From an optimization exercise on the open Yosys and OpenROAD flow, aimed at small area; shortcuts taken in it are not production practice. At most, simulation tests tie the RTL to the original design; equivalence was not proved. Not every run is shown, and edits may drop behaviour that the tests do not exercise. The RTL of runs 3 and 5 was laid out without a check of its function. The clock cells of runs 8, 9 and 11 come from the design's own scripts or RTL, not from TritonCTS. No driver is modelled on the clock port, so clock power and skew are understated where the tree is cut down; a real chip needs a root buffer or a tree.

==> run_1/m1.png <==
(2 px per µm)
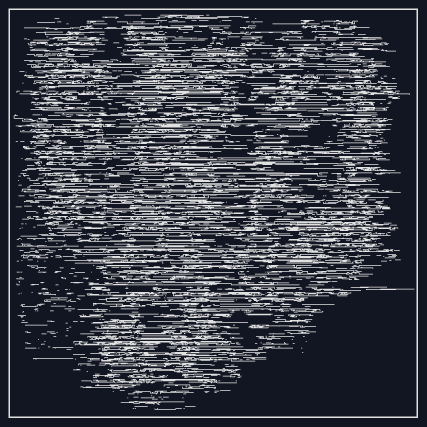
==> run_1/m2.png <==
(2 px per µm)
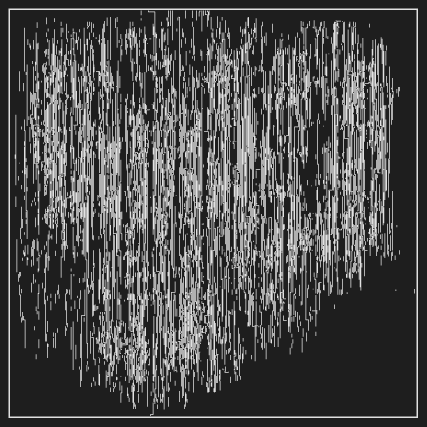
==> run_1/m3.png <==
(2 px per µm)
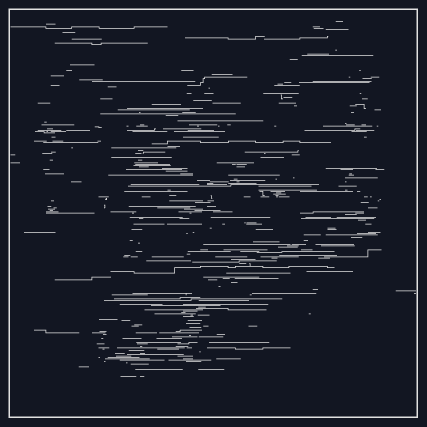
### design/flow/config.mk
export PLATFORM = sky130hd
export DESIGN_NAME = traffic_light_controller
export DESIGN_NICKNAME = traffic_light_controller
export VERILOG_FILES = /design/flow/design.v
export SDC_FILE = /design/flow/constraint.sdc
export NUM_CORES = 4
export LEC_CHECK = 0
export CAP_MARGIN = 20
export CORE_MARGIN = 2
export CORE_UTILIZATION = 40
export SLEW_MARGIN = 20
### design/flow/constraint.sdc
create_clock -name core_clock -period 8.0 [get_ports {clk_in}]
set_input_delay 1.6000 -clock core_clock [delete_from_list [all_inputs] [get_ports {clk_in}]]
set_output_delay 1.6000 -clock core_clock [all_outputs]
set_load 0.01 [all_outputs]
### design/flow/design.v
module Clock_divider(clock_in,reset,tick
    );
input clock_in; 
input reset;
output tick; 
reg[31:0] counter;
parameter DIVISOR = 32'd16;
always @(posedge clock_in)
begin
 if (reset)
  counter <= 32'd0;
 else begin
  counter <= counter + 32'd1;
  if(counter>=(DIVISOR-1))
   counter <= 32'd0;
 end
end
assign tick = (counter == 32'd0);
endmodule
module traffic_light_controller(
    input clk_in,
    input rst,
    input sw0,
    input sw1,
    input [2:0] btn,
    output reg [6:0] seg,
    output reg red,
    output reg yellow,
    output reg green,
    output reg red2,
    output reg yellow2,
    output reg green2 
);
wire tick;
Clock_divider m1(clk_in, rst, tick);
parameter RED = 3'b001;
parameter YELLOW = 3'b010;
parameter GREEN = 3'b100;
reg [2:0] state;
reg [23:0] timer;
reg [23:0] count;
integer red_time;
integer yellow_time;
integer green_time;
always @(posedge clk_in) begin
    if (rst) begin
        red_time = 6;
        yellow_time = 1;
        green_time = 2;
        state <= RED;
        timer <= 0;
        count <= red_time;
        red <= 1;
        yellow <= 0;
        green <= 0;
        red2 <= 0;
        yellow2 <= 0;
        green2 <= 1;
    end else if (tick) begin
    if (!sw1) begin
        if(btn[0]) red_time = red_time-1;
        if(btn[1]) yellow_time = yellow_time-1;
        if(btn[2]) green_time = green_time-1;
    end else begin
        if(btn[0]) red_time = red_time+1;
        if(btn[1]) yellow_time = yellow_time+1;
        if(btn[2]) green_time = green_time+1;
    end
         if (!sw0) begin
            case (state)
                RED: begin
                    if(timer == 2)begin 
                        red2 <= 0; 
                        yellow2 <= 1; 
                        green2 <= 0;
                        end
                    if(timer == 4)begin 
                        red2 <= 1; 
                        yellow2 <= 0; 
                        green2 <= 0;
                        end
                    if (timer == red_time) begin
                        state <= GREEN;
                        timer <= 0;
                        count <= green_time;
                        red <= 0;
                        yellow <= 0;
                        green <= 1;
                        red2 <= 1;
                        yellow2 <= 0;
                        green2 <= 0;
                    end else begin
                        timer <= timer + 1;
                        count <= count - 1;
                    end
                end
                GREEN: begin
                    if (timer == green_time) begin
                        state <= YELLOW;
                        timer <= 0;
                        count <= yellow_time;
                        red <= 0;
                        yellow <= 1;
                        green <= 0;
                        red2 <= 1;
                        yellow2 <= 0;
                        green2 <= 0;
                    end else begin
                        timer <= timer + 1; 
                        count <= count - 1; 
                    end 
                end 
                YELLOW: begin 
                    if (timer == yellow_time) begin 
                        red <= 1; 
                        yellow <= 0; 
                        green <= 0;
                        red2 <= 1; 
                        yellow2 <= 0; 
                        green2 <= 0;
                        count <= red_time;
                        timer <= timer + 1; 
                    end
                    else if (timer == yellow_time + 1) begin 
                        state <= RED; 
                        timer <= 0; 
                        red <= 1; 
                        yellow <= 0; 
                        green <= 0;
                        red2 <= 0; 
                        yellow2 <= 0; 
                        green2 <= 1;
                    end else begin 
                        timer <= timer + 1; 
                        count <= count - 1; 
                    end 
                end 
            endcase 
        end else if (sw0) begin 
		  red <= 0;
		  green <= 0;
		  red2 <= 0;
		  green2 <= 0;
		  count <= 10;
		  yellow <= 0;
		  yellow2 <= 1;
            if (timer == 1) begin 
                yellow <= ~yellow;
                yellow2 <= ~yellow2;
                timer <= 0;
            end else if(timer > 1) begin
                timer <= 0;
            end else begin 
                timer <= timer + 1;
            end  
        end  
    end  
end  
always @(*) begin
    case(count)
        4'd0: seg = 7'b1000000;  
        4'd1: seg = 7'b1111001;  
        4'd2: seg = 7'b0100100;  
        4'd3: seg = 7'b0110000;  
        4'd4: seg = 7'b0011001; 
	    4'd5: seg = 7'b0010010;
	    4'd6: seg = 7'b0000010;
	    4'd7: seg = 7'b1111000;
	    4'd8: seg = 7'b0000000;
	    4'd9: seg = 7'b0010000;
        default: seg = 7'b1111111;  
    endcase
end
endmodule
### design/flow/run.sh
#!/bin/bash
# synth_recipe.tcl (not shown) runs the flow's synth.tcl, then flattens the netlist and writes it again
# the make line also repeats each setting of config.mk as NAME=value (left out here)
make -C /OpenROAD-flow-scripts/flow DESIGN_CONFIG=/design/flow/config.mk WORK_HOME=/design/flow/orfs CLKGATE_MAP_FILE= SYNTH_SCRIPT=/design/flow/synth_recipe.tcl finish
==> results.txt, run 1 <==
mux share of post-synthesis cell area=under 10%; final core utilization=between 40% and 50%; Tcrit/Tclk final=about nine tenths; total die area=roughly 0.041 mm²; NonClk Buf Share=roughly 2.8%; Mapped Area=between 0.015 and 0.02 mm²; synthesized area per cell=about 7.6 µm²; EDFF count, synth=0; Final Hold Viols=0; root buffer cell=clkbuf_16; Hold Crit Class=flop to flop; arrival time worst endpoint=between 7 and 8 ns; drt drc=0; Final Instance Area=between 0.015 and 0.02 mm²; met2 WL=26900 µm; Inverters=48; ant diodes=1; global-route wire length before repair=just over 90000 µm; drt pass-1 iters=5; Levels on crit path=20; min-delay src=green2; Synth area leaders=dfxtp_1, xnor2_1, xor2_1; Final setup viols=0; sequential fraction of the synthesis area=roughly 24%; share of the synthesized area in the top cell type=24.2%; number of fill cells in the layout=between 4000 and 5000; Multi-input gate area=roughly 0.011 mm²; register share of the cell area=a little under a quarter; all-layer global routing usage=28.9%; total grt overflow=0; Syn Inst Count=around 2100; Final Slew Violations=0; CP endpoint kind=flop; clock network contribution to total cell area=under 10%; area grow syn2layout=7.43%; worst slew pin tran=~1.1 ns; most common cell after layout, fill and taps aside=nor2_1; met3 usage in global routing=5.82%; DPL Wire Length=~44000 µm; bufs w/o clock=~60; Max Fclk=approximately 140 MHz; Synth cell types=91; die height=203 µm; Synth area leader=dfxtp_1; RR Startpoint=yellow_time[0]; Placed Area=~0.016 mm²; maximum fanout along the worst path=9; M1 GR Usage=37.0%; Reg area=between 0.003 and 0.004 mm²; outcome=timing/DRC/antenna clean; most frequent cells in the layout=nor2_1, dfxtp_1, xnor2_1, nand2_1, a21oi_1; Top FF cell, synth=dfxtp_1
About m1.png:
wire length on this layer: 25.1 mm
nets with wire on the layer: 1960
share of all routed wire: 42%

About m2.png:
share of all routed wire: 45%
longest straight run: 75.1 µm
wire length on this layer: 26.9 mm
main direction: vertical
WL final: 59200 µm
Via Count: 15900

About m3.png:
share of all routed wire: 7.2%
longest straight run: 67.4 µm
wire length on this layer: 4260 µm

## Run 2: files that changed since run 1, shown whole
==> design/flow/design.v <==
module traffic_light_controller(
    input clk_in,
    input rst,
    input sw0,
    input sw1,
    input [2:0] btn,
    output reg [6:0] seg,
    output reg red,
    output reg yellow,
    output reg green,
    output reg red2,
    output reg yellow2,
    output reg green2
);
localparam RED = 2'd0, GREEN = 2'd1, YELLOW = 2'd2;
reg [3:0] cnt;
wire tick = (cnt == 4'd0);
always @(posedge clk_in)
    if (rst) cnt <= 4'd0;
    else     cnt <= cnt + 4'd1;
reg rst_d;      
reg fresh;      
always @(posedge clk_in) begin
    rst_d <= rst;
    fresh <= rst | (fresh & ~(tick & ~rst_d));
end
wire c0     = (cnt == 4'd1);                   
wire c1     = (cnt == 4'd2);                   
wire c2     = (cnt == 4'd3);                   
wire act_t8 = (cnt >= 4'd1) && (cnt <= 4'd8);   
wire act_t4 = (cnt >= 4'd9) && (cnt <= 4'd12);  
wire act_t  = act_t8 | act_t4;                  
wire act_c8 = (cnt >= 4'd3) && (cnt <= 4'd10);  
wire act_c2 = (cnt == 4'd11) || (cnt == 4'd12); 
wire act_c  = act_c8 | act_c2;                  
reg [2:0] q_btn;
reg       q_up;
reg       q_tclr, q_tinc;    
reg [1:0] q_csrc;            
reg       q_cclr;            
reg       q_cb;              
wire [3:0] r_lo, y_lo, g_lo;
wire rn0, rn1, yn0, yn1, gn0, gn1;
tl_time u_r (.clk(clk_in), .c0(c0), .fresh(fresh), .k0(c1), .k1(c0),
             .en(q_btn[0]), .up(q_up), .n0(rn0), .n1(rn1), .lo(r_lo));
tl_time u_y (.clk(clk_in), .c0(c0), .fresh(fresh), .k0(c0), .k1(1'b0),
             .en(q_btn[1]), .up(q_up), .n0(yn0), .n1(yn1), .lo(y_lo));
tl_time u_g (.clk(clk_in), .c0(c0), .fresh(fresh), .k0(1'b0), .k1(c0),
             .en(q_btn[2]), .up(q_up), .n0(gn0), .n1(gn1), .lo(g_lo));
reg [1:0] st;
reg xn0, xn1, ln0, ln1;
reg [3:0] l_lo;
always @(*) begin
    case (st)
        GREEN:   begin xn0 = gn0; xn1 = gn1; ln0 = yn0; ln1 = yn1; l_lo = y_lo; end
        YELLOW:  begin xn0 = yn0; xn1 = yn1; ln0 = rn0; ln1 = rn1; l_lo = r_lo; end
        default: begin xn0 = rn0; xn1 = rn1; ln0 = gn0; ln1 = gn1; l_lo = g_lo; end
    endcase
end
reg [7:0] te8, to8;      
reg [3:0] te4, to4;      
reg       tc;            
wire ta0 = (act_t8 ? te8[0] : te4[0]) & ~(fresh | q_tclr);
wire ta1 = (act_t8 ? to8[0] : to4[0]) & ~(fresh | q_tclr);
wire tcin = c0 ? q_tinc : tc;
wire tn0 = ta0 ^ tcin;
wire tk  = tcin & ta0;
wire tn1 = ta1 ^ tk;
always @(posedge clk_in) begin
    tc  <= tk & ta1;
    te8 <= {act_t8 ? tn0 : te8[0], te8[7:1]};
    to8 <= {act_t8 ? tn1 : to8[0], to8[7:1]};
    te4 <= {act_t4 ? tn0 : te4[0], te4[3:1]};
    to4 <= {act_t4 ? tn1 : to4[0], to4[3:1]};
end
wire tb0 = act_t & tn0;
wire tb1 = act_t & tn1;
reg tz3;
always @(posedge clk_in)
    if (c1)         tz3 <= ~tn1;
    else if (act_t) tz3 <= tz3 & ~tn0 & ~tn1;
reg [3:0] clo;           
reg       cz;            
reg [7:0] ce8, co8;      
reg [1:0] ce2, co2;      
reg       cbr;           
wire ca0 = (act_c8 ? ce8[0] : ce2[0]) & ~(fresh | q_cclr);
wire ca1 = (act_c8 ? co8[0] : co2[0]) & ~(fresh | q_cclr);
wire cbin = c2 ? q_cb : cbr;
wire ck  = cbin & ~ca0;
reg cn0, cn1;
always @(*) begin
    case (q_csrc)
        2'd1:    begin cn0 = rn0; cn1 = rn1; end
        2'd2:    begin cn0 = yn0; cn1 = yn1; end
        2'd3:    begin cn0 = gn0; cn1 = gn1; end
        default: begin cn0 = ca0 ^ cbin; cn1 = ca1 ^ ck; end
    endcase
end
always @(posedge clk_in) begin
    cbr <= ck & ~ca1;
    ce8 <= {act_c8 ? cn0 : ce8[0], ce8[7:1]};
    co8 <= {act_c8 ? cn1 : co8[0], co8[7:1]};
    ce2 <= {act_c2 ? cn0 : ce2[0], ce2[1]};
    co2 <= {act_c2 ? cn1 : co2[0], co2[1]};
end
reg c1f;
always @(posedge clk_in)
    if (c2)         c1f <= cn0 & ~cn1;
    else if (act_c) c1f <= c1f & ~cn0 & ~cn1;
reg lz, l1, lf;
always @(posedge clk_in)
    if (c2) begin
        lz <= ~ln0 & ~ln1;
        l1 <= ln0 & ~ln1;
        lf <= ln0 & ln1;
    end else if (act_c) begin
        lz <= lz & ~ln0 & ~ln1;
        l1 <= l1 & ~ln0 & ~ln1;
        lf <= lf & ln0 & ln1;
    end
reg db;                  
reg [1:0] dlo;           
reg dz, dones;           
wire dbin = c0 ? 1'b0 : db;
wire d0  = tb0 ^ xn0 ^ dbin;
wire db1 = (~tb0 & xn0) | (~(tb0 ^ xn0) & dbin);
wire d1  = tb1 ^ xn1 ^ db1;
always @(posedge clk_in) begin
    db <= (~tb1 & xn1) | (~(tb1 ^ xn1) & db1);
    if (c0) begin
        dlo   <= {d1, d0};
        dz    <= 1'b1;
        dones <= 1'b1;
    end else begin
        dz    <= dz & ~d0 & ~d1;
        dones <= dones & d0 & d1;
    end
end
wire dz_f  = ~rst_d & dz & ~d0 & ~d1;
wire do_f  = ~rst_d & dones & d0 & d1;
wire is_m1 = do_f & (dlo == 2'd3);
wire is_0  = dz_f & (dlo == 2'd0);
wire is_1  = dz_f & (dlo == 2'd1);
wire is_2  = dz_f & (dlo == 2'd2);
wire [2:0] tlo = rst_d ? 3'd0 : {te8[2], to8[1], te8[1]};
wire tz  = rst_d | tz3;
wire t_0 = tz & (tlo == 3'd0);
wire t_1 = tz & (tlo == 3'd1);
wire t_2 = tz & (tlo == 3'd2);
wire t_4 = tz & (tlo == 3'd4);
reg en_x, en_l;
always @(*) begin
    case (st)
        GREEN:   begin en_x = btn[2]; en_l = btn[1]; end
        YELLOW:  begin en_x = btn[1]; en_l = btn[0]; end
        default: begin en_x = btn[0]; en_l = btn[2]; end
    endcase
end
wire eq_a = ~en_x ? is_0 : (sw1 ? is_1 : is_m1);    
wire eq_b = ~en_x ? is_1 : (sw1 ? is_2 : is_0);     
wire [3:0] l_new = l_lo + (en_l ? (sw1 ? 4'd1 : 4'd15) : 4'd0);
wire l_cy = en_l & sw1 & (l_lo == 4'd15);
wire l_bw = en_l & ~sw1 & (l_lo == 4'd0);
wire c_bw = (clo == 4'd0);
always @(posedge clk_in) begin
    if (tick) begin
        q_btn <= btn;
        q_up  <= sw1;
    end
    if (rst) begin
        st <= RED;
        clo <= 4'd6;
        cz  <= 1'b1;
        red <= 1'b1; yellow <= 1'b0; green <= 1'b0;
        red2 <= 1'b0; yellow2 <= 1'b0; green2 <= 1'b1;
    end else if (tick) begin
        q_tclr <= 1'b0;
        q_tinc <= 1'b1;
        q_csrc <= 2'd0;
        q_cclr <= 1'b0;
        q_cb   <= c_bw;
        clo    <= clo - 4'd1;
        if (c_bw) cz <= c1f & ~rst_d;
        if (sw0) begin
            red <= 1'b0; green <= 1'b0; red2 <= 1'b0; green2 <= 1'b0;
            q_cclr <= 1'b1;
            q_cb   <= 1'b0;
            clo    <= 4'd10;
            cz     <= 1'b1;
            q_tclr <= 1'b1;
            q_tinc <= t_0;
            if (t_1) begin
                yellow  <= ~yellow;
                yellow2 <= ~yellow2;
            end else begin
                yellow  <= 1'b0;
                yellow2 <= 1'b1;
            end
        end else begin
            if (eq_a) begin
                q_csrc <= (st == GREEN) ? 2'd2 : (st == YELLOW) ? 2'd1 : 2'd3;
                q_cb   <= 1'b0;
                clo    <= l_new;
                cz     <= l_cy ? lf : l_bw ? l1 : lz;
            end
            case (st)
                GREEN: begin
                    if (eq_a) begin
                        st <= YELLOW;
                        q_tclr <= 1'b1; q_tinc <= 1'b0;
                        red <= 1'b0; yellow <= 1'b1; green <= 1'b0;
                        red2 <= 1'b1; yellow2 <= 1'b0; green2 <= 1'b0;
                    end
                end
                YELLOW: begin
                    if (eq_a) begin
                        red <= 1'b1; yellow <= 1'b0; green <= 1'b0;
                        red2 <= 1'b1; yellow2 <= 1'b0; green2 <= 1'b0;
                    end else if (eq_b) begin
                        st <= RED;
                        q_tclr <= 1'b1; q_tinc <= 1'b0;
                        q_cb <= 1'b0;
                        clo <= clo;
                        cz  <= cz;
                        red <= 1'b1; yellow <= 1'b0; green <= 1'b0;
                        red2 <= 1'b0; yellow2 <= 1'b0; green2 <= 1'b1;
                    end
                end
                default: begin
                    if (t_2) begin
                        red2 <= 1'b0; yellow2 <= 1'b1; green2 <= 1'b0;
                    end
                    if (t_4) begin
                        red2 <= 1'b1; yellow2 <= 1'b0; green2 <= 1'b0;
                    end
                    if (eq_a) begin
                        st <= GREEN;
                        q_tclr <= 1'b1; q_tinc <= 1'b0;
                        red <= 1'b0; yellow <= 1'b0; green <= 1'b1;
                        red2 <= 1'b1; yellow2 <= 1'b0; green2 <= 1'b0;
                    end
                end
            endcase
        end
    end
end
always @(*) begin
    if (!cz) seg = 7'b1111111;
    else case (clo)
        4'd0: seg = 7'b1000000;
        4'd1: seg = 7'b1111001;
        4'd2: seg = 7'b0100100;
        4'd3: seg = 7'b0110000;
        4'd4: seg = 7'b0011001;
        4'd5: seg = 7'b0010010;
        4'd6: seg = 7'b0000010;
        4'd7: seg = 7'b1111000;
        4'd8: seg = 7'b0000000;
        4'd9: seg = 7'b0010000;
        default: seg = 7'b1111111;
    endcase
end
endmodule
module tl_time(
    input clk,
    input c0,            
    input fresh,         
    input k0,
    input k1,
    input en,            
    input up,            
    output n0,           
    output n1,
    output [3:0] lo      
);
reg [15:0] e, o;
reg cy;
wire a0 = fresh ? k0 : e[0];
wire a1 = fresh ? k1 : o[0];
wire cin = c0 ? en : cy;
assign n0 = a0 ^ cin;
wire k = cin & ~(a0 ^ up);
assign n1 = a1 ^ k;
always @(posedge clk) begin
    cy <= k & ~(a1 ^ up);
    e <= {n0, e[15:1]};
    o <= {n1, o[15:1]};
end
assign lo = {o[2], e[2], o[1], e[1]};
endmodule
==> design/flow/config.mk <==
export PLATFORM = sky130hd
export DESIGN_NAME = traffic_light_controller
export DESIGN_NICKNAME = traffic_light_controller
export VERILOG_FILES = /design/flow/design.v
export SDC_FILE = /design/flow/constraint.sdc
export NUM_CORES = 4
export LEC_CHECK = 0
export ABC_AREA = 1
export CAP_MARGIN = 20
export CORE_MARGIN = 2
export CORE_UTILIZATION = 40
export SLEW_MARGIN = 20
==> run 2 against run 1 <==
Compared with the run above: still clean on timing, DRC and antenna; design area decreased by 56%; first-iteration DRC count shrank 82%; setup slack improved by 2.0 ns; worst hold slack got worse by 0.12 ns; routed wire length decreased by 80%; clock skew down 0.013 ns; global-route usage shrank 14 points; largest cell class is now sequential cells.
==> results.txt, run 2 <==
Mapped Area=0.00642 mm² (-60%); outcome=timing/DRC/antenna clean; share of the synthesized area in the top cell type=54.2% (+30 points); mux share of post-synthesis cell area=0% (-3.7 points); bufs w/o clock=19 (-68%); arrival time worst endpoint=5.46 ns (-2.15 ns); Final Hold Viols=0 (unchanged); number of fill cells in the layout=1438 (-65%); Placed Area=0.00685 mm² (-58%); RR Startpoint=cnt[0]; total grt overflow=0 (unchanged); min-delay src=u_r.e[4]; Final Instance Area=0.00743 mm² (-56%); Reg area=0.00399 mm² (+3.9%); Top FF cell, synth=dfxtp_1; NonClk Buf Share=2.56% (-0.27 points); Synth cell types=39 (-57%); drt pass-1 iters=5 (unchanged); Final setup viols=0 (unchanged); met2 WL=5660 µm (-79%); Multi-input gate area=0.00209 mm² (-82%); total die area=0.0171 mm² (-59%); area grow syn2layout=15.6%; sequential fraction of the synthesis area=62.2% (+38 points); most common cell after layout, fill and taps aside=dfxtp_1; ant diodes=0 (-1); DPL Wire Length=8700 µm (-80%); global-route wire length before repair=19700 µm (-78%); most frequent cells in the layout=dfxtp_1, nand2_1, inv_1, nor2_1, nand3_1
==> run_2/m1.png <==
(4 px per µm)
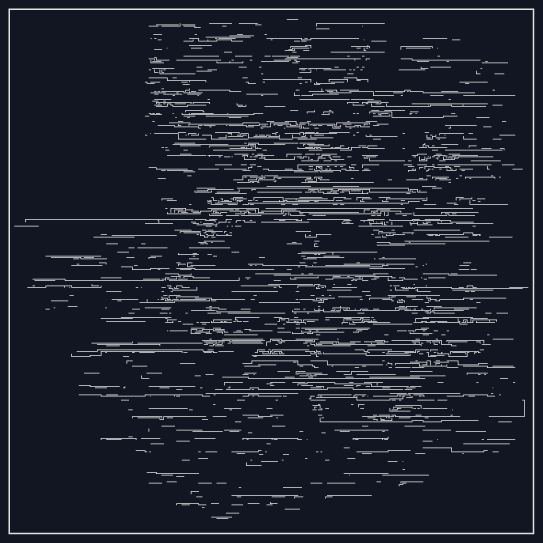
wire length on this layer: 5690 µm
share of all routed wire: 47%
main direction: horizontal
nets with wire on the layer: 687
WL final: 12100 µm
Via Count: 4280

==> run_2/m2.png <==
(4 px per µm)
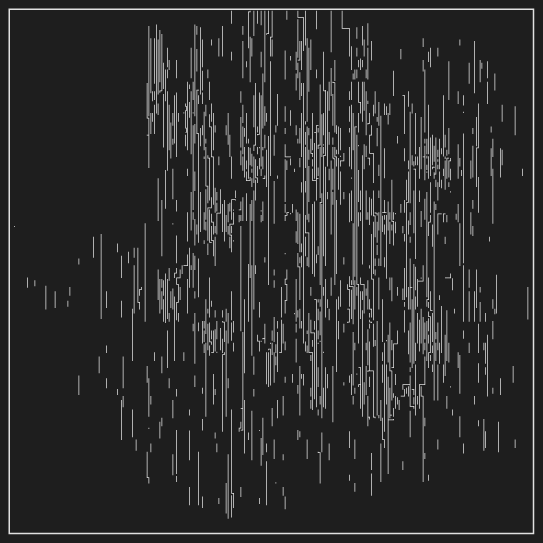
main direction: vertical
longest straight run: 64.9 µm
wire length on this layer: 5660 µm
nets with wire on the layer: 597
share of all routed wire: 47%
grt met2 use: 24.9%

--- run 3 (changed files replaced; the others as in run 2) ---
removed: design/flow/run.sh
==> design/flow/design.v <==
module traffic_light_controller(
    input clk_in,
    input rst,
    input sw0,
    input sw1,
    input [2:0] btn,
    output reg [6:0] seg,
    output reg red,
    output reg yellow,
    output reg green,
    output reg red2,
    output reg yellow2,
    output reg green2
);
localparam RED = 2'd0, GREEN = 2'd1, YELLOW = 2'd2;
reg [3:0] cnt;
wire tick = (cnt == 4'd0);
always @(posedge clk_in)
    if (rst) cnt <= 4'd0;
    else     cnt <= cnt + 4'd1;
reg rst_d;      
reg fresh;      
always @(posedge clk_in) begin
    rst_d <= rst;
    fresh <= rst | (fresh & ~(tick & ~rst_d));
end
wire c0     = (cnt == 4'd1);                   
wire c1     = (cnt == 4'd2);                   
wire c2     = (cnt == 4'd3);                   
wire act_t8 = (cnt >= 4'd1) && (cnt <= 4'd8);   
wire act_t4 = (cnt >= 4'd9) && (cnt <= 4'd12);  
wire act_t  = act_t8 | act_t4;                  
wire act_c8 = (cnt >= 4'd3) && (cnt <= 4'd10);  
wire act_c2 = (cnt == 4'd11) || (cnt == 4'd12); 
wire act_c  = act_c8 | act_c2;                  
reg       q_up;
reg       q_tclr;            
reg [1:0] q_csrc;            
reg       q_cclr;            
wire [3:0] r_lo, y_lo, g_lo;
wire rn0, rn1, yn0, yn1, gn0, gn1;
tl_time u_r (.clk(clk_in), .fresh(fresh), .k0(c1), .k1(c0),
             .tick(tick), .en(btn[0]), .up(q_up), .n0(rn0), .n1(rn1), .lo(r_lo));
tl_time u_y (.clk(clk_in), .fresh(fresh), .k0(c0), .k1(1'b0),
             .tick(tick), .en(btn[1]), .up(q_up), .n0(yn0), .n1(yn1), .lo(y_lo));
tl_time u_g (.clk(clk_in), .fresh(fresh), .k0(1'b0), .k1(c0),
             .tick(tick), .en(btn[2]), .up(q_up), .n0(gn0), .n1(gn1), .lo(g_lo));
reg [1:0] st;
reg xn0, xn1, ln0, ln1;
reg [3:0] l_lo;
always @(*) begin
    case (st)
        GREEN:   begin xn0 = gn0; xn1 = gn1; ln0 = yn0; ln1 = yn1; l_lo = y_lo; end
        YELLOW:  begin xn0 = yn0; xn1 = yn1; ln0 = rn0; ln1 = rn1; l_lo = r_lo; end
        default: begin xn0 = rn0; xn1 = rn1; ln0 = gn0; ln1 = gn1; l_lo = g_lo; end
    endcase
end
reg [7:0] te8, to8;      
reg [3:0] te4, to4;      
reg       tc;            
wire ta0 = (act_t8 ? te8[0] : te4[0]) & ~(fresh | q_tclr);
wire ta1 = (act_t8 ? to8[0] : to4[0]) & ~(fresh | q_tclr);
wire tcin = tc;
wire tn0 = ta0 ^ tcin;
wire tk  = tcin & ta0;
wire tn1 = ta1 ^ tk;
always @(posedge clk_in) begin
    tc  <= tick ? t_inc : (tk & ta1);
    te8 <= {act_t8 ? tn0 : te8[0], te8[7:1]};
    to8 <= {act_t8 ? tn1 : to8[0], to8[7:1]};
    te4 <= {act_t4 ? tn0 : te4[0], te4[3:1]};
    to4 <= {act_t4 ? tn1 : to4[0], to4[3:1]};
end
wire tb0 = act_t & tn0;
wire tb1 = act_t & tn1;
reg tz3;
always @(posedge clk_in)
    if (c1)         tz3 <= ~tn1;
    else if (act_t) tz3 <= tz3 & ~tn0 & ~tn1;
reg [3:0] clo;           
reg       cz;            
reg [7:0] ce8, co8;      
reg [1:0] ce2, co2;      
reg       cbr;           
wire ca0 = (act_c8 ? ce8[0] : act_c2 & ce2[0]) & ~(fresh | q_cclr);
wire ca1 = (act_c8 ? co8[0] : act_c2 & co2[0]) & ~(fresh | q_cclr);
wire cbin = cbr;
wire ck  = cbin & ~ca0;
reg cn0, cn1;
always @(*) begin
    case (q_csrc)
        2'd1:    begin cn0 = rn0; cn1 = rn1; end
        2'd2:    begin cn0 = yn0; cn1 = yn1; end
        2'd3:    begin cn0 = gn0; cn1 = gn1; end
        default: begin cn0 = ca0 ^ cbin; cn1 = ca1 ^ ck; end
    endcase
end
always @(posedge clk_in) begin
    cbr <= tick ? c_b : (ck & ~ca1);
    ce8 <= {act_c8 ? cn0 : ce8[0], ce8[7:1]};
    co8 <= {act_c8 ? cn1 : co8[0], co8[7:1]};
    ce2 <= {act_c2 ? cn0 : ce2[0], ce2[1]};
    co2 <= {act_c2 ? cn1 : co2[0], co2[1]};
end
reg c1f;
always @(posedge clk_in)
    if (c2)         c1f <= cn0 & ~cn1;
    else if (act_c) c1f <= c1f & ~cn0 & ~cn1;
reg lz, l1, lf;
always @(posedge clk_in)
    if (c2) begin
        lz <= ~ln0 & ~ln1;
        l1 <= ln0 & ~ln1;
        lf <= ln0 & ln1;
    end else if (act_c) begin
        lz <= lz & ~ln0 & ~ln1;
        l1 <= l1 & ~ln0 & ~ln1;
        lf <= lf & ln0 & ln1;
    end
reg db;                  
reg [1:0] dlo;           
reg dz, dones;           
wire dbin = db;
wire d0  = tb0 ^ xn0 ^ dbin;
wire db1 = (~tb0 & xn0) | (~(tb0 ^ xn0) & dbin);
wire d1  = tb1 ^ xn1 ^ db1;
always @(posedge clk_in) begin
    db <= ~tick & ((~tb1 & xn1) | (~(tb1 ^ xn1) & db1));
    if (c0) begin
        dlo   <= {d1, d0};
        dz    <= 1'b1;
        dones <= 1'b1;
    end else begin
        dz    <= dz & ~d0 & ~d1;
        dones <= dones & d0 & d1;
    end
end
wire dz_f  = ~rst_d & dz & ~d0 & ~d1;
wire do_f  = ~rst_d & dones & d0 & d1;
wire is_m1 = do_f & (dlo == 2'd3);
wire is_0  = dz_f & (dlo == 2'd0);
wire is_1  = dz_f & (dlo == 2'd1);
wire is_2  = dz_f & (dlo == 2'd2);
wire [2:0] tlo = rst_d ? 3'd0 : {te8[2], to8[1], te8[1]};
wire tz  = rst_d | tz3;
wire t_0 = tz & (tlo == 3'd0);
wire t_1 = tz & (tlo == 3'd1);
wire t_2 = tz & (tlo == 3'd2);
wire t_4 = tz & (tlo == 3'd4);
reg en_x, en_l;
always @(*) begin
    case (st)
        GREEN:   begin en_x = btn[2]; en_l = btn[1]; end
        YELLOW:  begin en_x = btn[1]; en_l = btn[0]; end
        default: begin en_x = btn[0]; en_l = btn[2]; end
    endcase
end
wire eq_a = ~en_x ? is_0 : (sw1 ? is_1 : is_m1);    
wire eq_b = ~en_x ? is_1 : (sw1 ? is_2 : is_0);     
wire [3:0] l_new = l_lo + (en_l ? (sw1 ? 4'd1 : 4'd15) : 4'd0);
wire l_cy = en_l & sw1 & (l_lo == 4'd15);
wire l_bw = en_l & ~sw1 & (l_lo == 4'd0);
wire c_bw = (clo == 4'd0);
wire t_inc = sw0 ? t_0 :
             ~(eq_a & (st != YELLOW)) & ~((st == YELLOW) & ~eq_a & eq_b);
wire c_b   = ~sw0 & ~eq_a & ~((st == YELLOW) & eq_b) & c_bw;
always @(posedge clk_in) begin
    if (tick) q_up <= sw1;
    if (rst) begin
        st <= RED;
        clo <= 4'd6;
        cz  <= 1'b1;
        red <= 1'b1; yellow <= 1'b0; green <= 1'b0;
        red2 <= 1'b0; yellow2 <= 1'b0; green2 <= 1'b1;
    end else if (tick) begin
        q_tclr <= 1'b0;
        q_csrc <= 2'd0;
        q_cclr <= 1'b0;
        clo    <= clo - 4'd1;
        if (c_bw) cz <= c1f & ~rst_d;
        if (sw0) begin
            red <= 1'b0; green <= 1'b0; red2 <= 1'b0; green2 <= 1'b0;
            q_cclr <= 1'b1;
            clo    <= 4'd10;
            cz     <= 1'b1;
            q_tclr <= 1'b1;
            if (t_1) begin
                yellow  <= ~yellow;
                yellow2 <= ~yellow2;
            end else begin
                yellow  <= 1'b0;
                yellow2 <= 1'b1;
            end
        end else begin
            if (eq_a) begin
                q_csrc <= (st == GREEN) ? 2'd2 : (st == YELLOW) ? 2'd1 : 2'd3;
                clo    <= l_new;
                cz     <= l_cy ? lf : l_bw ? l1 : lz;
            end
            case (st)
                GREEN: begin
                    if (eq_a) begin
                        st <= YELLOW;
                        q_tclr <= 1'b1;
                        red <= 1'b0; yellow <= 1'b1; green <= 1'b0;
                        red2 <= 1'b1; yellow2 <= 1'b0; green2 <= 1'b0;
                    end
                end
                YELLOW: begin
                    if (eq_a) begin
                        red <= 1'b1; yellow <= 1'b0; green <= 1'b0;
                        red2 <= 1'b1; yellow2 <= 1'b0; green2 <= 1'b0;
                    end else if (eq_b) begin
                        st <= RED;
                        q_tclr <= 1'b1;
                        clo <= clo;
                        cz  <= cz;
                        red <= 1'b1; yellow <= 1'b0; green <= 1'b0;
                        red2 <= 1'b0; yellow2 <= 1'b0; green2 <= 1'b1;
                    end
                end
                default: begin
                    if (t_2) begin
                        red2 <= 1'b0; yellow2 <= 1'b1; green2 <= 1'b0;
                    end
                    if (t_4) begin
                        red2 <= 1'b1; yellow2 <= 1'b0; green2 <= 1'b0;
                    end
                    if (eq_a) begin
                        st <= GREEN;
                        q_tclr <= 1'b1;
                        red <= 1'b0; yellow <= 1'b0; green <= 1'b1;
                        red2 <= 1'b1; yellow2 <= 1'b0; green2 <= 1'b0;
                    end
                end
            endcase
        end
    end
end
always @(*) begin
    if (!cz) seg = 7'b1111111;
    else case (clo)
        4'd0: seg = 7'b1000000;
        4'd1: seg = 7'b1111001;
        4'd2: seg = 7'b0100100;
        4'd3: seg = 7'b0110000;
        4'd4: seg = 7'b0011001;
        4'd5: seg = 7'b0010010;
        4'd6: seg = 7'b0000010;
        4'd7: seg = 7'b1111000;
        4'd8: seg = 7'b0000000;
        4'd9: seg = 7'b0010000;
        default: seg = 7'b1111111;
    endcase
end
endmodule
module tl_time(
    input clk,
    input tick,          
    input fresh,         
    input k0,
    input k1,
    input en,            
    input up,            
    output n0,           
    output n1,
    output [3:0] lo      
);
reg [15:0] e, o;
reg cy;
wire a0 = fresh ? k0 : e[0];
wire a1 = fresh ? k1 : o[0];
wire cin = cy;
assign n0 = a0 ^ cin;
wire k = cin & ~(a0 ^ up);
assign n1 = a1 ^ k;
always @(posedge clk) begin
    cy <= tick ? en : (k & ~(a1 ^ up));
    e <= {n0, e[15:1]};
    o <= {n1, o[15:1]};
end
assign lo = {o[2], e[2], o[1], e[1]};
endmodule
==> design/flow/flow/run.sh <==
#!/bin/bash
# Own layout flow: the standard synthesis, then the combinational logic
# re-mapped for area (registers untouched), then the standard ORFS steps with
# a clock tree without dummy loads and minimum-size port buffers.
set -euo pipefail
W=$PWD
F=$W/flow
R=$W/orfs/results/$FLOW_PLATFORM/traffic_light_controller/base
LIB=$FLOW_HOME/platforms/$FLOW_PLATFORM/lib/sky130_fd_sc_hd__tt_025C_1v80.lib

bash standard.sh synth > $W/log_1_synth.log 2>&1
cp $R/1_2_yosys.v $W/std_1_2_yosys.v

REOPT_LIB=$LIB REOPT_IN=$W/std_1_2_yosys.v REOPT_OUT=$W/reopt.v REOPT_TOP=$FLOW_TOP \
REOPT_ABC=$F/abc.script REOPT_DONTUSE=$F/dontuse.txt REOPT_STAT=$W/reopt_stat.txt \
  yosys -c $F/reopt.tcl > $W/log_2_reopt.log 2>&1

cp $W/reopt.v $R/1_2_yosys.v
rm -f $R/1_synth.odb $R/1_synth.sdc

bash standard.sh \
  "CTS_ARGS=-sink_clustering_enable -repair_clock_nets -dont_use_dummy_load" \
  "BUFFER_PORTS_ARGS=-buffer_cell sky130_fd_sc_hd__buf_1" \
  finish > $W/log_3_layout.log 2>&1
==> design/flow/flow/abc.script <==
strash; &get -n; &dch -f; &nf -a -R 1000; &put; topo
==> design/flow/flow/dontuse.txt <==
-dont_use sky130_fd_sc_hd__probe_p_8 -dont_use sky130_fd_sc_hd__probec_p_8 -dont_use sky130_fd_sc_hd__lpflow_bleeder_1 -dont_use sky130_fd_sc_hd__lpflow_clkbufkapwr_1 -dont_use sky130_fd_sc_hd__lpflow_clkbufkapwr_16 -dont_use sky130_fd_sc_hd__lpflow_clkbufkapwr_2 -dont_use sky130_fd_sc_hd__lpflow_clkbufkapwr_4 -dont_use sky130_fd_sc_hd__lpflow_clkbufkapwr_8 -dont_use sky130_fd_sc_hd__lpflow_clkinvkapwr_1 -dont_use sky130_fd_sc_hd__lpflow_clkinvkapwr_16 -dont_use sky130_fd_sc_hd__lpflow_clkinvkapwr_2 -dont_use sky130_fd_sc_hd__lpflow_clkinvkapwr_4 -dont_use sky130_fd_sc_hd__lpflow_clkinvkapwr_8 -dont_use sky130_fd_sc_hd__lpflow_decapkapwr_12 -dont_use sky130_fd_sc_hd__lpflow_decapkapwr_3 -dont_use sky130_fd_sc_hd__lpflow_decapkapwr_4 -dont_use sky130_fd_sc_hd__lpflow_decapkapwr_6 -dont_use sky130_fd_sc_hd__lpflow_decapkapwr_8 -dont_use sky130_fd_sc_hd__lpflow_inputiso0n_1 -dont_use sky130_fd_sc_hd__lpflow_inputiso0p_1 -dont_use sky130_fd_sc_hd__lpflow_inputiso1n_1 -dont_use sky130_fd_sc_hd__lpflow_inputiso1p_1 -dont_use sky130_fd_sc_hd__lpflow_inputisolatch_1 -dont_use sky130_fd_sc_hd__lpflow_isobufsrc_1 -dont_use sky130_fd_sc_hd__lpflow_isobufsrc_16 -dont_use sky130_fd_sc_hd__lpflow_isobufsrc_2 -dont_use sky130_fd_sc_hd__lpflow_isobufsrc_4 -dont_use sky130_fd_sc_hd__lpflow_isobufsrc_8 -dont_use sky130_fd_sc_hd__lpflow_isobufsrckapwr_16 -dont_use sky130_fd_sc_hd__lpflow_lsbuf_lh_hl_isowell_tap_1 -dont_use sky130_fd_sc_hd__lpflow_lsbuf_lh_hl_isowell_tap_2 -dont_use sky130_fd_sc_hd__lpflow_lsbuf_lh_hl_isowell_tap_4 -dont_use sky130_fd_sc_hd__lpflow_lsbuf_lh_isowell_4 -dont_use sky130_fd_sc_hd__lpflow_lsbuf_lh_isowell_tap_1 -dont_use sky130_fd_sc_hd__lpflow_lsbuf_lh_isowell_tap_2 -dont_use sky130_fd_sc_hd__lpflow_lsbuf_lh_isowell_tap_4 
==> design/flow/flow/reopt.tcl <==
# Re-map the combinational logic of the standard synthesis netlist with a
# plain area-oriented ABC script. Every register instance keeps its name and
# cell; only the gates between registers and ports change.
yosys -import
set lib $::env(REOPT_LIB)
# combinational cells as logic, sequential cells as black boxes
read_liberty -overwrite -ignore_miss_func $lib
delete sky130_fd_sc_hd__df* sky130_fd_sc_hd__edf* sky130_fd_sc_hd__sdf* sky130_fd_sc_hd__sedf* sky130_fd_sc_hd__dl* sky130_fd_sc_hd__conb*
read_liberty -lib -ignore_redef $lib
read_verilog $::env(REOPT_IN)
hierarchy -top $::env(REOPT_TOP)
scratchpad -set flatten.separator __
flatten -noscopeinfo
# nets get private names (cells keep theirs)
yosys rename -hide w:* i:* o:* %u %d
opt_clean -purge
yosys abc -script $::env(REOPT_ABC) -liberty $lib {*}[split [string trim [read [open $::env(REOPT_DONTUSE)]]]]
read_liberty -lib -ignore_redef $lib
opt_clean -purge
splitnets
opt_clean -purge
hilomap -singleton -hicell sky130_fd_sc_hd__conb_1 HI -locell sky130_fd_sc_hd__conb_1 LO
insbuf -buf sky130_fd_sc_hd__buf_4 A X
tee -o $::env(REOPT_STAT) stat -liberty $lib
check -assert
write_verilog -noattr -nohex -nodec $::env(REOPT_OUT)
==> design/flow/standard.sh <==
#!/bin/bash
# synth_recipe.tcl (not shown) runs the flow's synth.tcl, then flattens the netlist and writes it again
# the make line also repeats each setting of config.mk as NAME=value (left out here)
make -C /OpenROAD-flow-scripts/flow DESIGN_CONFIG=/design/flow/config.mk WORK_HOME=/design/flow/orfs CLKGATE_MAP_FILE= SYNTH_SCRIPT=/design/flow/synth_recipe.tcl "${@:-finish}"
==> run 3 against run 2 <==
Compared with the run above: still clean; sequential share of layout area up 7.2 points; non-clock buffer count up 3; first-iteration DRC count up 8.5%; design area down 15%; area after synthesis down 13%; fmax down 7.2%; critical path type unchanged.
==> results.txt, run 3 <==
#MultiIn Comb=288; Syn Inst Count=just under 500; Max Fclk=181 MHz; total die area=0.0149 mm² (-13%); met2 WL=4340 µm (-23%); DPL Wire Length=6950 µm (-20%); RR Startpoint=cnt[0]; Reg area=0.00384 mm² (-3.8%); die height=about 120 µm; most frequent cells in the layout=dfxtp_1, nor2_1, o21ai_0, nand2_1, a21oi_1; grt met2 use=22.1% (-2.8 points); Final Hold Viols=0 (unchanged); initial antenna violation count=0; arrival time worst endpoint=5.81 ns (+0.35 ns); ant diodes=0 (unchanged); bufs w/o clock=22 (+3); maximum fanout along the worst path=9; Syn. warnings=2; Final Non-Filler Cells=between 700 and 800; Mapped Area=0.00556 mm² (-13%); Multi-input gate area=0.00167 mm² (-20%); NonClk Buf Share=1.49% (-1.1 points); Via Count=3500 (-18%); total grt overflow=0 (unchanged); Taps Inserted=180; min-delay src=u_y.o[3]; most common cell after layout, fill and taps aside=dfxtp_1; outcome=timing/DRC/antenna clean; global-route wire length before repair=16500 µm (-16%); drt pass-1 iters=5 (unchanged); area grow syn2layout=13.4%; Clk pin slew, worst setup/hold paths=roughly 0.06 ns; Core Area=between 0.01 and 0.015 mm²; Final Instance Area=0.00630 mm² (-15%); number of fill cells in the layout=1288 (-10%); Placed Area=0.00588 mm² (-14%); unrepaired setup endpoints after global routing=false
==> run_3/m1.png <==
(4 px per µm)
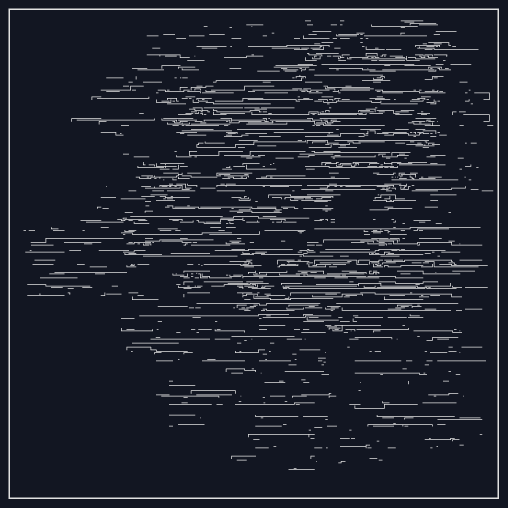
main direction: horizontal
nets with wire on the layer: 504
share of all routed wire: 48%
longest straight run: 34.0 µm
wire length on this layer: 4840 µm
WL final: 10000 µm
M1 GR Usage: 18.9%

==> run_3/clock_nets.png <==
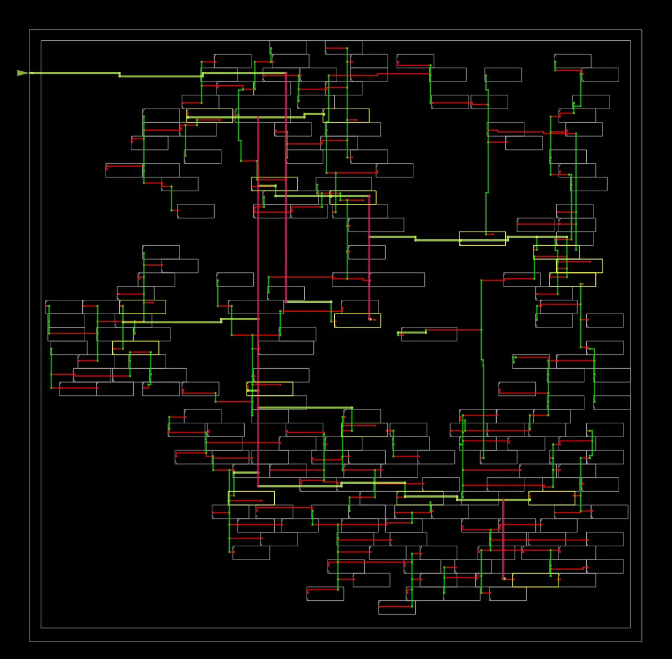
total clock sinks: 186
CTS buffer count: 17
CLK BUF: 17

--- run 4 (changed files replaced; the others as in run 3) ---
==> design/flow/design.v <==
module traffic_light_controller(
    input clk_in,
    input rst,
    input sw0,
    input sw1,
    input [2:0] btn,
    output reg [6:0] seg,
    output reg red,
    output reg yellow,
    output reg green,
    output reg red2,
    output reg yellow2,
    output reg green2
);
localparam RED = 2'd0, GREEN = 2'd1, YELLOW = 2'd2;
reg [3:0] p;                        
wire tick = (p == 4'd15);
always @(posedge clk_in)
    if (rst) p <= 4'd15;
    else     p <= p + 4'd1;
reg rst_d;      
reg fresh;      
always @(posedge clk_in) begin
    rst_d <= rst;
    fresh <= rst | (fresh & ~(tick & ~rst_d));
end
wire c0     = (p == 4'd0);             
wire c1     = (p == 4'd1);             
wire c2     = (p == 4'd2);             
wire act_t8 = ~p[3];                   
wire act_t4 = p[3] & ~p[2];            
wire act_t  = ~(p[3] & p[2]);          
wire act_c2 = ~p[3] & ~p[2] & p[1];    
wire act_c8 = p[3] ^ p[2];             
wire act_c  = act_c2 | act_c8;         
reg       q_up;              
reg       q_tclr;            
reg       q_cclr;            
reg       q_cload;           
wire      rot = q_tclr & ~q_cclr;    
wire [3:0] s0_lo, s1_lo, s2_lo;
wire s0n0, s0n1, s1n0, s1n1, s2n0, s2n1;
wire s0h0, s0h1, s1h0, s1h1, s2h0, s2h1;
reg  en0, en1, en2;          
tl_time u_s0 (.clk(clk_in), .tick(tick), .fresh(fresh), .k0(c1), .k1(c0),
              .rot(rot), .r0(s1h0), .r1(s1h1), .en(en0), .up(q_up),
              .h0(s0h0), .h1(s0h1), .n0(s0n0), .n1(s0n1), .lo(s0_lo));
tl_time u_s1 (.clk(clk_in), .tick(tick), .fresh(fresh), .k0(1'b0), .k1(c0),
              .rot(rot), .r0(s2h0), .r1(s2h1), .en(en1), .up(q_up),
              .h0(s1h0), .h1(s1h1), .n0(s1n0), .n1(s1n1), .lo(s1_lo));
tl_time u_s2 (.clk(clk_in), .tick(tick), .fresh(fresh), .k0(c0), .k1(1'b0),
              .rot(rot), .r0(s0h0), .r1(s0h1), .en(en2), .up(q_up),
              .h0(s2h0), .h1(s2h1), .n0(s2n0), .n1(s2n1), .lo(s2_lo));
reg [1:0] st;
reg [7:0] te8, to8;      
reg [3:0] te4, to4;      
reg       tc;            
wire ta0 = (act_t8 ? te8[0] : te4[0]) & ~(fresh | q_tclr);
wire ta1 = (act_t8 ? to8[0] : to4[0]) & ~(fresh | q_tclr);
wire tn0 = ta0 ^ tc;
wire tk  = tc & ta0;
wire tn1 = ta1 ^ tk;
reg  t_inc;
always @(posedge clk_in) begin
    tc  <= tick ? t_inc : (tk & ta1);
    te8 <= {act_t8 ? tn0 : te8[0], te8[7:1]};
    to8 <= {act_t8 ? tn1 : to8[0], to8[7:1]};
    te4 <= {act_t4 ? tn0 : te4[0], te4[3:1]};
    to4 <= {act_t4 ? tn1 : to4[0], to4[3:1]};
end
wire tb0 = act_t & tn0;
wire tb1 = act_t & tn1;
reg tz3;
always @(posedge clk_in)
    if (c1)         tz3 <= ~tn1;
    else if (act_t) tz3 <= tz3 & ~tn0 & ~tn1;
reg [3:0] clo;           
reg       cz;            
reg [1:0] ce2, co2;      
reg [7:0] ce8, co8;      
reg       cbr;           
wire ca0 = (act_c2 & ce2[0] | act_c8 & ce8[0]) & ~(fresh | q_cclr);
wire ca1 = (act_c2 & co2[0] | act_c8 & co8[0]) & ~(fresh | q_cclr);
wire ck  = cbr & ~ca0;
wire cn0 = q_cload ? (rot ? s0n0 : s1n0) : ca0 ^ cbr;
wire cn1 = q_cload ? (rot ? s0n1 : s1n1) : ca1 ^ ck;
reg  c_b;
always @(posedge clk_in) begin
    cbr <= tick ? c_b : (ck & ~ca1);
    ce2 <= {act_c2 ? cn0 : ce2[0], ce2[1]};
    co2 <= {act_c2 ? cn1 : co2[0], co2[1]};
    ce8 <= {act_c8 ? cn0 : ce8[0], ce8[7:1]};
    co8 <= {act_c8 ? cn1 : co8[0], co8[7:1]};
end
reg c1f;
always @(posedge clk_in)
    if (c2)         c1f <= cn0 & ~cn1;
    else if (act_c) c1f <= c1f & ~cn0 & ~cn1;
reg lz, l1, lf;
always @(posedge clk_in)
    if (c2) begin
        lz <= ~s1n0 & ~s1n1;
        l1 <= s1n0 & ~s1n1;
        lf <= s1n0 & s1n1;
    end else if (act_c) begin
        lz <= lz & ~s1n0 & ~s1n1;
        l1 <= l1 & ~s1n0 & ~s1n1;
        lf <= lf & s1n0 & s1n1;
    end
reg db;                  
reg [1:0] dlo;           
reg dz, dones;           
wire d0  = tb0 ^ s0n0 ^ db;
wire db1 = (~tb0 & s0n0) | (~(tb0 ^ s0n0) & db);
wire d1  = tb1 ^ s0n1 ^ db1;
always @(posedge clk_in) begin
    db <= ~tick & ((~tb1 & s0n1) | (~(tb1 ^ s0n1) & db1));
    if (c0) begin
        dlo   <= {d1, d0};
        dz    <= 1'b1;
        dones <= 1'b1;
    end else begin
        dz    <= dz & ~d0 & ~d1;
        dones <= dones & d0 & d1;
    end
end
wire dz_f  = ~rst_d & dz & ~d0 & ~d1;
wire do_f  = ~rst_d & dones & d0 & d1;
wire is_m1 = do_f & (dlo == 2'd3);
wire is_0  = dz_f & (dlo == 2'd0);
wire is_1  = dz_f & (dlo == 2'd1);
wire is_2  = dz_f & (dlo == 2'd2);
wire [2:0] tlo = rst_d ? 3'd0 : {te8[2], to8[1], te8[1]};
wire tz  = rst_d | tz3;
wire t_0 = tz & (tlo == 3'd0);
wire t_1 = tz & (tlo == 3'd1);
wire t_2 = tz & (tlo == 3'd2);
wire t_4 = tz & (tlo == 3'd4);
reg b0, b1, b2;
always @(*) begin
    case (st)
        GREEN:   begin b0 = btn[2]; b1 = btn[1]; b2 = btn[0]; end
        YELLOW:  begin b0 = btn[1]; b1 = btn[0]; b2 = btn[2]; end
        default: begin b0 = btn[0]; b1 = btn[2]; b2 = btn[1]; end
    endcase
end
wire eq_a = ~b0 ? is_0 : (sw1 ? is_1 : is_m1);    
wire eq_b = ~b0 ? is_1 : (sw1 ? is_2 : is_0);     
wire [3:0] l_new = s1_lo + (b1 ? (sw1 ? 4'd1 : 4'd15) : 4'd0);
wire l_cy = b1 & sw1 & (s1_lo == 4'd15);
wire l_bw = b1 & ~sw1 & (s1_lo == 4'd0);
wire c_bw = (clo == 4'd0);
wire go   = ~sw0 & eq_a & (st != YELLOW);                
wire back = ~sw0 & ~eq_a & eq_b & (st == YELLOW);         
wire move = go | back;
always @(*) begin
    t_inc = sw0 ? t_0 : ~move;
    c_b   = ~sw0 & ~eq_a & ~back & c_bw;
    en0   = move ? b1 : b0;
    en1   = move ? b2 : b1;
    en2   = move ? b0 : b2;
end
always @(posedge clk_in) begin
    if (tick) q_up <= sw1;
    if (rst) begin
        st <= RED;
        clo <= 4'd6;
        cz  <= 1'b1;
        red <= 1'b1; yellow <= 1'b0; green <= 1'b0;
        red2 <= 1'b0; yellow2 <= 1'b0; green2 <= 1'b1;
    end else if (tick) begin
        q_tclr  <= move;
        q_cclr  <= 1'b0;
        q_cload <= 1'b0;
        clo     <= clo - 4'd1;
        if (c_bw) cz <= c1f & ~rst_d;
        if (sw0) begin
            red <= 1'b0; green <= 1'b0; red2 <= 1'b0; green2 <= 1'b0;
            q_tclr <= 1'b1;
            q_cclr <= 1'b1;
            clo    <= 4'd10;
            cz     <= 1'b1;
            if (t_1) begin
                yellow  <= ~yellow;
                yellow2 <= ~yellow2;
            end else begin
                yellow  <= 1'b0;
                yellow2 <= 1'b1;
            end
        end else begin
            if (eq_a) begin
                q_cload <= 1'b1;
                clo     <= l_new;
                cz      <= l_cy ? lf : l_bw ? l1 : lz;
            end
            case (st)
                GREEN: begin
                    if (eq_a) begin
                        st <= YELLOW;
                        red <= 1'b0; yellow <= 1'b1; green <= 1'b0;
                        red2 <= 1'b1; yellow2 <= 1'b0; green2 <= 1'b0;
                    end
                end
                YELLOW: begin
                    if (eq_a) begin
                        red <= 1'b1; yellow <= 1'b0; green <= 1'b0;
                        red2 <= 1'b1; yellow2 <= 1'b0; green2 <= 1'b0;
                    end else if (eq_b) begin
                        st <= RED;
                        clo <= clo;
                        cz  <= cz;
                        red <= 1'b1; yellow <= 1'b0; green <= 1'b0;
                        red2 <= 1'b0; yellow2 <= 1'b0; green2 <= 1'b1;
                    end
                end
                default: begin
                    if (t_2) begin
                        red2 <= 1'b0; yellow2 <= 1'b1; green2 <= 1'b0;
                    end
                    if (t_4) begin
                        red2 <= 1'b1; yellow2 <= 1'b0; green2 <= 1'b0;
                    end
                    if (eq_a) begin
                        st <= GREEN;
                        red <= 1'b0; yellow <= 1'b0; green <= 1'b1;
                        red2 <= 1'b1; yellow2 <= 1'b0; green2 <= 1'b0;
                    end
                end
            endcase
        end
    end
end
always @(*) begin
    if (!cz) seg = 7'b1111111;
    else case (clo)
        4'd0: seg = 7'b1000000;
        4'd1: seg = 7'b1111001;
        4'd2: seg = 7'b0100100;
        4'd3: seg = 7'b0110000;
        4'd4: seg = 7'b0011001;
        4'd5: seg = 7'b0010010;
        4'd6: seg = 7'b0000010;
        4'd7: seg = 7'b1111000;
        4'd8: seg = 7'b0000000;
        4'd9: seg = 7'b0010000;
        default: seg = 7'b1111111;
    endcase
end
endmodule
module tl_time(
    input clk,
    input tick,          
    input fresh,         
    input k0,
    input k1,
    input rot,           
    input r0,
    input r1,
    input en,            
    input up,            
    output h0,           
    output h1,
    output n0,           
    output n1,
    output [3:0] lo      
);
reg [15:0] e, o;
reg cy;
assign h0 = e[0];
assign h1 = o[0];
wire a0 = fresh ? k0 : (rot ? r0 : e[0]);
wire a1 = fresh ? k1 : (rot ? r1 : o[0]);
assign n0 = a0 ^ cy;
wire k = cy & ~(a0 ^ up);
assign n1 = a1 ^ k;
always @(posedge clk) begin
    cy <= tick ? en : (k & ~(a1 ^ up));
    e <= {n0, e[15:1]};
    o <= {n1, o[15:1]};
end
assign lo = {o[2], e[2], o[1], e[1]};
endmodule
==> design/flow/flow/run.sh <==
#!/bin/bash
# Own layout flow: the standard synthesis, then the combinational logic
# re-mapped for area (registers untouched), then the standard ORFS steps with
# a clock tree without dummy loads and minimum-size port buffers.
set -euo pipefail
W=$PWD
F=$W/flow
R=$W/orfs/results/$FLOW_PLATFORM/traffic_light_controller/base
LIB=$FLOW_HOME/platforms/$FLOW_PLATFORM/lib/sky130_fd_sc_hd__tt_025C_1v80.lib

bash standard.sh synth > $W/log_1_synth.log 2>&1
cp $R/1_2_yosys.v $W/std_1_2_yosys.v

REOPT_LIB=$LIB REOPT_IN=$W/std_1_2_yosys.v REOPT_OUT=$W/reopt.v REOPT_TOP=$FLOW_TOP \
REOPT_ABC=$F/abc.script REOPT_DONTUSE=$F/dontuse.txt REOPT_STAT=$W/reopt_stat.txt \
  yosys -c $F/reopt.tcl > $W/log_2_reopt.log 2>&1

cp $W/reopt.v $R/1_2_yosys.v
rm -f $R/1_synth.odb $R/1_synth.sdc

bash standard.sh \
  "CTS_ARGS=-sink_clustering_enable -repair_clock_nets -dont_use_dummy_load -buf_list sky130_fd_sc_hd__clkbuf_8" \
  "BUFFER_PORTS_ARGS=-buffer_cell sky130_fd_sc_hd__buf_1" \
  finish > $W/log_3_layout.log 2>&1
==> run 4 against run 3 <==
Compared with the run above: highest routed layer unchanged; sequential share of layout area is 2.8 points higher; clock skew is 0.0025 ns higher; area after synthesis shrank 2.0%; synthesized cell count down 3.1%; register-to-register slack improved by 0.30 ns; die area down 1.9%; critical path depth decreased by 5; still clean on timing, DRC and antenna; routed wire length shrank 10%.
==> results.txt, run 4 <==
total grt overflow=0 (unchanged); grt met2 use=19.5% (-2.6 points); outcome=timing/DRC/antenna clean; #MultiIn Comb=279 (-3.1%); Max-Cap Viols=0; CTS buffer count=17 (unchanged); unrepaired setup endpoints after global routing=false; RR Startpoint=p[3]; Syn. warnings=2 (unchanged); Placed Area=0.00575 mm² (-2.2%); bufs w/o clock=20 (-9.1%); Final Non-Filler Cells=684 (-3.0%); Starting Density=between 40 and 50%; most frequent cells in the layout=dfxtp_1, nor2_1, nand2_1, o21ai_0, a21oi_1; die height=121 µm (-0.95%); M1 GR Usage=17.8% (-1.1 points); arrival time worst endpoint=5.51 ns (-0.30 ns); drt pass-1 iters=6 (+1); maximum fanout along the worst path=15 (+6); CP top delay family=simple AND/OR/NAND/NOR gates; Final Instance Area=0.00598 mm² (-5.1%); Taps Inserted=176 (-2.2%); Final Hold Viols=0 (unchanged); final worst slack=about 2.8 ns; Mapped Area=0.00545 mm² (-2.0%); DR top layer=met4; most common cell after layout, fill and taps aside=dfxtp_1; met2 WL=3900 µm (-10%); ant diodes=0 (unchanged); DP Worst Slack=between 2 and 3 ns; Clk pin slew, worst setup/hold paths=0.08 ns (+0.02 ns); Slew HR=38.0%; Max Fclk=191 MHz (+5.7%); Multi-input gate area=0.00161 mm² (-3.7%); number of fill cells in the layout=1275 (-1.0%); Syn Inst Count=471 (-3.1%); clock network contribution to total cell area=roughly 4%; global-route wire length before repair=14800 µm (-11%); NonClk Buf Share=1.32% (-0.17 points); CLK BUF=17 (unchanged); Hold Crit Class=flop to flop; total die area=0.0146 mm² (-1.9%); DPL Wire Length=6240 µm (-10%); area grow syn2layout=9.78%; initial antenna violation count=1 (+1)
==> run_4/clock_nets.png <==
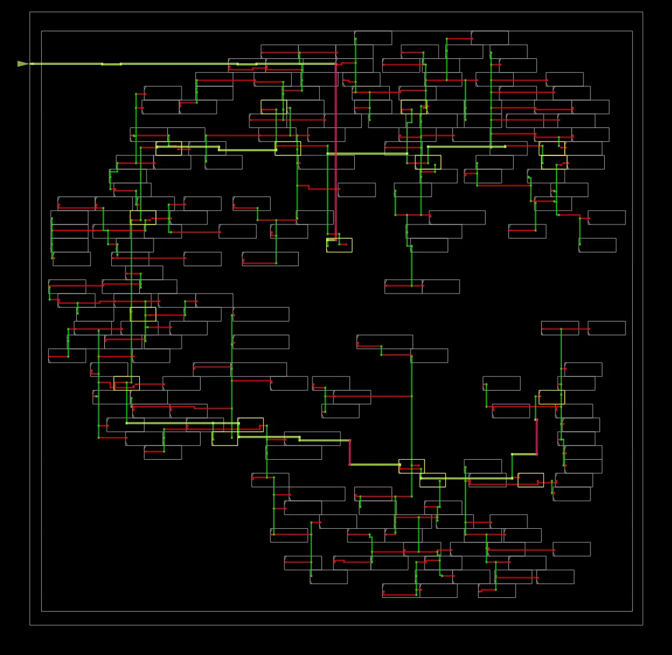
total clock sinks: 185
clk latency of the worst-skew pair: 0.43 ns
Seq cells: 185
Max Clock Skew: 0.0223 ns

==> run_4/m3.png <==
(3 px per µm)
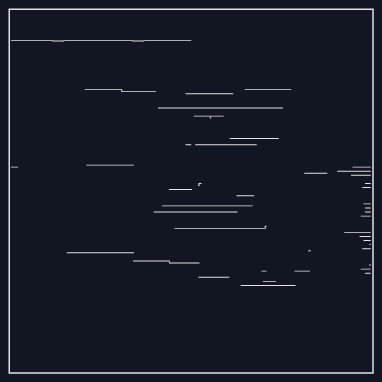
share of all routed wire: 5.3%
wire length on this layer: 473 µm
longest straight run: 41.4 µm
main direction: horizontal
nets with wire on the layer: 32
WL final: 8990 µm
met3 usage in global routing: 4.25%
Via Count: 3280

==> run 5: changes to the inputs <==
--- a/design/flow/design.v
+++ b/design/flow/design.v
@@ -110,3 +110,2 @@
 reg db;                  
-reg [1:0] dlo;           
 reg dz, dones;           
@@ -118,3 +117,2 @@
     if (c0) begin
-        dlo   <= {d1, d0};
         dz    <= 1'b1;
@@ -126,2 +124,3 @@
 end
+wire [1:0] dlo = {to8[1] ^ s0_lo[1] ^ (~te8[1] & s0_lo[0]), te8[1] ^ s0_lo[0]};
 wire dz_f  = ~rst_d & dz & ~d0 & ~d1;
@@ -232,17 +231,13 @@
 end
+localparam [15:0] SEG_A = 16'hfc12, SEG_B = 16'hfc60, SEG_C = 16'hfc04,
+                  SEG_D = 16'hfc92, SEG_E = 16'hfeba, SEG_F = 16'hfc8e,
+                  SEG_G = 16'hfc83;
 always @(*) begin
-    if (!cz) seg = 7'b1111111;
-    else case (clo)
-        4'd0: seg = 7'b1000000;
-        4'd1: seg = 7'b1111001;
-        4'd2: seg = 7'b0100100;
-        4'd3: seg = 7'b0110000;
-        4'd4: seg = 7'b0011001;
-        4'd5: seg = 7'b0010010;
-        4'd6: seg = 7'b0000010;
-        4'd7: seg = 7'b1111000;
-        4'd8: seg = 7'b0000000;
-        4'd9: seg = 7'b0010000;
-        default: seg = 7'b1111111;
-    endcase
+    seg[0] = ~cz | SEG_A[clo];
+    seg[1] = ~cz | SEG_B[clo];
+    seg[2] = ~cz | SEG_C[clo];
+    seg[3] = ~cz | SEG_D[clo];
+    seg[4] = ~cz | SEG_E[clo];
+    seg[5] = ~cz | SEG_F[clo];
+    seg[6] = ~cz | SEG_G[clo];
 end
--- a/design/flow/flow/run.sh
+++ b/design/flow/flow/run.sh
@@ -21,3 +21,3 @@
 bash standard.sh \
-  "CTS_ARGS=-sink_clustering_enable -repair_clock_nets -dont_use_dummy_load -buf_list sky130_fd_sc_hd__clkbuf_8" \
+  "CTS_ARGS=-sink_clustering_enable -repair_clock_nets -dont_use_dummy_load -buf_list sky130_fd_sc_hd__buf_6" \
   "BUFFER_PORTS_ARGS=-buffer_cell sky130_fd_sc_hd__buf_1" \
--- a/design/flow/config.mk
+++ b/design/flow/config.mk
@@ -10,3 +10,3 @@
 export CORE_MARGIN = 2
-export CORE_UTILIZATION = 40
+export CORE_UTILIZATION = 60
 export SLEW_MARGIN = 20
==> run 5 against run 4 <==
Compared with the run above: still clean on timing, DRC and antenna; clock skew rose by 0.026 ns; register-to-register slack improved by 0.17 ns; sequential share of layout area rose by 0.50 points.
==> results.txt, run 5 <==
grt met2 use=29.6% (+10 points); Starting Density=60.7% (+20 points); met3 usage in global routing=6.26% (+2.0 points); unrepaired setup endpoints after global routing=false; Slew HR=40.3% (+2.4 points); drt pass-1 iters=5 (-1); Via Count=3182 (-3.0%); most frequent cells in the layout=dfxtp_1, nand2_1, nor2_1, o21ai_0, a21oi_1; initial antenna violation count=0 (-1); arrival time worst endpoint=5.35 ns (-0.16 ns); Multi-input gate area=0.00158 mm² (-1.6%); Syn. warnings=2 (unchanged); Seq cells=176 (-4.9%); number of fill cells in the layout=699 (-45%); RR Startpoint=q_tclr; CLK BUF=17 (unchanged); met2 WL=3850 µm (-1.2%); CTS buffer count=17 (unchanged); Hold Crit Class=flop to flop; Max Clock Skew=0.0480 ns (+0.0257 ns); final worst slack=2.93 ns (+0.172 ns); outcome=timing/DRC/antenna clean; DP Worst Slack=3.01 ns (+0.180 ns)
==> run_5/util_map.png <==
(4 px per µm) 10 x 10 tiles, from dark blue (low) to red (high), 0 to 100% covered.
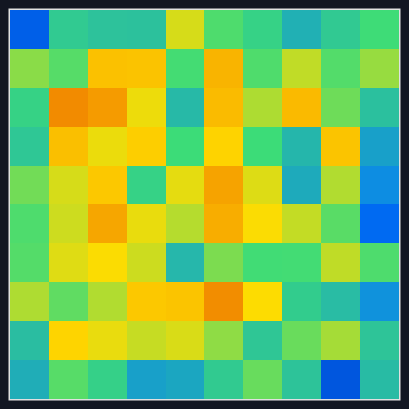
fullest tile: 84%
tiles over 75% full: 19%
mean over tiles: 58%

==> run_5/m1.png <==
(4 px per µm)
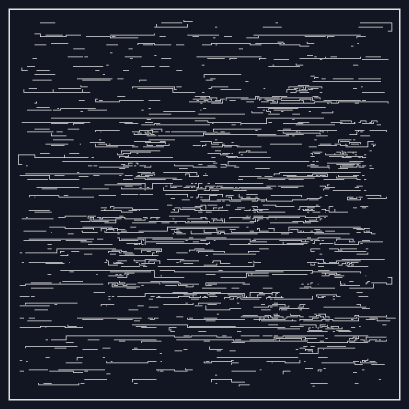
share of all routed wire: 49%
longest straight run: 40.9 µm
wire length on this layer: 4240 µm
main direction: horizontal
WL final: 8660 µm
M1 GR Usage: 28.0%

==> run 6: changes to the inputs <==
--- a/design/flow/design.v
+++ b/design/flow/design.v
@@ -147,6 +147,11 @@
 wire eq_b = ~b0 ? is_1 : (sw1 ? is_2 : is_0);     
-wire [3:0] l_new = s1_lo + (b1 ? (sw1 ? 4'd1 : 4'd15) : 4'd0);
-wire l_cy = b1 & sw1 & (s1_lo == 4'd15);
-wire l_bw = b1 & ~sw1 & (s1_lo == 4'd0);
-wire c_bw = (clo == 4'd0);
+wire       ld    = ~sw0 & eq_a;
+wire [3:0] a_op  = ld ? s1_lo : clo;
+wire       a_inc = ld & b1 & sw1;
+wire       a_dec = ~ld | (b1 & ~sw1);
+wire [3:0] a_sum = a_op + {a_dec, a_dec, a_dec, a_dec | a_inc};
+wire       a_cy  = a_inc & (a_op == 4'd15);
+wire       a_bw  = a_dec & (a_op == 4'd0);
+wire       c_bw  = ~ld & a_bw;
+wire       a_z   = ld ? (a_cy ? lf : a_bw ? l1 : lz) : (a_bw ? c1f & ~rst_d : cz);
 wire go   = ~sw0 & eq_a & (st != YELLOW);                
@@ -173,4 +178,4 @@
         q_cload <= 1'b0;
-        clo     <= clo - 4'd1;
-        if (c_bw) cz <= c1f & ~rst_d;
+        clo     <= a_sum;
+        cz      <= a_z;
         if (sw0) begin
@@ -191,4 +196,2 @@
                 q_cload <= 1'b1;
-                clo     <= l_new;
-                cz      <= l_cy ? lf : l_bw ? l1 : lz;
             end
==> design/flow/flow/abc.script (replaced) <==
strash; &get -n; &deepsyn -T 20; &put; &get -n; &dch -f; &nf -a -R 1000; &put; &get -n; &dch -f; &nf -a -R 1000; &put
--- a/design/flow/config.mk
+++ b/design/flow/config.mk
@@ -10,3 +10,3 @@
 export CORE_MARGIN = 2
-export CORE_UTILIZATION = 60
+export CORE_UTILIZATION = 75
 export SLEW_MARGIN = 20
==> run 6 against run 5 <==
Compared with the run above: highest routed layer unchanged; routed wire length increased by 15%; synthesized cell count decreased by 3.1%; largest cell class unchanged.
==> results.txt, run 6 <==
Clock Tree Buf Depth=2; unrepaired setup endpoints after global routing=false; CP top delay family=simple AND/OR/NAND/NOR gates; DP Worst Slack=3.75 ns (+0.735 ns); Crit. Startpoint=p[3]; final core utilization=between 80% and 90%; final worst slack=3.55 ns (+0.618 ns); Reg area=0.00361 mm²; Routed WL per cell=between 15 and 20 µm; number of fill cells in the layout=372 (-47%); met3 usage in global routing=9.71% (+3.5 points); Slew HR=47.8% (+7.4 points); Syn. warnings=2 (unchanged); clock network contribution to total cell area=~3.5%; outcome=timing/DRC/antenna clean; RR Startpoint=p[3]; Met3 Wirelength=between 700 and 800 µm; drt pass-1 iters=5 (unchanged); CLK BUF=17 (unchanged); worst slew pin tran=between 0.7 and 0.8 ns; CTS buffer count=17 (unchanged); routed length on met1=4100 µm; Seq cells=176 (unchanged); arrival time worst endpoint=4.80 ns (-0.55 ns); Core Area=approximately 0.0067 mm²; hold_buf cts=0; total die area=0.00751 mm²; met2 WL=4880 µm (+27%); Multi-input gate area=0.00147 mm² (-7.4%); most frequent cells in the layout=dfxtp_1, nand2_1, nor2_1, o21ai_0, a21oi_1; Hold Crit Class=flop to flop; Starting Density=76.6% (+16 points); grt met2 use=46.2% (+17 points); share of cells above drive strength 1=3.73%; Post-DRT Antenna Nets=0; initial antenna violation count=0 (unchanged); drt drc=0; Max-Cap Viols=0; NonClk Buf Share=1.44%
==> run_6/clock_nets.png <==
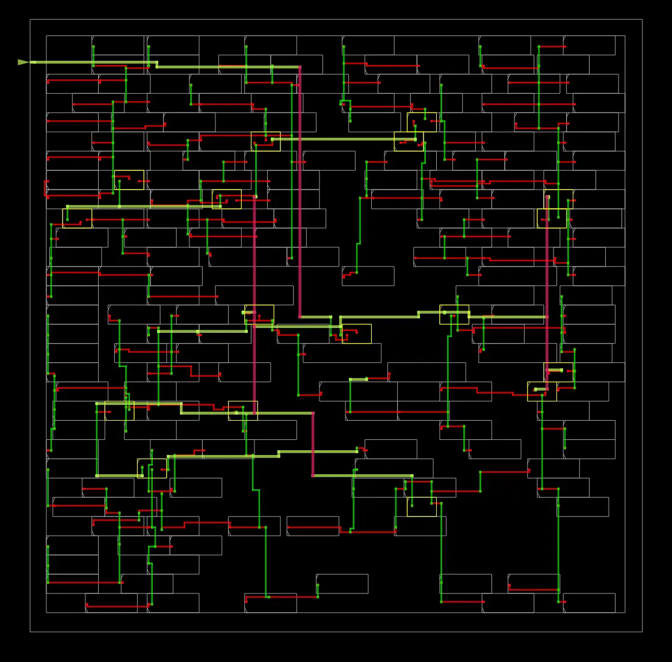
Max Clock Skew: 0.0444 ns
total clock sinks: 176

==> run_6/m1.png <==
(6 px per µm)
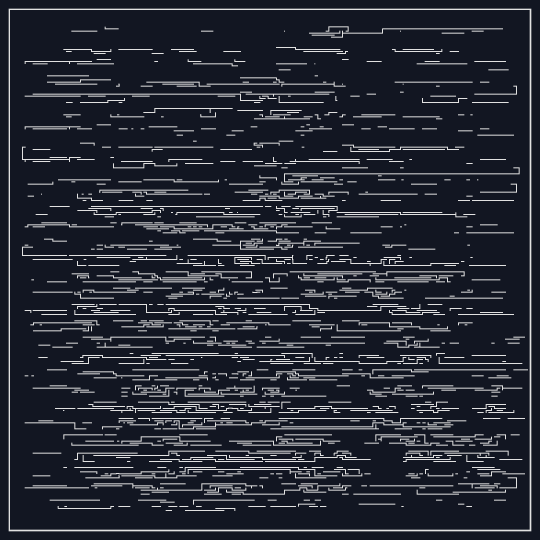
longest straight run: 39.1 µm
share of all routed wire: 41%
main direction: horizontal
M1 GR Usage: 34.5%
Via Count: 3381
WL final: 10000 µm

==> run 7: changes to the inputs <==
--- a/design/flow/config.mk
+++ b/design/flow/config.mk
@@ -10,3 +10,3 @@
 export CORE_MARGIN = 2
-export CORE_UTILIZATION = 75
+export CORE_UTILIZATION = 60
 export SLEW_MARGIN = 20
==> run 7 against run 6 <==
Compared with the run above: largest cell class unchanged; die area rose by 24%; register-to-register slack better by 0.06 ns; critical endpoint is now cz; routed wire length fell by 12%; first-iteration DRC count down 47%; count of clock-buffer cells in the layout is the same.
==> results.txt, run 7 <==
Max-Cap Viols=0 (unchanged); M1 GR Usage=28.1% (-6.4 points); unrepaired setup endpoints after global routing=false; share of cells above drive strength 1=3.50% (-0.24 points); most frequent cells in the layout=dfxtp_1, nor2_1, nand2_1, o21ai_0; hold_buf cts=0 (unchanged); Via Count=3139 (-7.2%); initial antenna violation count=0 (unchanged); Seq cells=176 (unchanged); met2 WL=4080 µm (-16%); Clock Tree Buf Depth=2 (unchanged); Crit. Startpoint=q_tclr; total clock sinks=176 (unchanged); drt drc=0 (unchanged); total die area=0.00932 mm² (+24%); RR Startpoint=q_tclr; CLK BUF=17 (unchanged); Hold Crit Class=flop to flop; Routed WL per cell=15.0 µm (-16%); Slew HR=40.4% (-7.4 points); DP Worst Slack=3.62 ns (-0.128 ns); WL final=8850 µm (-12%); outcome=timing/DRC/antenna clean; Syn. warnings=2 (unchanged); number of fill cells in the layout=641 (+72%); CTS buffer count=17 (unchanged); Met3 Wirelength=478 µm (-35%); routed length on met1=4240 µm (+3.5%); met3 usage in global routing=6.05% (-3.7 points); Post-DRT Antenna Nets=0 (unchanged); Multi-input gate area=0.00147 mm² (+0.34%); drt pass-1 iters=5 (unchanged); grt met2 use=33.6% (-13 points)
==> run_7/m2.png <==
(4 px per µm)
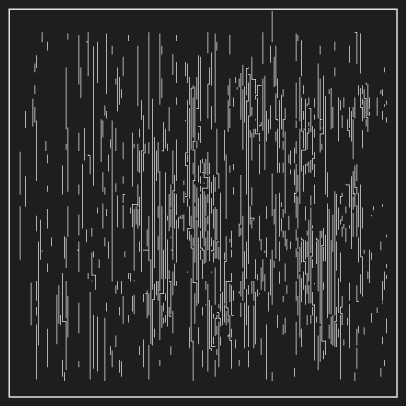
wire length on this layer: 4080 µm
main direction: vertical

==> run_7/util_map.png <==
(4 px per µm) 10 x 10 tiles, from dark blue (low) to red (high), 0 to 100% covered.
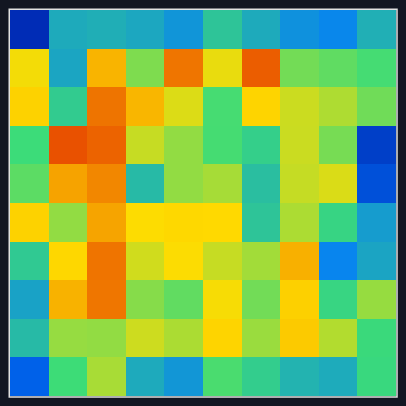
mean over tiles: 58%
densest ninth of the die: middle left
tiles over 75% full: 23%
fullest tile: 91%
final core utilization: 67.0%
Starting Density: 62.3%
Core Area: 0.00826 mm²

==> run 8: changes to the inputs <==
--- a/design/flow/flow/run.sh
+++ b/design/flow/flow/run.sh
@@ -3,3 +3,4 @@
 # re-mapped for area (registers untouched), then the standard ORFS steps with
-# a clock tree without dummy loads and minimum-size port buffers.
+# a clock tree of one root and 16 leaf buffers (flow/mancts.tcl) and
+# minimum-size port buffers.
 set -euo pipefail
@@ -21,3 +22,3 @@
 bash standard.sh \
-  "CTS_ARGS=-sink_clustering_enable -repair_clock_nets -dont_use_dummy_load -buf_list sky130_fd_sc_hd__buf_6" \
+  "PRE_CTS_TCL=$F/mancts.tcl" \
   "BUFFER_PORTS_ARGS=-buffer_cell sky130_fd_sc_hd__buf_1" \
==> design/flow/flow/mancts.tcl (new file) <==
# Clock tree built here instead of by clock_tree_synthesis (ORFS calls this
# proc in its CTS step): the clock port drives one root buffer, which drives
# NB leaf buffers; each leaf drives the registers of one group, the groups
# split by position (NX columns by x, each cut into rows by y) and each leaf
# placed at the centre of its group. Detailed placement legalizes them.
proc clock_tree_synthesis { args } {
  set nx 4
  set ny 4
  set leaf_cell sky130_fd_sc_hd__buf_4
  set root_cell sky130_fd_sc_hd__buf_12
  set block [ord::get_db_block]
  set dbu [$block getDbUnitsPerMicron]
  set src [get_full_name [lindex [get_property [lindex [all_clocks] 0] sources] 0]]
  set clk [get_nets $src]
  set net [$block findNet $src]
  set pts {}
  foreach it [$net getITerms] {
    set inst [$it getInst]
    set bb [$inst getBBox]
    set x [expr {([$bb xMin] + [$bb xMax]) / 2.0 / $dbu}]
    set y [expr {([$bb yMin] + [$bb yMax]) / 2.0 / $dbu}]
    lappend pts [list $x $y "[$inst getName]/[[$it getMTerm] getName]"]
  }
  set groups {}
  set cols [lsort -real -index 0 $pts]
  set n [llength $cols]
  for {set i 0} {$i < $nx} {incr i} {
    set col [lrange $cols [expr {$i * $n / $nx}] [expr {($i + 1) * $n / $nx - 1}]]
    set col [lsort -real -index 1 $col]
    set m [llength $col]
    for {set j 0} {$j < $ny} {incr j} {
      lappend groups [lrange $col [expr {$j * $m / $ny}] [expr {($j + 1) * $m / $ny - 1}]]
    }
  }
  set leafs {}
  set g 0
  foreach grp $groups {
    if {[llength $grp] == 0} { continue }
    set sx 0; set sy 0; set pins {}
    foreach p $grp {
      set sx [expr {$sx + [lindex $p 0]}]
      set sy [expr {$sy + [lindex $p 1]}]
      lappend pins [get_pins [lindex $p 2]]
    }
    set cx [expr {$sx / [llength $grp]}]
    set cy [expr {$sy / [llength $grp]}]
    lappend leafs [insert_buffer -buffer_cell $leaf_cell -net $clk -load_pins $pins \
      -location [list $cx $cy] -buffer_name clkbuf_leaf_$g -net_name clknet_leaf_$g]
    incr g
  }
  set pins {}
  set sx 0; set sy 0
  foreach p $pts { set sx [expr {$sx + [lindex $p 0]}]; set sy [expr {$sy + [lindex $p 1]}] }
  foreach b $leafs { lappend pins [get_pins [get_full_name $b]/A] }
  insert_buffer -buffer_cell $root_cell -net $clk -load_pins $pins \
    -location [list [expr {$sx / [llength $pts]}] [expr {$sy / [llength $pts]}]] \
    -buffer_name clkbuf_root -net_name clknet_root
  set_propagated_clock [all_clocks]
  puts "manual clock tree: root $root_cell, [llength $leafs] x $leaf_cell for [llength $pts] registers"
}
--- a/design/flow/config.mk
+++ b/design/flow/config.mk
@@ -10,3 +10,3 @@
 export CORE_MARGIN = 2
-export CORE_UTILIZATION = 60
+export CORE_UTILIZATION = 75
 export SLEW_MARGIN = 20
==> run 8 against run 7 <==
Compared with the run above: global-route usage is 8.5 points higher; area after synthesis shrank 0.34%; fmax decreased by 1.3%; die area down 19%; setup slack got worse by 0.057 ns; critical endpoint is now red2; sequential share of layout area increased by 1.1 points; cell count fell by 6.1%; still clean; highest routed layer unchanged; clock skew fell by 0.0096 ns; design area decreased by 1.7%; worst hold slack better by 0.023 ns; routed wire length grew 22%.
==> results.txt, run 8 <==
outcome=timing/DRC/antenna clean; Hold Crit Class=flop to flop; hold_buf cts=0 (unchanged); grt met2 use=49.5% (+16 points); Hold Path End=co2[0]; total grt overflow=0; Met3 Wirelength=768 µm (+61%); multi-input gate share of total cell area=between 20% and 30%; share of cells above drive strength 1=3.79% (+0.29 points); Final Slew Violations=0; Via Count=3403 (+8.4%); RR Startpoint=q_cclr; hold path cells=0; routed length on met1=4420 µm (+4.2%); Post-DRT Antenna Nets=0 (unchanged); Crit. Startpoint=q_cclr; Tcrit/Tclk final=between 50% and 60%; Slowest-stage cell, CP=o21ai_0; drt drc=0 (unchanged); Max-Cap Viols=0 (unchanged); area grow syn2layout=6.23%; drt pass-1 iters=6 (+1); Starting Density=76.3% (+14 points); maximum fanout along the worst path=6; Syn. warnings=2 (unchanged); GP Congestion=0.946; setup TNS=0 ns; Seq cells=176 (unchanged); initial antenna violation count=0 (unchanged); met3 usage in global routing=4.67% (-1.4 points); Crit path buffers/inverters=0; met2 WL=5140 µm (+26%); Hold Worst Slack=0.323 ns; Multi-input gate area=0.00147 mm² (-0.17%); final core utilization=81.0% (+14 points); total die area=0.00751 mm² (-19%); Core Area=0.00672 mm² (-19%); ant diodes=0; most frequent cells in the layout=dfxtp_1, nor2_1, nand2_1, o21ai_0, a21oi_1; Routed WL per cell=19.5 µm (+30%); unrepaired setup endpoints after global routing=false; WL final=10800 µm (+22%); largest net degree at the start of global routing=19; IO Port Bufs=19; M1 GR Usage=38.2% (+10 points); critical path data required time=roughly 8.3 ns; Slew HR=37.1% (-3.4 points); Final Non-Filler Cells=555; number of fill cells in the layout=371 (-42%); DP Worst Slack=3.63 ns (+0.00718 ns)
==> run_8/m4.png <==
(4 px per µm)
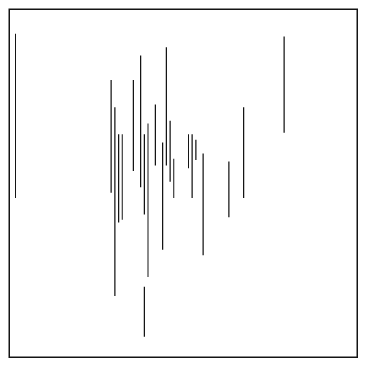
wire length on this layer: 492 µm
longest straight run: 46.9 µm

==> run_8/m3.png <==
(4 px per µm)
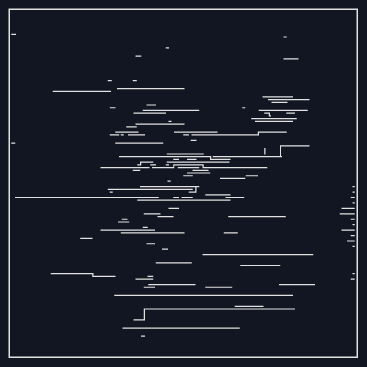
share of all routed wire: 7.1%
nets with wire on the layer: 71
wire length on this layer: 768 µm
main direction: horizontal

==> run 9: changes to the inputs <==
--- a/design/flow/design.v
+++ b/design/flow/design.v
@@ -7,10 +7,18 @@
     output reg [6:0] seg,
-    output reg red,
-    output reg yellow,
-    output reg green,
-    output reg red2,
-    output reg yellow2,
-    output reg green2
+    output red,
+    output yellow,
+    output green,
+    output red2,
+    output yellow2,
+    output green2
 );
 localparam RED = 2'd0, GREEN = 2'd1, YELLOW = 2'd2;
+localparam L_OFF = 2'd0, L_R = 2'd1, L_Y = 2'd2, L_G = 2'd3;
+reg [1:0] ml, sl;        
+assign red     = ml[0] & ~ml[1];
+assign yellow  = ml[1] & ~ml[0];
+assign green   = ml[0] & ml[1];
+assign red2    = sl[0] & ~sl[1];
+assign yellow2 = sl[1] & ~sl[0];
+assign green2  = sl[0] & sl[1];
 reg [3:0] p;                        
@@ -74,4 +82,3 @@
 always @(posedge clk_in)
-    if (c1)         tz3 <= ~tn1;
-    else if (act_t) tz3 <= tz3 & ~tn0 & ~tn1;
+    tz3 <= c1 ? ~tn1 : tz3 & ~(act_t & (tn0 | tn1));
 reg [3:0] clo;           
@@ -96,15 +103,9 @@
 always @(posedge clk_in)
-    if (c2)         c1f <= cn0 & ~cn1;
-    else if (act_c) c1f <= c1f & ~cn0 & ~cn1;
+    c1f <= c2 ? cn0 & ~cn1 : c1f & ~(act_c & (cn0 | cn1));
 reg lz, l1, lf;
-always @(posedge clk_in)
-    if (c2) begin
-        lz <= ~s1n0 & ~s1n1;
-        l1 <= s1n0 & ~s1n1;
-        lf <= s1n0 & s1n1;
-    end else if (act_c) begin
-        lz <= lz & ~s1n0 & ~s1n1;
-        l1 <= l1 & ~s1n0 & ~s1n1;
-        lf <= lf & s1n0 & s1n1;
-    end
+always @(posedge clk_in) begin
+    lz <= c2 ? ~s1n0 & ~s1n1 : lz & ~(act_c & (s1n0 | s1n1));
+    l1 <= c2 ? s1n0 & ~s1n1  : l1 & ~(act_c & (s1n0 | s1n1));
+    lf <= c2 ? s1n0 & s1n1   : lf & ~(act_c & ~(s1n0 & s1n1));
+end
 reg db;                  
@@ -167,3 +168,8 @@
 always @(posedge clk_in) begin
-    if (tick) q_up <= sw1;
+    if (tick) begin
+        q_up    <= sw1;
+        q_tclr  <= sw0 | move;
+        q_cclr  <= sw0;
+        q_cload <= ld;
+    end
     if (rst) begin
@@ -172,8 +178,5 @@
         cz  <= 1'b1;
-        red <= 1'b1; yellow <= 1'b0; green <= 1'b0;
-        red2 <= 1'b0; yellow2 <= 1'b0; green2 <= 1'b1;
+        ml <= L_R;
+        sl <= L_G;
     end else if (tick) begin
-        q_tclr  <= move;
-        q_cclr  <= 1'b0;
-        q_cload <= 1'b0;
         clo     <= a_sum;
@@ -181,17 +184,8 @@
         if (sw0) begin
-            red <= 1'b0; green <= 1'b0; red2 <= 1'b0; green2 <= 1'b0;
-            q_tclr <= 1'b1;
-            q_cclr <= 1'b1;
             clo    <= 4'd10;
             cz     <= 1'b1;
-            if (t_1) begin
-                yellow  <= ~yellow;
-                yellow2 <= ~yellow2;
-            end else begin
-                yellow  <= 1'b0;
-                yellow2 <= 1'b1;
-            end
+            ml <= (t_1 & ~yellow) ? L_Y : L_OFF;
+            sl <= (t_1 & yellow2) ? L_OFF : L_Y;
         end else begin
             if (eq_a) begin
-                q_cload <= 1'b1;
             end
@@ -201,4 +195,3 @@
                         st <= YELLOW;
-                        red <= 1'b0; yellow <= 1'b1; green <= 1'b0;
-                        red2 <= 1'b1; yellow2 <= 1'b0; green2 <= 1'b0;
+                        ml <= L_Y; sl <= L_R;
                     end
@@ -207,4 +200,3 @@
                     if (eq_a) begin
-                        red <= 1'b1; yellow <= 1'b0; green <= 1'b0;
-                        red2 <= 1'b1; yellow2 <= 1'b0; green2 <= 1'b0;
+                        ml <= L_R; sl <= L_R;
                     end else if (eq_b) begin
@@ -213,4 +205,3 @@
                         cz  <= cz;
-                        red <= 1'b1; yellow <= 1'b0; green <= 1'b0;
-                        red2 <= 1'b0; yellow2 <= 1'b0; green2 <= 1'b1;
+                        ml <= L_R; sl <= L_G;
                     end
@@ -218,12 +209,7 @@
                 default: begin
-                    if (t_2) begin
-                        red2 <= 1'b0; yellow2 <= 1'b1; green2 <= 1'b0;
-                    end
-                    if (t_4) begin
-                        red2 <= 1'b1; yellow2 <= 1'b0; green2 <= 1'b0;
-                    end
+                    if (t_2) sl <= L_Y;
+                    if (t_4) sl <= L_R;
                     if (eq_a) begin
                         st <= GREEN;
-                        red <= 1'b0; yellow <= 1'b0; green <= 1'b1;
-                        red2 <= 1'b1; yellow2 <= 1'b0; green2 <= 1'b0;
+                        ml <= L_G; sl <= L_R;
                     end
--- a/design/flow/flow/run.sh
+++ b/design/flow/flow/run.sh
@@ -15,3 +15,3 @@
 REOPT_LIB=$LIB REOPT_IN=$W/std_1_2_yosys.v REOPT_OUT=$W/reopt.v REOPT_TOP=$FLOW_TOP \
-REOPT_ABC=$F/abc.script REOPT_DONTUSE=$F/dontuse.txt REOPT_STAT=$W/reopt_stat.txt \
+REOPT_ABC=$F/abc.script REOPT_SEEDS="1 2 3 4 5" REOPT_DONTUSE=$F/dontuse.txt REOPT_STAT=$W/reopt_stat.txt \
   yosys -c $F/reopt.tcl > $W/log_2_reopt.log 2>&1
==> design/flow/flow/abc.script (replaced) <==
strash; &get -n; &deepsyn -T 15 -S SEED; &put; &get -n; &dch -f; &nf -a -R 1000; &put; &get -n; &dch -f; &nf -a -R 1000; &put
--- a/design/flow/flow/reopt.tcl
+++ b/design/flow/flow/reopt.tcl
@@ -16,4 +16,24 @@
 opt_clean -purge
-yosys abc -script $::env(REOPT_ABC) -liberty $lib {*}[split [string trim [read [open $::env(REOPT_DONTUSE)]]]]
-read_liberty -lib -ignore_redef $lib
+# several ABC runs (the script's SEED replaced by 1, 2, ...), the smallest kept
+set dontuse [split [string trim [read [open $::env(REOPT_DONTUSE)]]]]
+set template [read [open $::env(REOPT_ABC)]]
+design -save pre
+set best 1e12
+foreach seed $::env(REOPT_SEEDS) {
+  design -load pre
+  set f [open abc_seed_$seed.script w]
+  puts $f [string map [list SEED $seed] $template]
+  close $f
+  yosys abc -script abc_seed_$seed.script -liberty $lib {*}$dontuse
+  read_liberty -lib -ignore_redef $lib
+  set out [tee -q -s result.string stat -liberty $lib]
+  regexp {Chip area for module [^:]*: ([0-9.]+)} $out -> area
+  puts "REOPT seed $seed area $area"
+  if {$area < $best} {
+    set best $area
+    design -save best
+  }
+}
+design -load best
+puts "REOPT best area $best"
 opt_clean -purge
--- a/design/flow/config.mk
+++ b/design/flow/config.mk
@@ -10,3 +10,3 @@
 export CORE_MARGIN = 2
-export CORE_UTILIZATION = 75
+export CORE_UTILIZATION = 85
 export SLEW_MARGIN = 20
==> run 9 against run 8 <==
Compared with the run above: still clean; worst hold slack got worse by 0.010 ns; design area decreased by 1.3%; critical endpoint is now cz.
==> results.txt, run 9 <==
outcome=timing/DRC/antenna clean; setup TNS=0 ns (unchanged); area grow syn2layout=6.03%; met2 WL=6250 µm (+22%); GP Congestion=0.904 (-4.5%); met3 usage in global routing=18.8% (+14 points); drt pass-1 iters=6 (unchanged); DP Worst Slack=3.30 ns (-0.327 ns); critical path data required time=8.23 ns (-0.05 ns); initial antenna violation count=2 (+2); most frequent cells in the layout=dfxtp_1, nand2_1, nor2_1, a21oi_1, o21ai_0; Final Slew Violations=0 (unchanged); unrepaired setup endpoints after global routing=false; maximum fanout along the worst path=6 (unchanged); Final Non-Filler Cells=556 (+0.18%); grt met2 use=68.3% (+19 points); hold_buf cts=0 (unchanged); Post-DRT Antenna Nets=0 (unchanged); Routed WL per cell=25.5 µm (+31%); multi-input gate share of total cell area=28.0% (+1.0 points); Multi-input gate area=0.00150 mm² (+2.4%); Hold Crit Class=flop to flop; Met3 Wirelength=2040 µm (+160%); Hold Worst Slack=0.313 ns (-0.0100 ns); drt drc=0 (unchanged); hold path cells=0 (unchanged); Crit. Startpoint=q_cclr; largest net degree at the start of global routing=18 (-1); final core utilization=91.8% (+11 points); Syn. warnings=2 (unchanged); number of fill cells in the layout=174 (-53%)
==> run_9/m3.png <==
(4 px per µm)
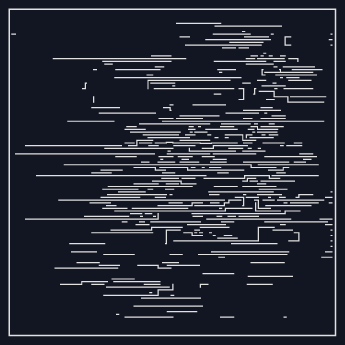
nets with wire on the layer: 180
main direction: horizontal
WL final: 14200 µm
Via Count: 4018

==> run_9/m1.png <==
(6 px per µm)
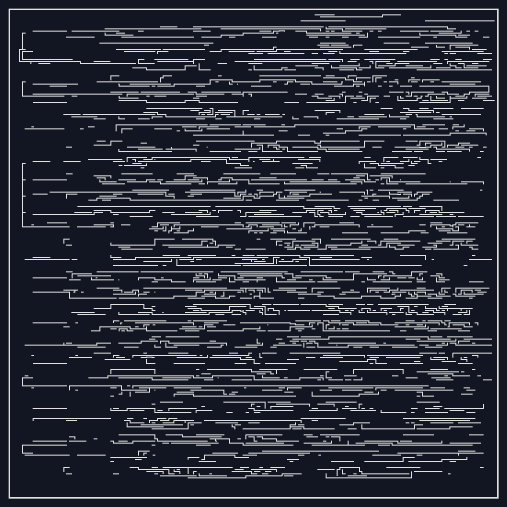
nets with wire on the layer: 479
share of all routed wire: 34%
main direction: horizontal
wire length on this layer: 4780 µm
M1 GR Usage: 50.8%

==> run 10: changes to the inputs <==
--- a/design/flow/flow/mancts.tcl
+++ b/design/flow/flow/mancts.tcl
@@ -59,2 +59,23 @@
   puts "manual clock tree: root $root_cell, [llength $leafs] x $leaf_cell for [llength $pts] registers"
+  # a leaf whose registers see a slow clock edge gets the next larger buffer
+  estimate_parasitics -placement
+  foreach b $leafs {
+    set name [get_full_name $b]
+    foreach cell $::mancts_upsizes {
+      set worst 0
+      foreach pin [get_pins -of_objects [get_nets -of_objects [get_pins $name/X]]] {
+        if {[get_property $pin direction] ne "input"} { continue }
+        foreach e {slew_max_rise slew_max_fall} {
+          set v [get_property $pin $e]
+          if {$v > $worst} { set worst $v }
+        }
+      }
+      if {$worst <= $::mancts_slew_target} { break }
+      puts "manual clock tree: $name slew $worst, now $cell"
+      replace_cell [get_cells $name] $cell
+      estimate_parasitics -placement
+    }
+  }
 }
+set mancts_slew_target 0.095
+set mancts_upsizes {sky130_fd_sc_hd__buf_6 sky130_fd_sc_hd__buf_8}
--- a/design/flow/config.mk
+++ b/design/flow/config.mk
@@ -10,3 +10,3 @@
 export CORE_MARGIN = 2
-export CORE_UTILIZATION = 85
+export CORE_UTILIZATION = 75
 export SLEW_MARGIN = 20
==> run 10 against run 9 <==
Compared with the run above: the flow now stops in clock tree synthesis; area after synthesis is the same; synthesized cell count is the same.
==> results.txt, run 10 <==
row count=29; die width=86.2 µm; I/O pin count=20; IO Port Bufs=19; Stop stage=clock tree synthesis; die height=about 86 µm; DPL Wire Length=around 7200 µm; Placed Cells=approximately 540; Mapped Area=a little over 0.005 mm²; Placed Area=0.00523 mm²; stop err=Error: cts.tcl, 36 can't read "::mancts_upsizes": no such variable; synthesized area per cell=11.4 µm²; Syn Inst Count=approximately 450; outcome=aborted with a tool error; Syn. warnings=2 (unchanged); DP Worst Slack=3.43 ns (+0.130 ns); GP Congestion=0.890 (-1.6%); Starting Density=between 70% and 80%
==> run 11: changes to the inputs <==
--- a/design/flow/flow/mancts.tcl
+++ b/design/flow/flow/mancts.tcl
@@ -10,2 +10,6 @@
   set root_cell sky130_fd_sc_hd__buf_12
+  # leaves whose registers see a clock slew above this (ns, estimated from
+  # placement) get the next larger buffer
+  set slew_target 0.095
+  set upsizes {sky130_fd_sc_hd__buf_6 sky130_fd_sc_hd__buf_8}
   set block [ord::get_db_block]
@@ -63,3 +67,3 @@
     set name [get_full_name $b]
-    foreach cell $::mancts_upsizes {
+    foreach cell $upsizes {
       set worst 0
@@ -72,3 +76,3 @@
       }
-      if {$worst <= $::mancts_slew_target} { break }
+      if {$worst <= $slew_target} { break }
       puts "manual clock tree: $name slew $worst, now $cell"
@@ -79,3 +83,2 @@
 }
-set mancts_slew_target 0.095
-set mancts_upsizes {sky130_fd_sc_hd__buf_6 sky130_fd_sc_hd__buf_8}
+
==> run 11 against run 10 <==
Compared with the run above: now clean on timing, DRC and antenna; area after synthesis stayed put; synthesized cell count did not move.
==> results.txt, run 11 <==
drt drc=0; Post-DRT Antenna Nets=0; final worst slack=between 3 and 4 ns; Taps Inserted=slightly below 80; number of fill cells in the layout=324; total grt overflow=0; Hold Crit Class=flop to flop; Post-CTS Setup Bufs=0; DP Worst Slack=3.43 ns (unchanged); Worst R2R End=cz; DPL Wire Length=7160 µm (unchanged); flop2flop setup slack=3.37 ns; Tcrit/Tclk final=57.9%; IO Port Bufs=19 (unchanged); met3 usage in global routing=under 10%; Crit. Startpoint=q_tclr; I/O pin count=20 (unchanged); multi-input gate share of total cell area=between 20 and 30%; Final Hold Viols=0; Syn. warnings=2 (unchanged); final core utilization=roughly 84%; initial DRC count=roughly 370; row count=29 (unchanged); CP max stage delay=0.54 ns; most common cell after layout, fill and taps aside=dfxtp_1; DR top layer=met4; GP Congestion=0.890 (unchanged); outcome=timing/DRC/antenna clean; Hold Worst Slack=about 0.31 ns; register share of the cell area=between 60% and 70%; Syn Inst Count=445 (unchanged); Placed Cells=541 (unchanged); Inverters=10; Placed Area=0.00523 mm² (unchanged); ant diodes=0; die height=86.2 µm (unchanged); Starting Density=78.9% (unchanged); synthesized area per cell=11.4 µm² (unchanged); routed length on met1=4360 µm; CP endpoint kind=flop; Final Non-Filler Cells=roughly 560; die width=86.2 µm (unchanged); Mapped Area=0.00506 mm² (unchanged); Levels on crit path=21
==> run_11/m2.png <==
(6 px per µm)
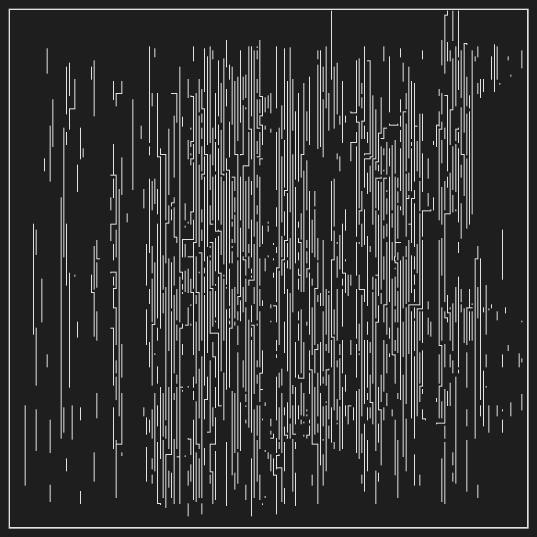
nets with wire on the layer: 438
share of all routed wire: 47%
wire length on this layer: 5030 µm
main direction: vertical
WL final: 10600 µm
Via Count: 3519
grt met2 use: 49.4%

==> run_11/clock_nets.png <==
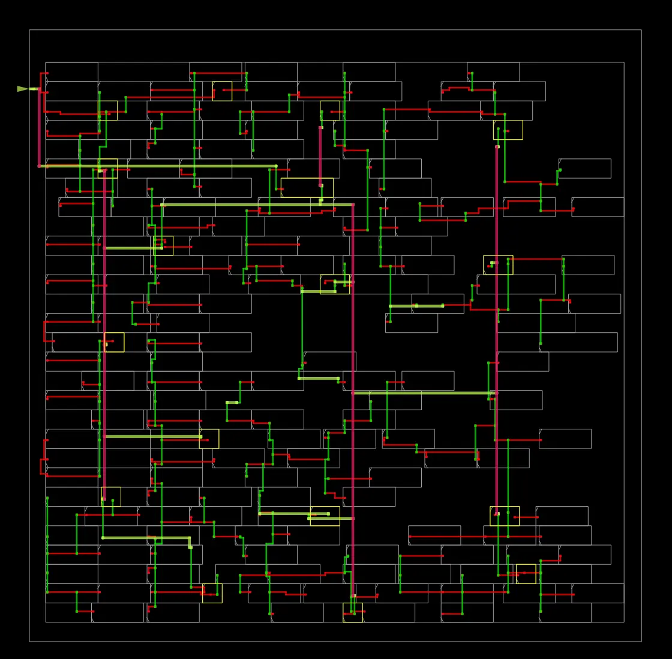
Seq cells: 174
Max Clock Skew: 0.0264 ns
clk latency of the worst-skew pair: 0.33 ns


==> screenshots <==
M3 wires.
shot_01.png
(4 px per µm)
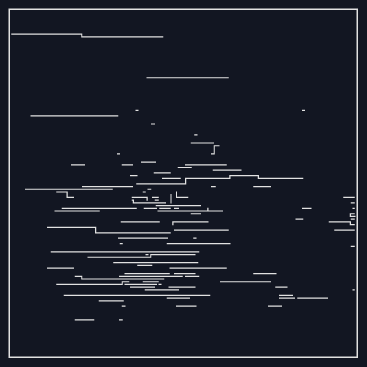
shot_02.png
(4 px per µm)
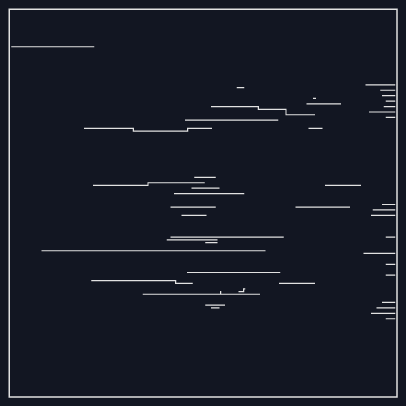
shot_03.png
(3 px per µm)
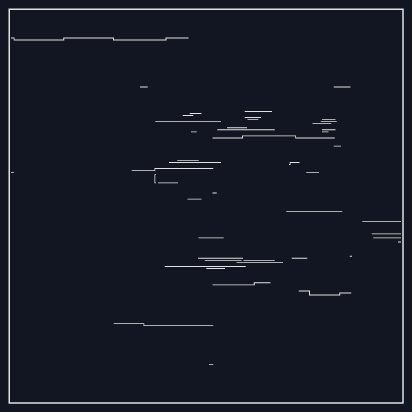
shot_04.png
(4 px per µm)
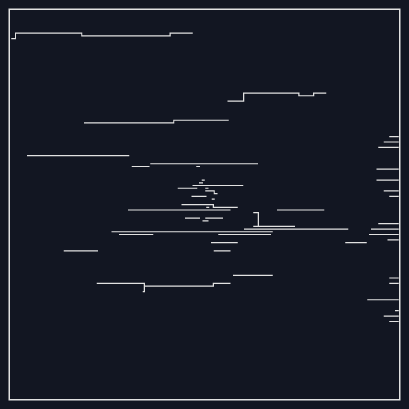
shot_05.png
(4 px per µm)
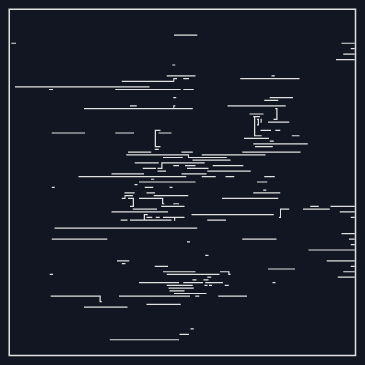
| picture | from |
|---|---|
| shot_04.png | run 5 |
| shot_05.png | run 11 |
| shot_02.png | run 7 |
| shot_01.png | run 6 |
| shot_03.png | run 2 |
Of these, largest die: shot_03.png

Key to shot_05.png:
main direction: horizontal
nets with wire on the layer: 93
wire length on this layer: 815 µm


==> screenshots <==
Signal wires on met2.
picture 1
(6 px per µm)
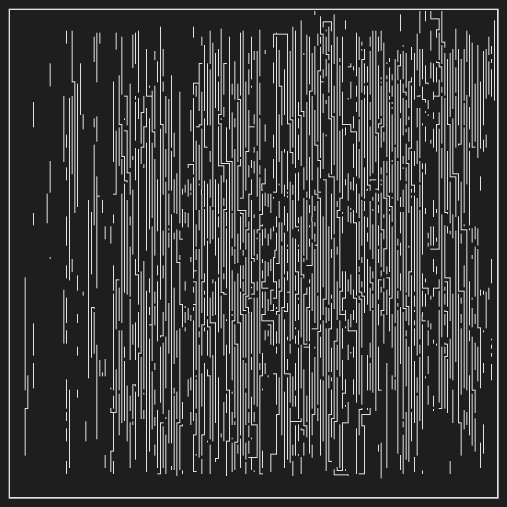
picture 2
(6 px per µm)
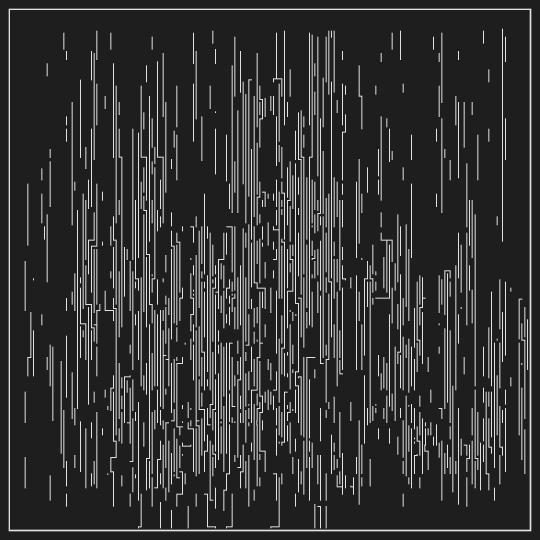
picture 3
(4 px per µm)
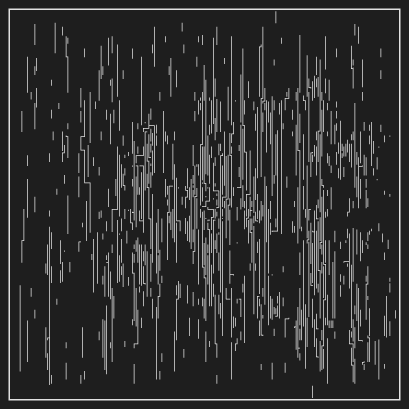
picture 4
(4 px per µm)
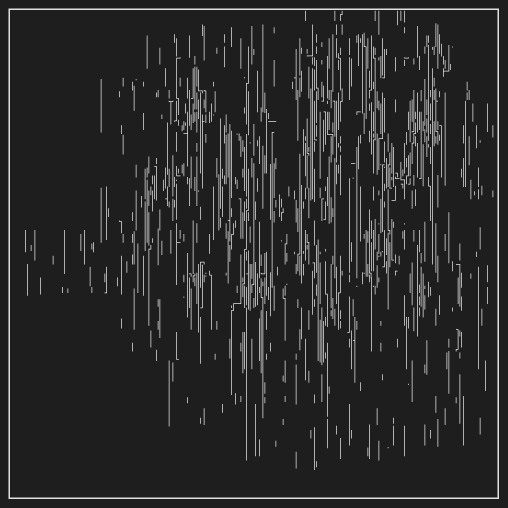
picture 5
(4 px per µm)
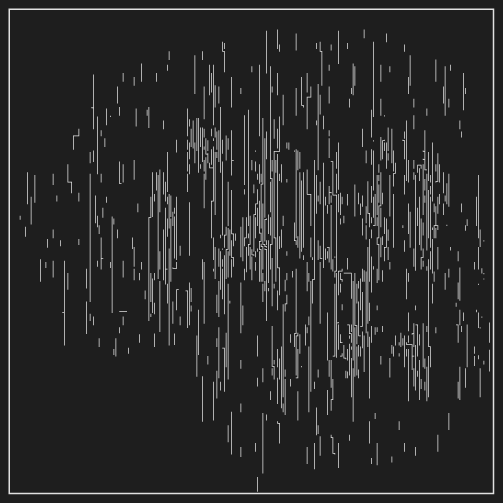
picture 2 -> run 6
picture 3 -> run 5
picture 4 -> run 3
picture 1 -> run 9
picture 5 -> run 4

Key to picture 2:
wire length on this layer: 4880 µm
nets with wire on the layer: 437

==> afterwards: timing with drivers on the ports <==
In the flow no input, the clock included, has a driving cell. The finished layouts below were timed again as built, in two steps. Step 1 (the two cells are an assumption about what drives the block):
set clk [get_ports {clk_in}]
set_driving_cell -lib_cell sky130_fd_sc_hd__clkbuf_16 $clk
set_driving_cell -lib_cell sky130_fd_sc_hd__buf_2 [delete_from_list [all_inputs] $clk]
Step 2 times the ports against the registers' clock, not the clock port: input delays grow and output delays shrink by t, the midpoint of the rising clock arrivals with the driver on. Three values: no drivers, after step 1, after step 2; two values: the first two.
run	shift t [ns]	slack for setup (ns)	worst setup path after step 2	clock arrival spread, ns	worst slew at a driven data input, ns
run 1	0.562	0.832 / 0.857 / 0.295	input to register	0.019 / 0.020	0.04
run 2	0.464	2.862 / 2.862 / 2.862	register to register	0.007 / 0.007	0.03
run 3	0.457	2.461 / 2.461 / 2.461	register to register	0.025 / 0.024	0.03
run 4	0.454	2.761 / 2.761 / 2.761	register to register	0.024 / 0.023	0.03
run 5	0.427	2.933 / 2.933 / 2.933	register to register	0.049 / 0.049	0.03
run 6	0.434	3.550 / 3.550 / 3.550	register to register	0.044 / 0.045	0.04
run 7	0.428	3.607 / 3.607 / 3.607	register to register	0.041 / 0.041	0.03
run 8	0.358	3.550 / 3.550 / 3.550	register to register	0.029 / 0.029	0.03
run 9	0.370	2.164 / 2.164 / 2.164	register to register	0.029 / 0.029	0.03
run 11	0.354	3.371 / 3.371 / 3.280	input to register	0.026 / 0.026	0.03
After both steps every run listed still meets setup and hold. The setup slack of run 1, which loses most, moves by +0.025 ns with the drivers and by -0.537 ns with both steps.
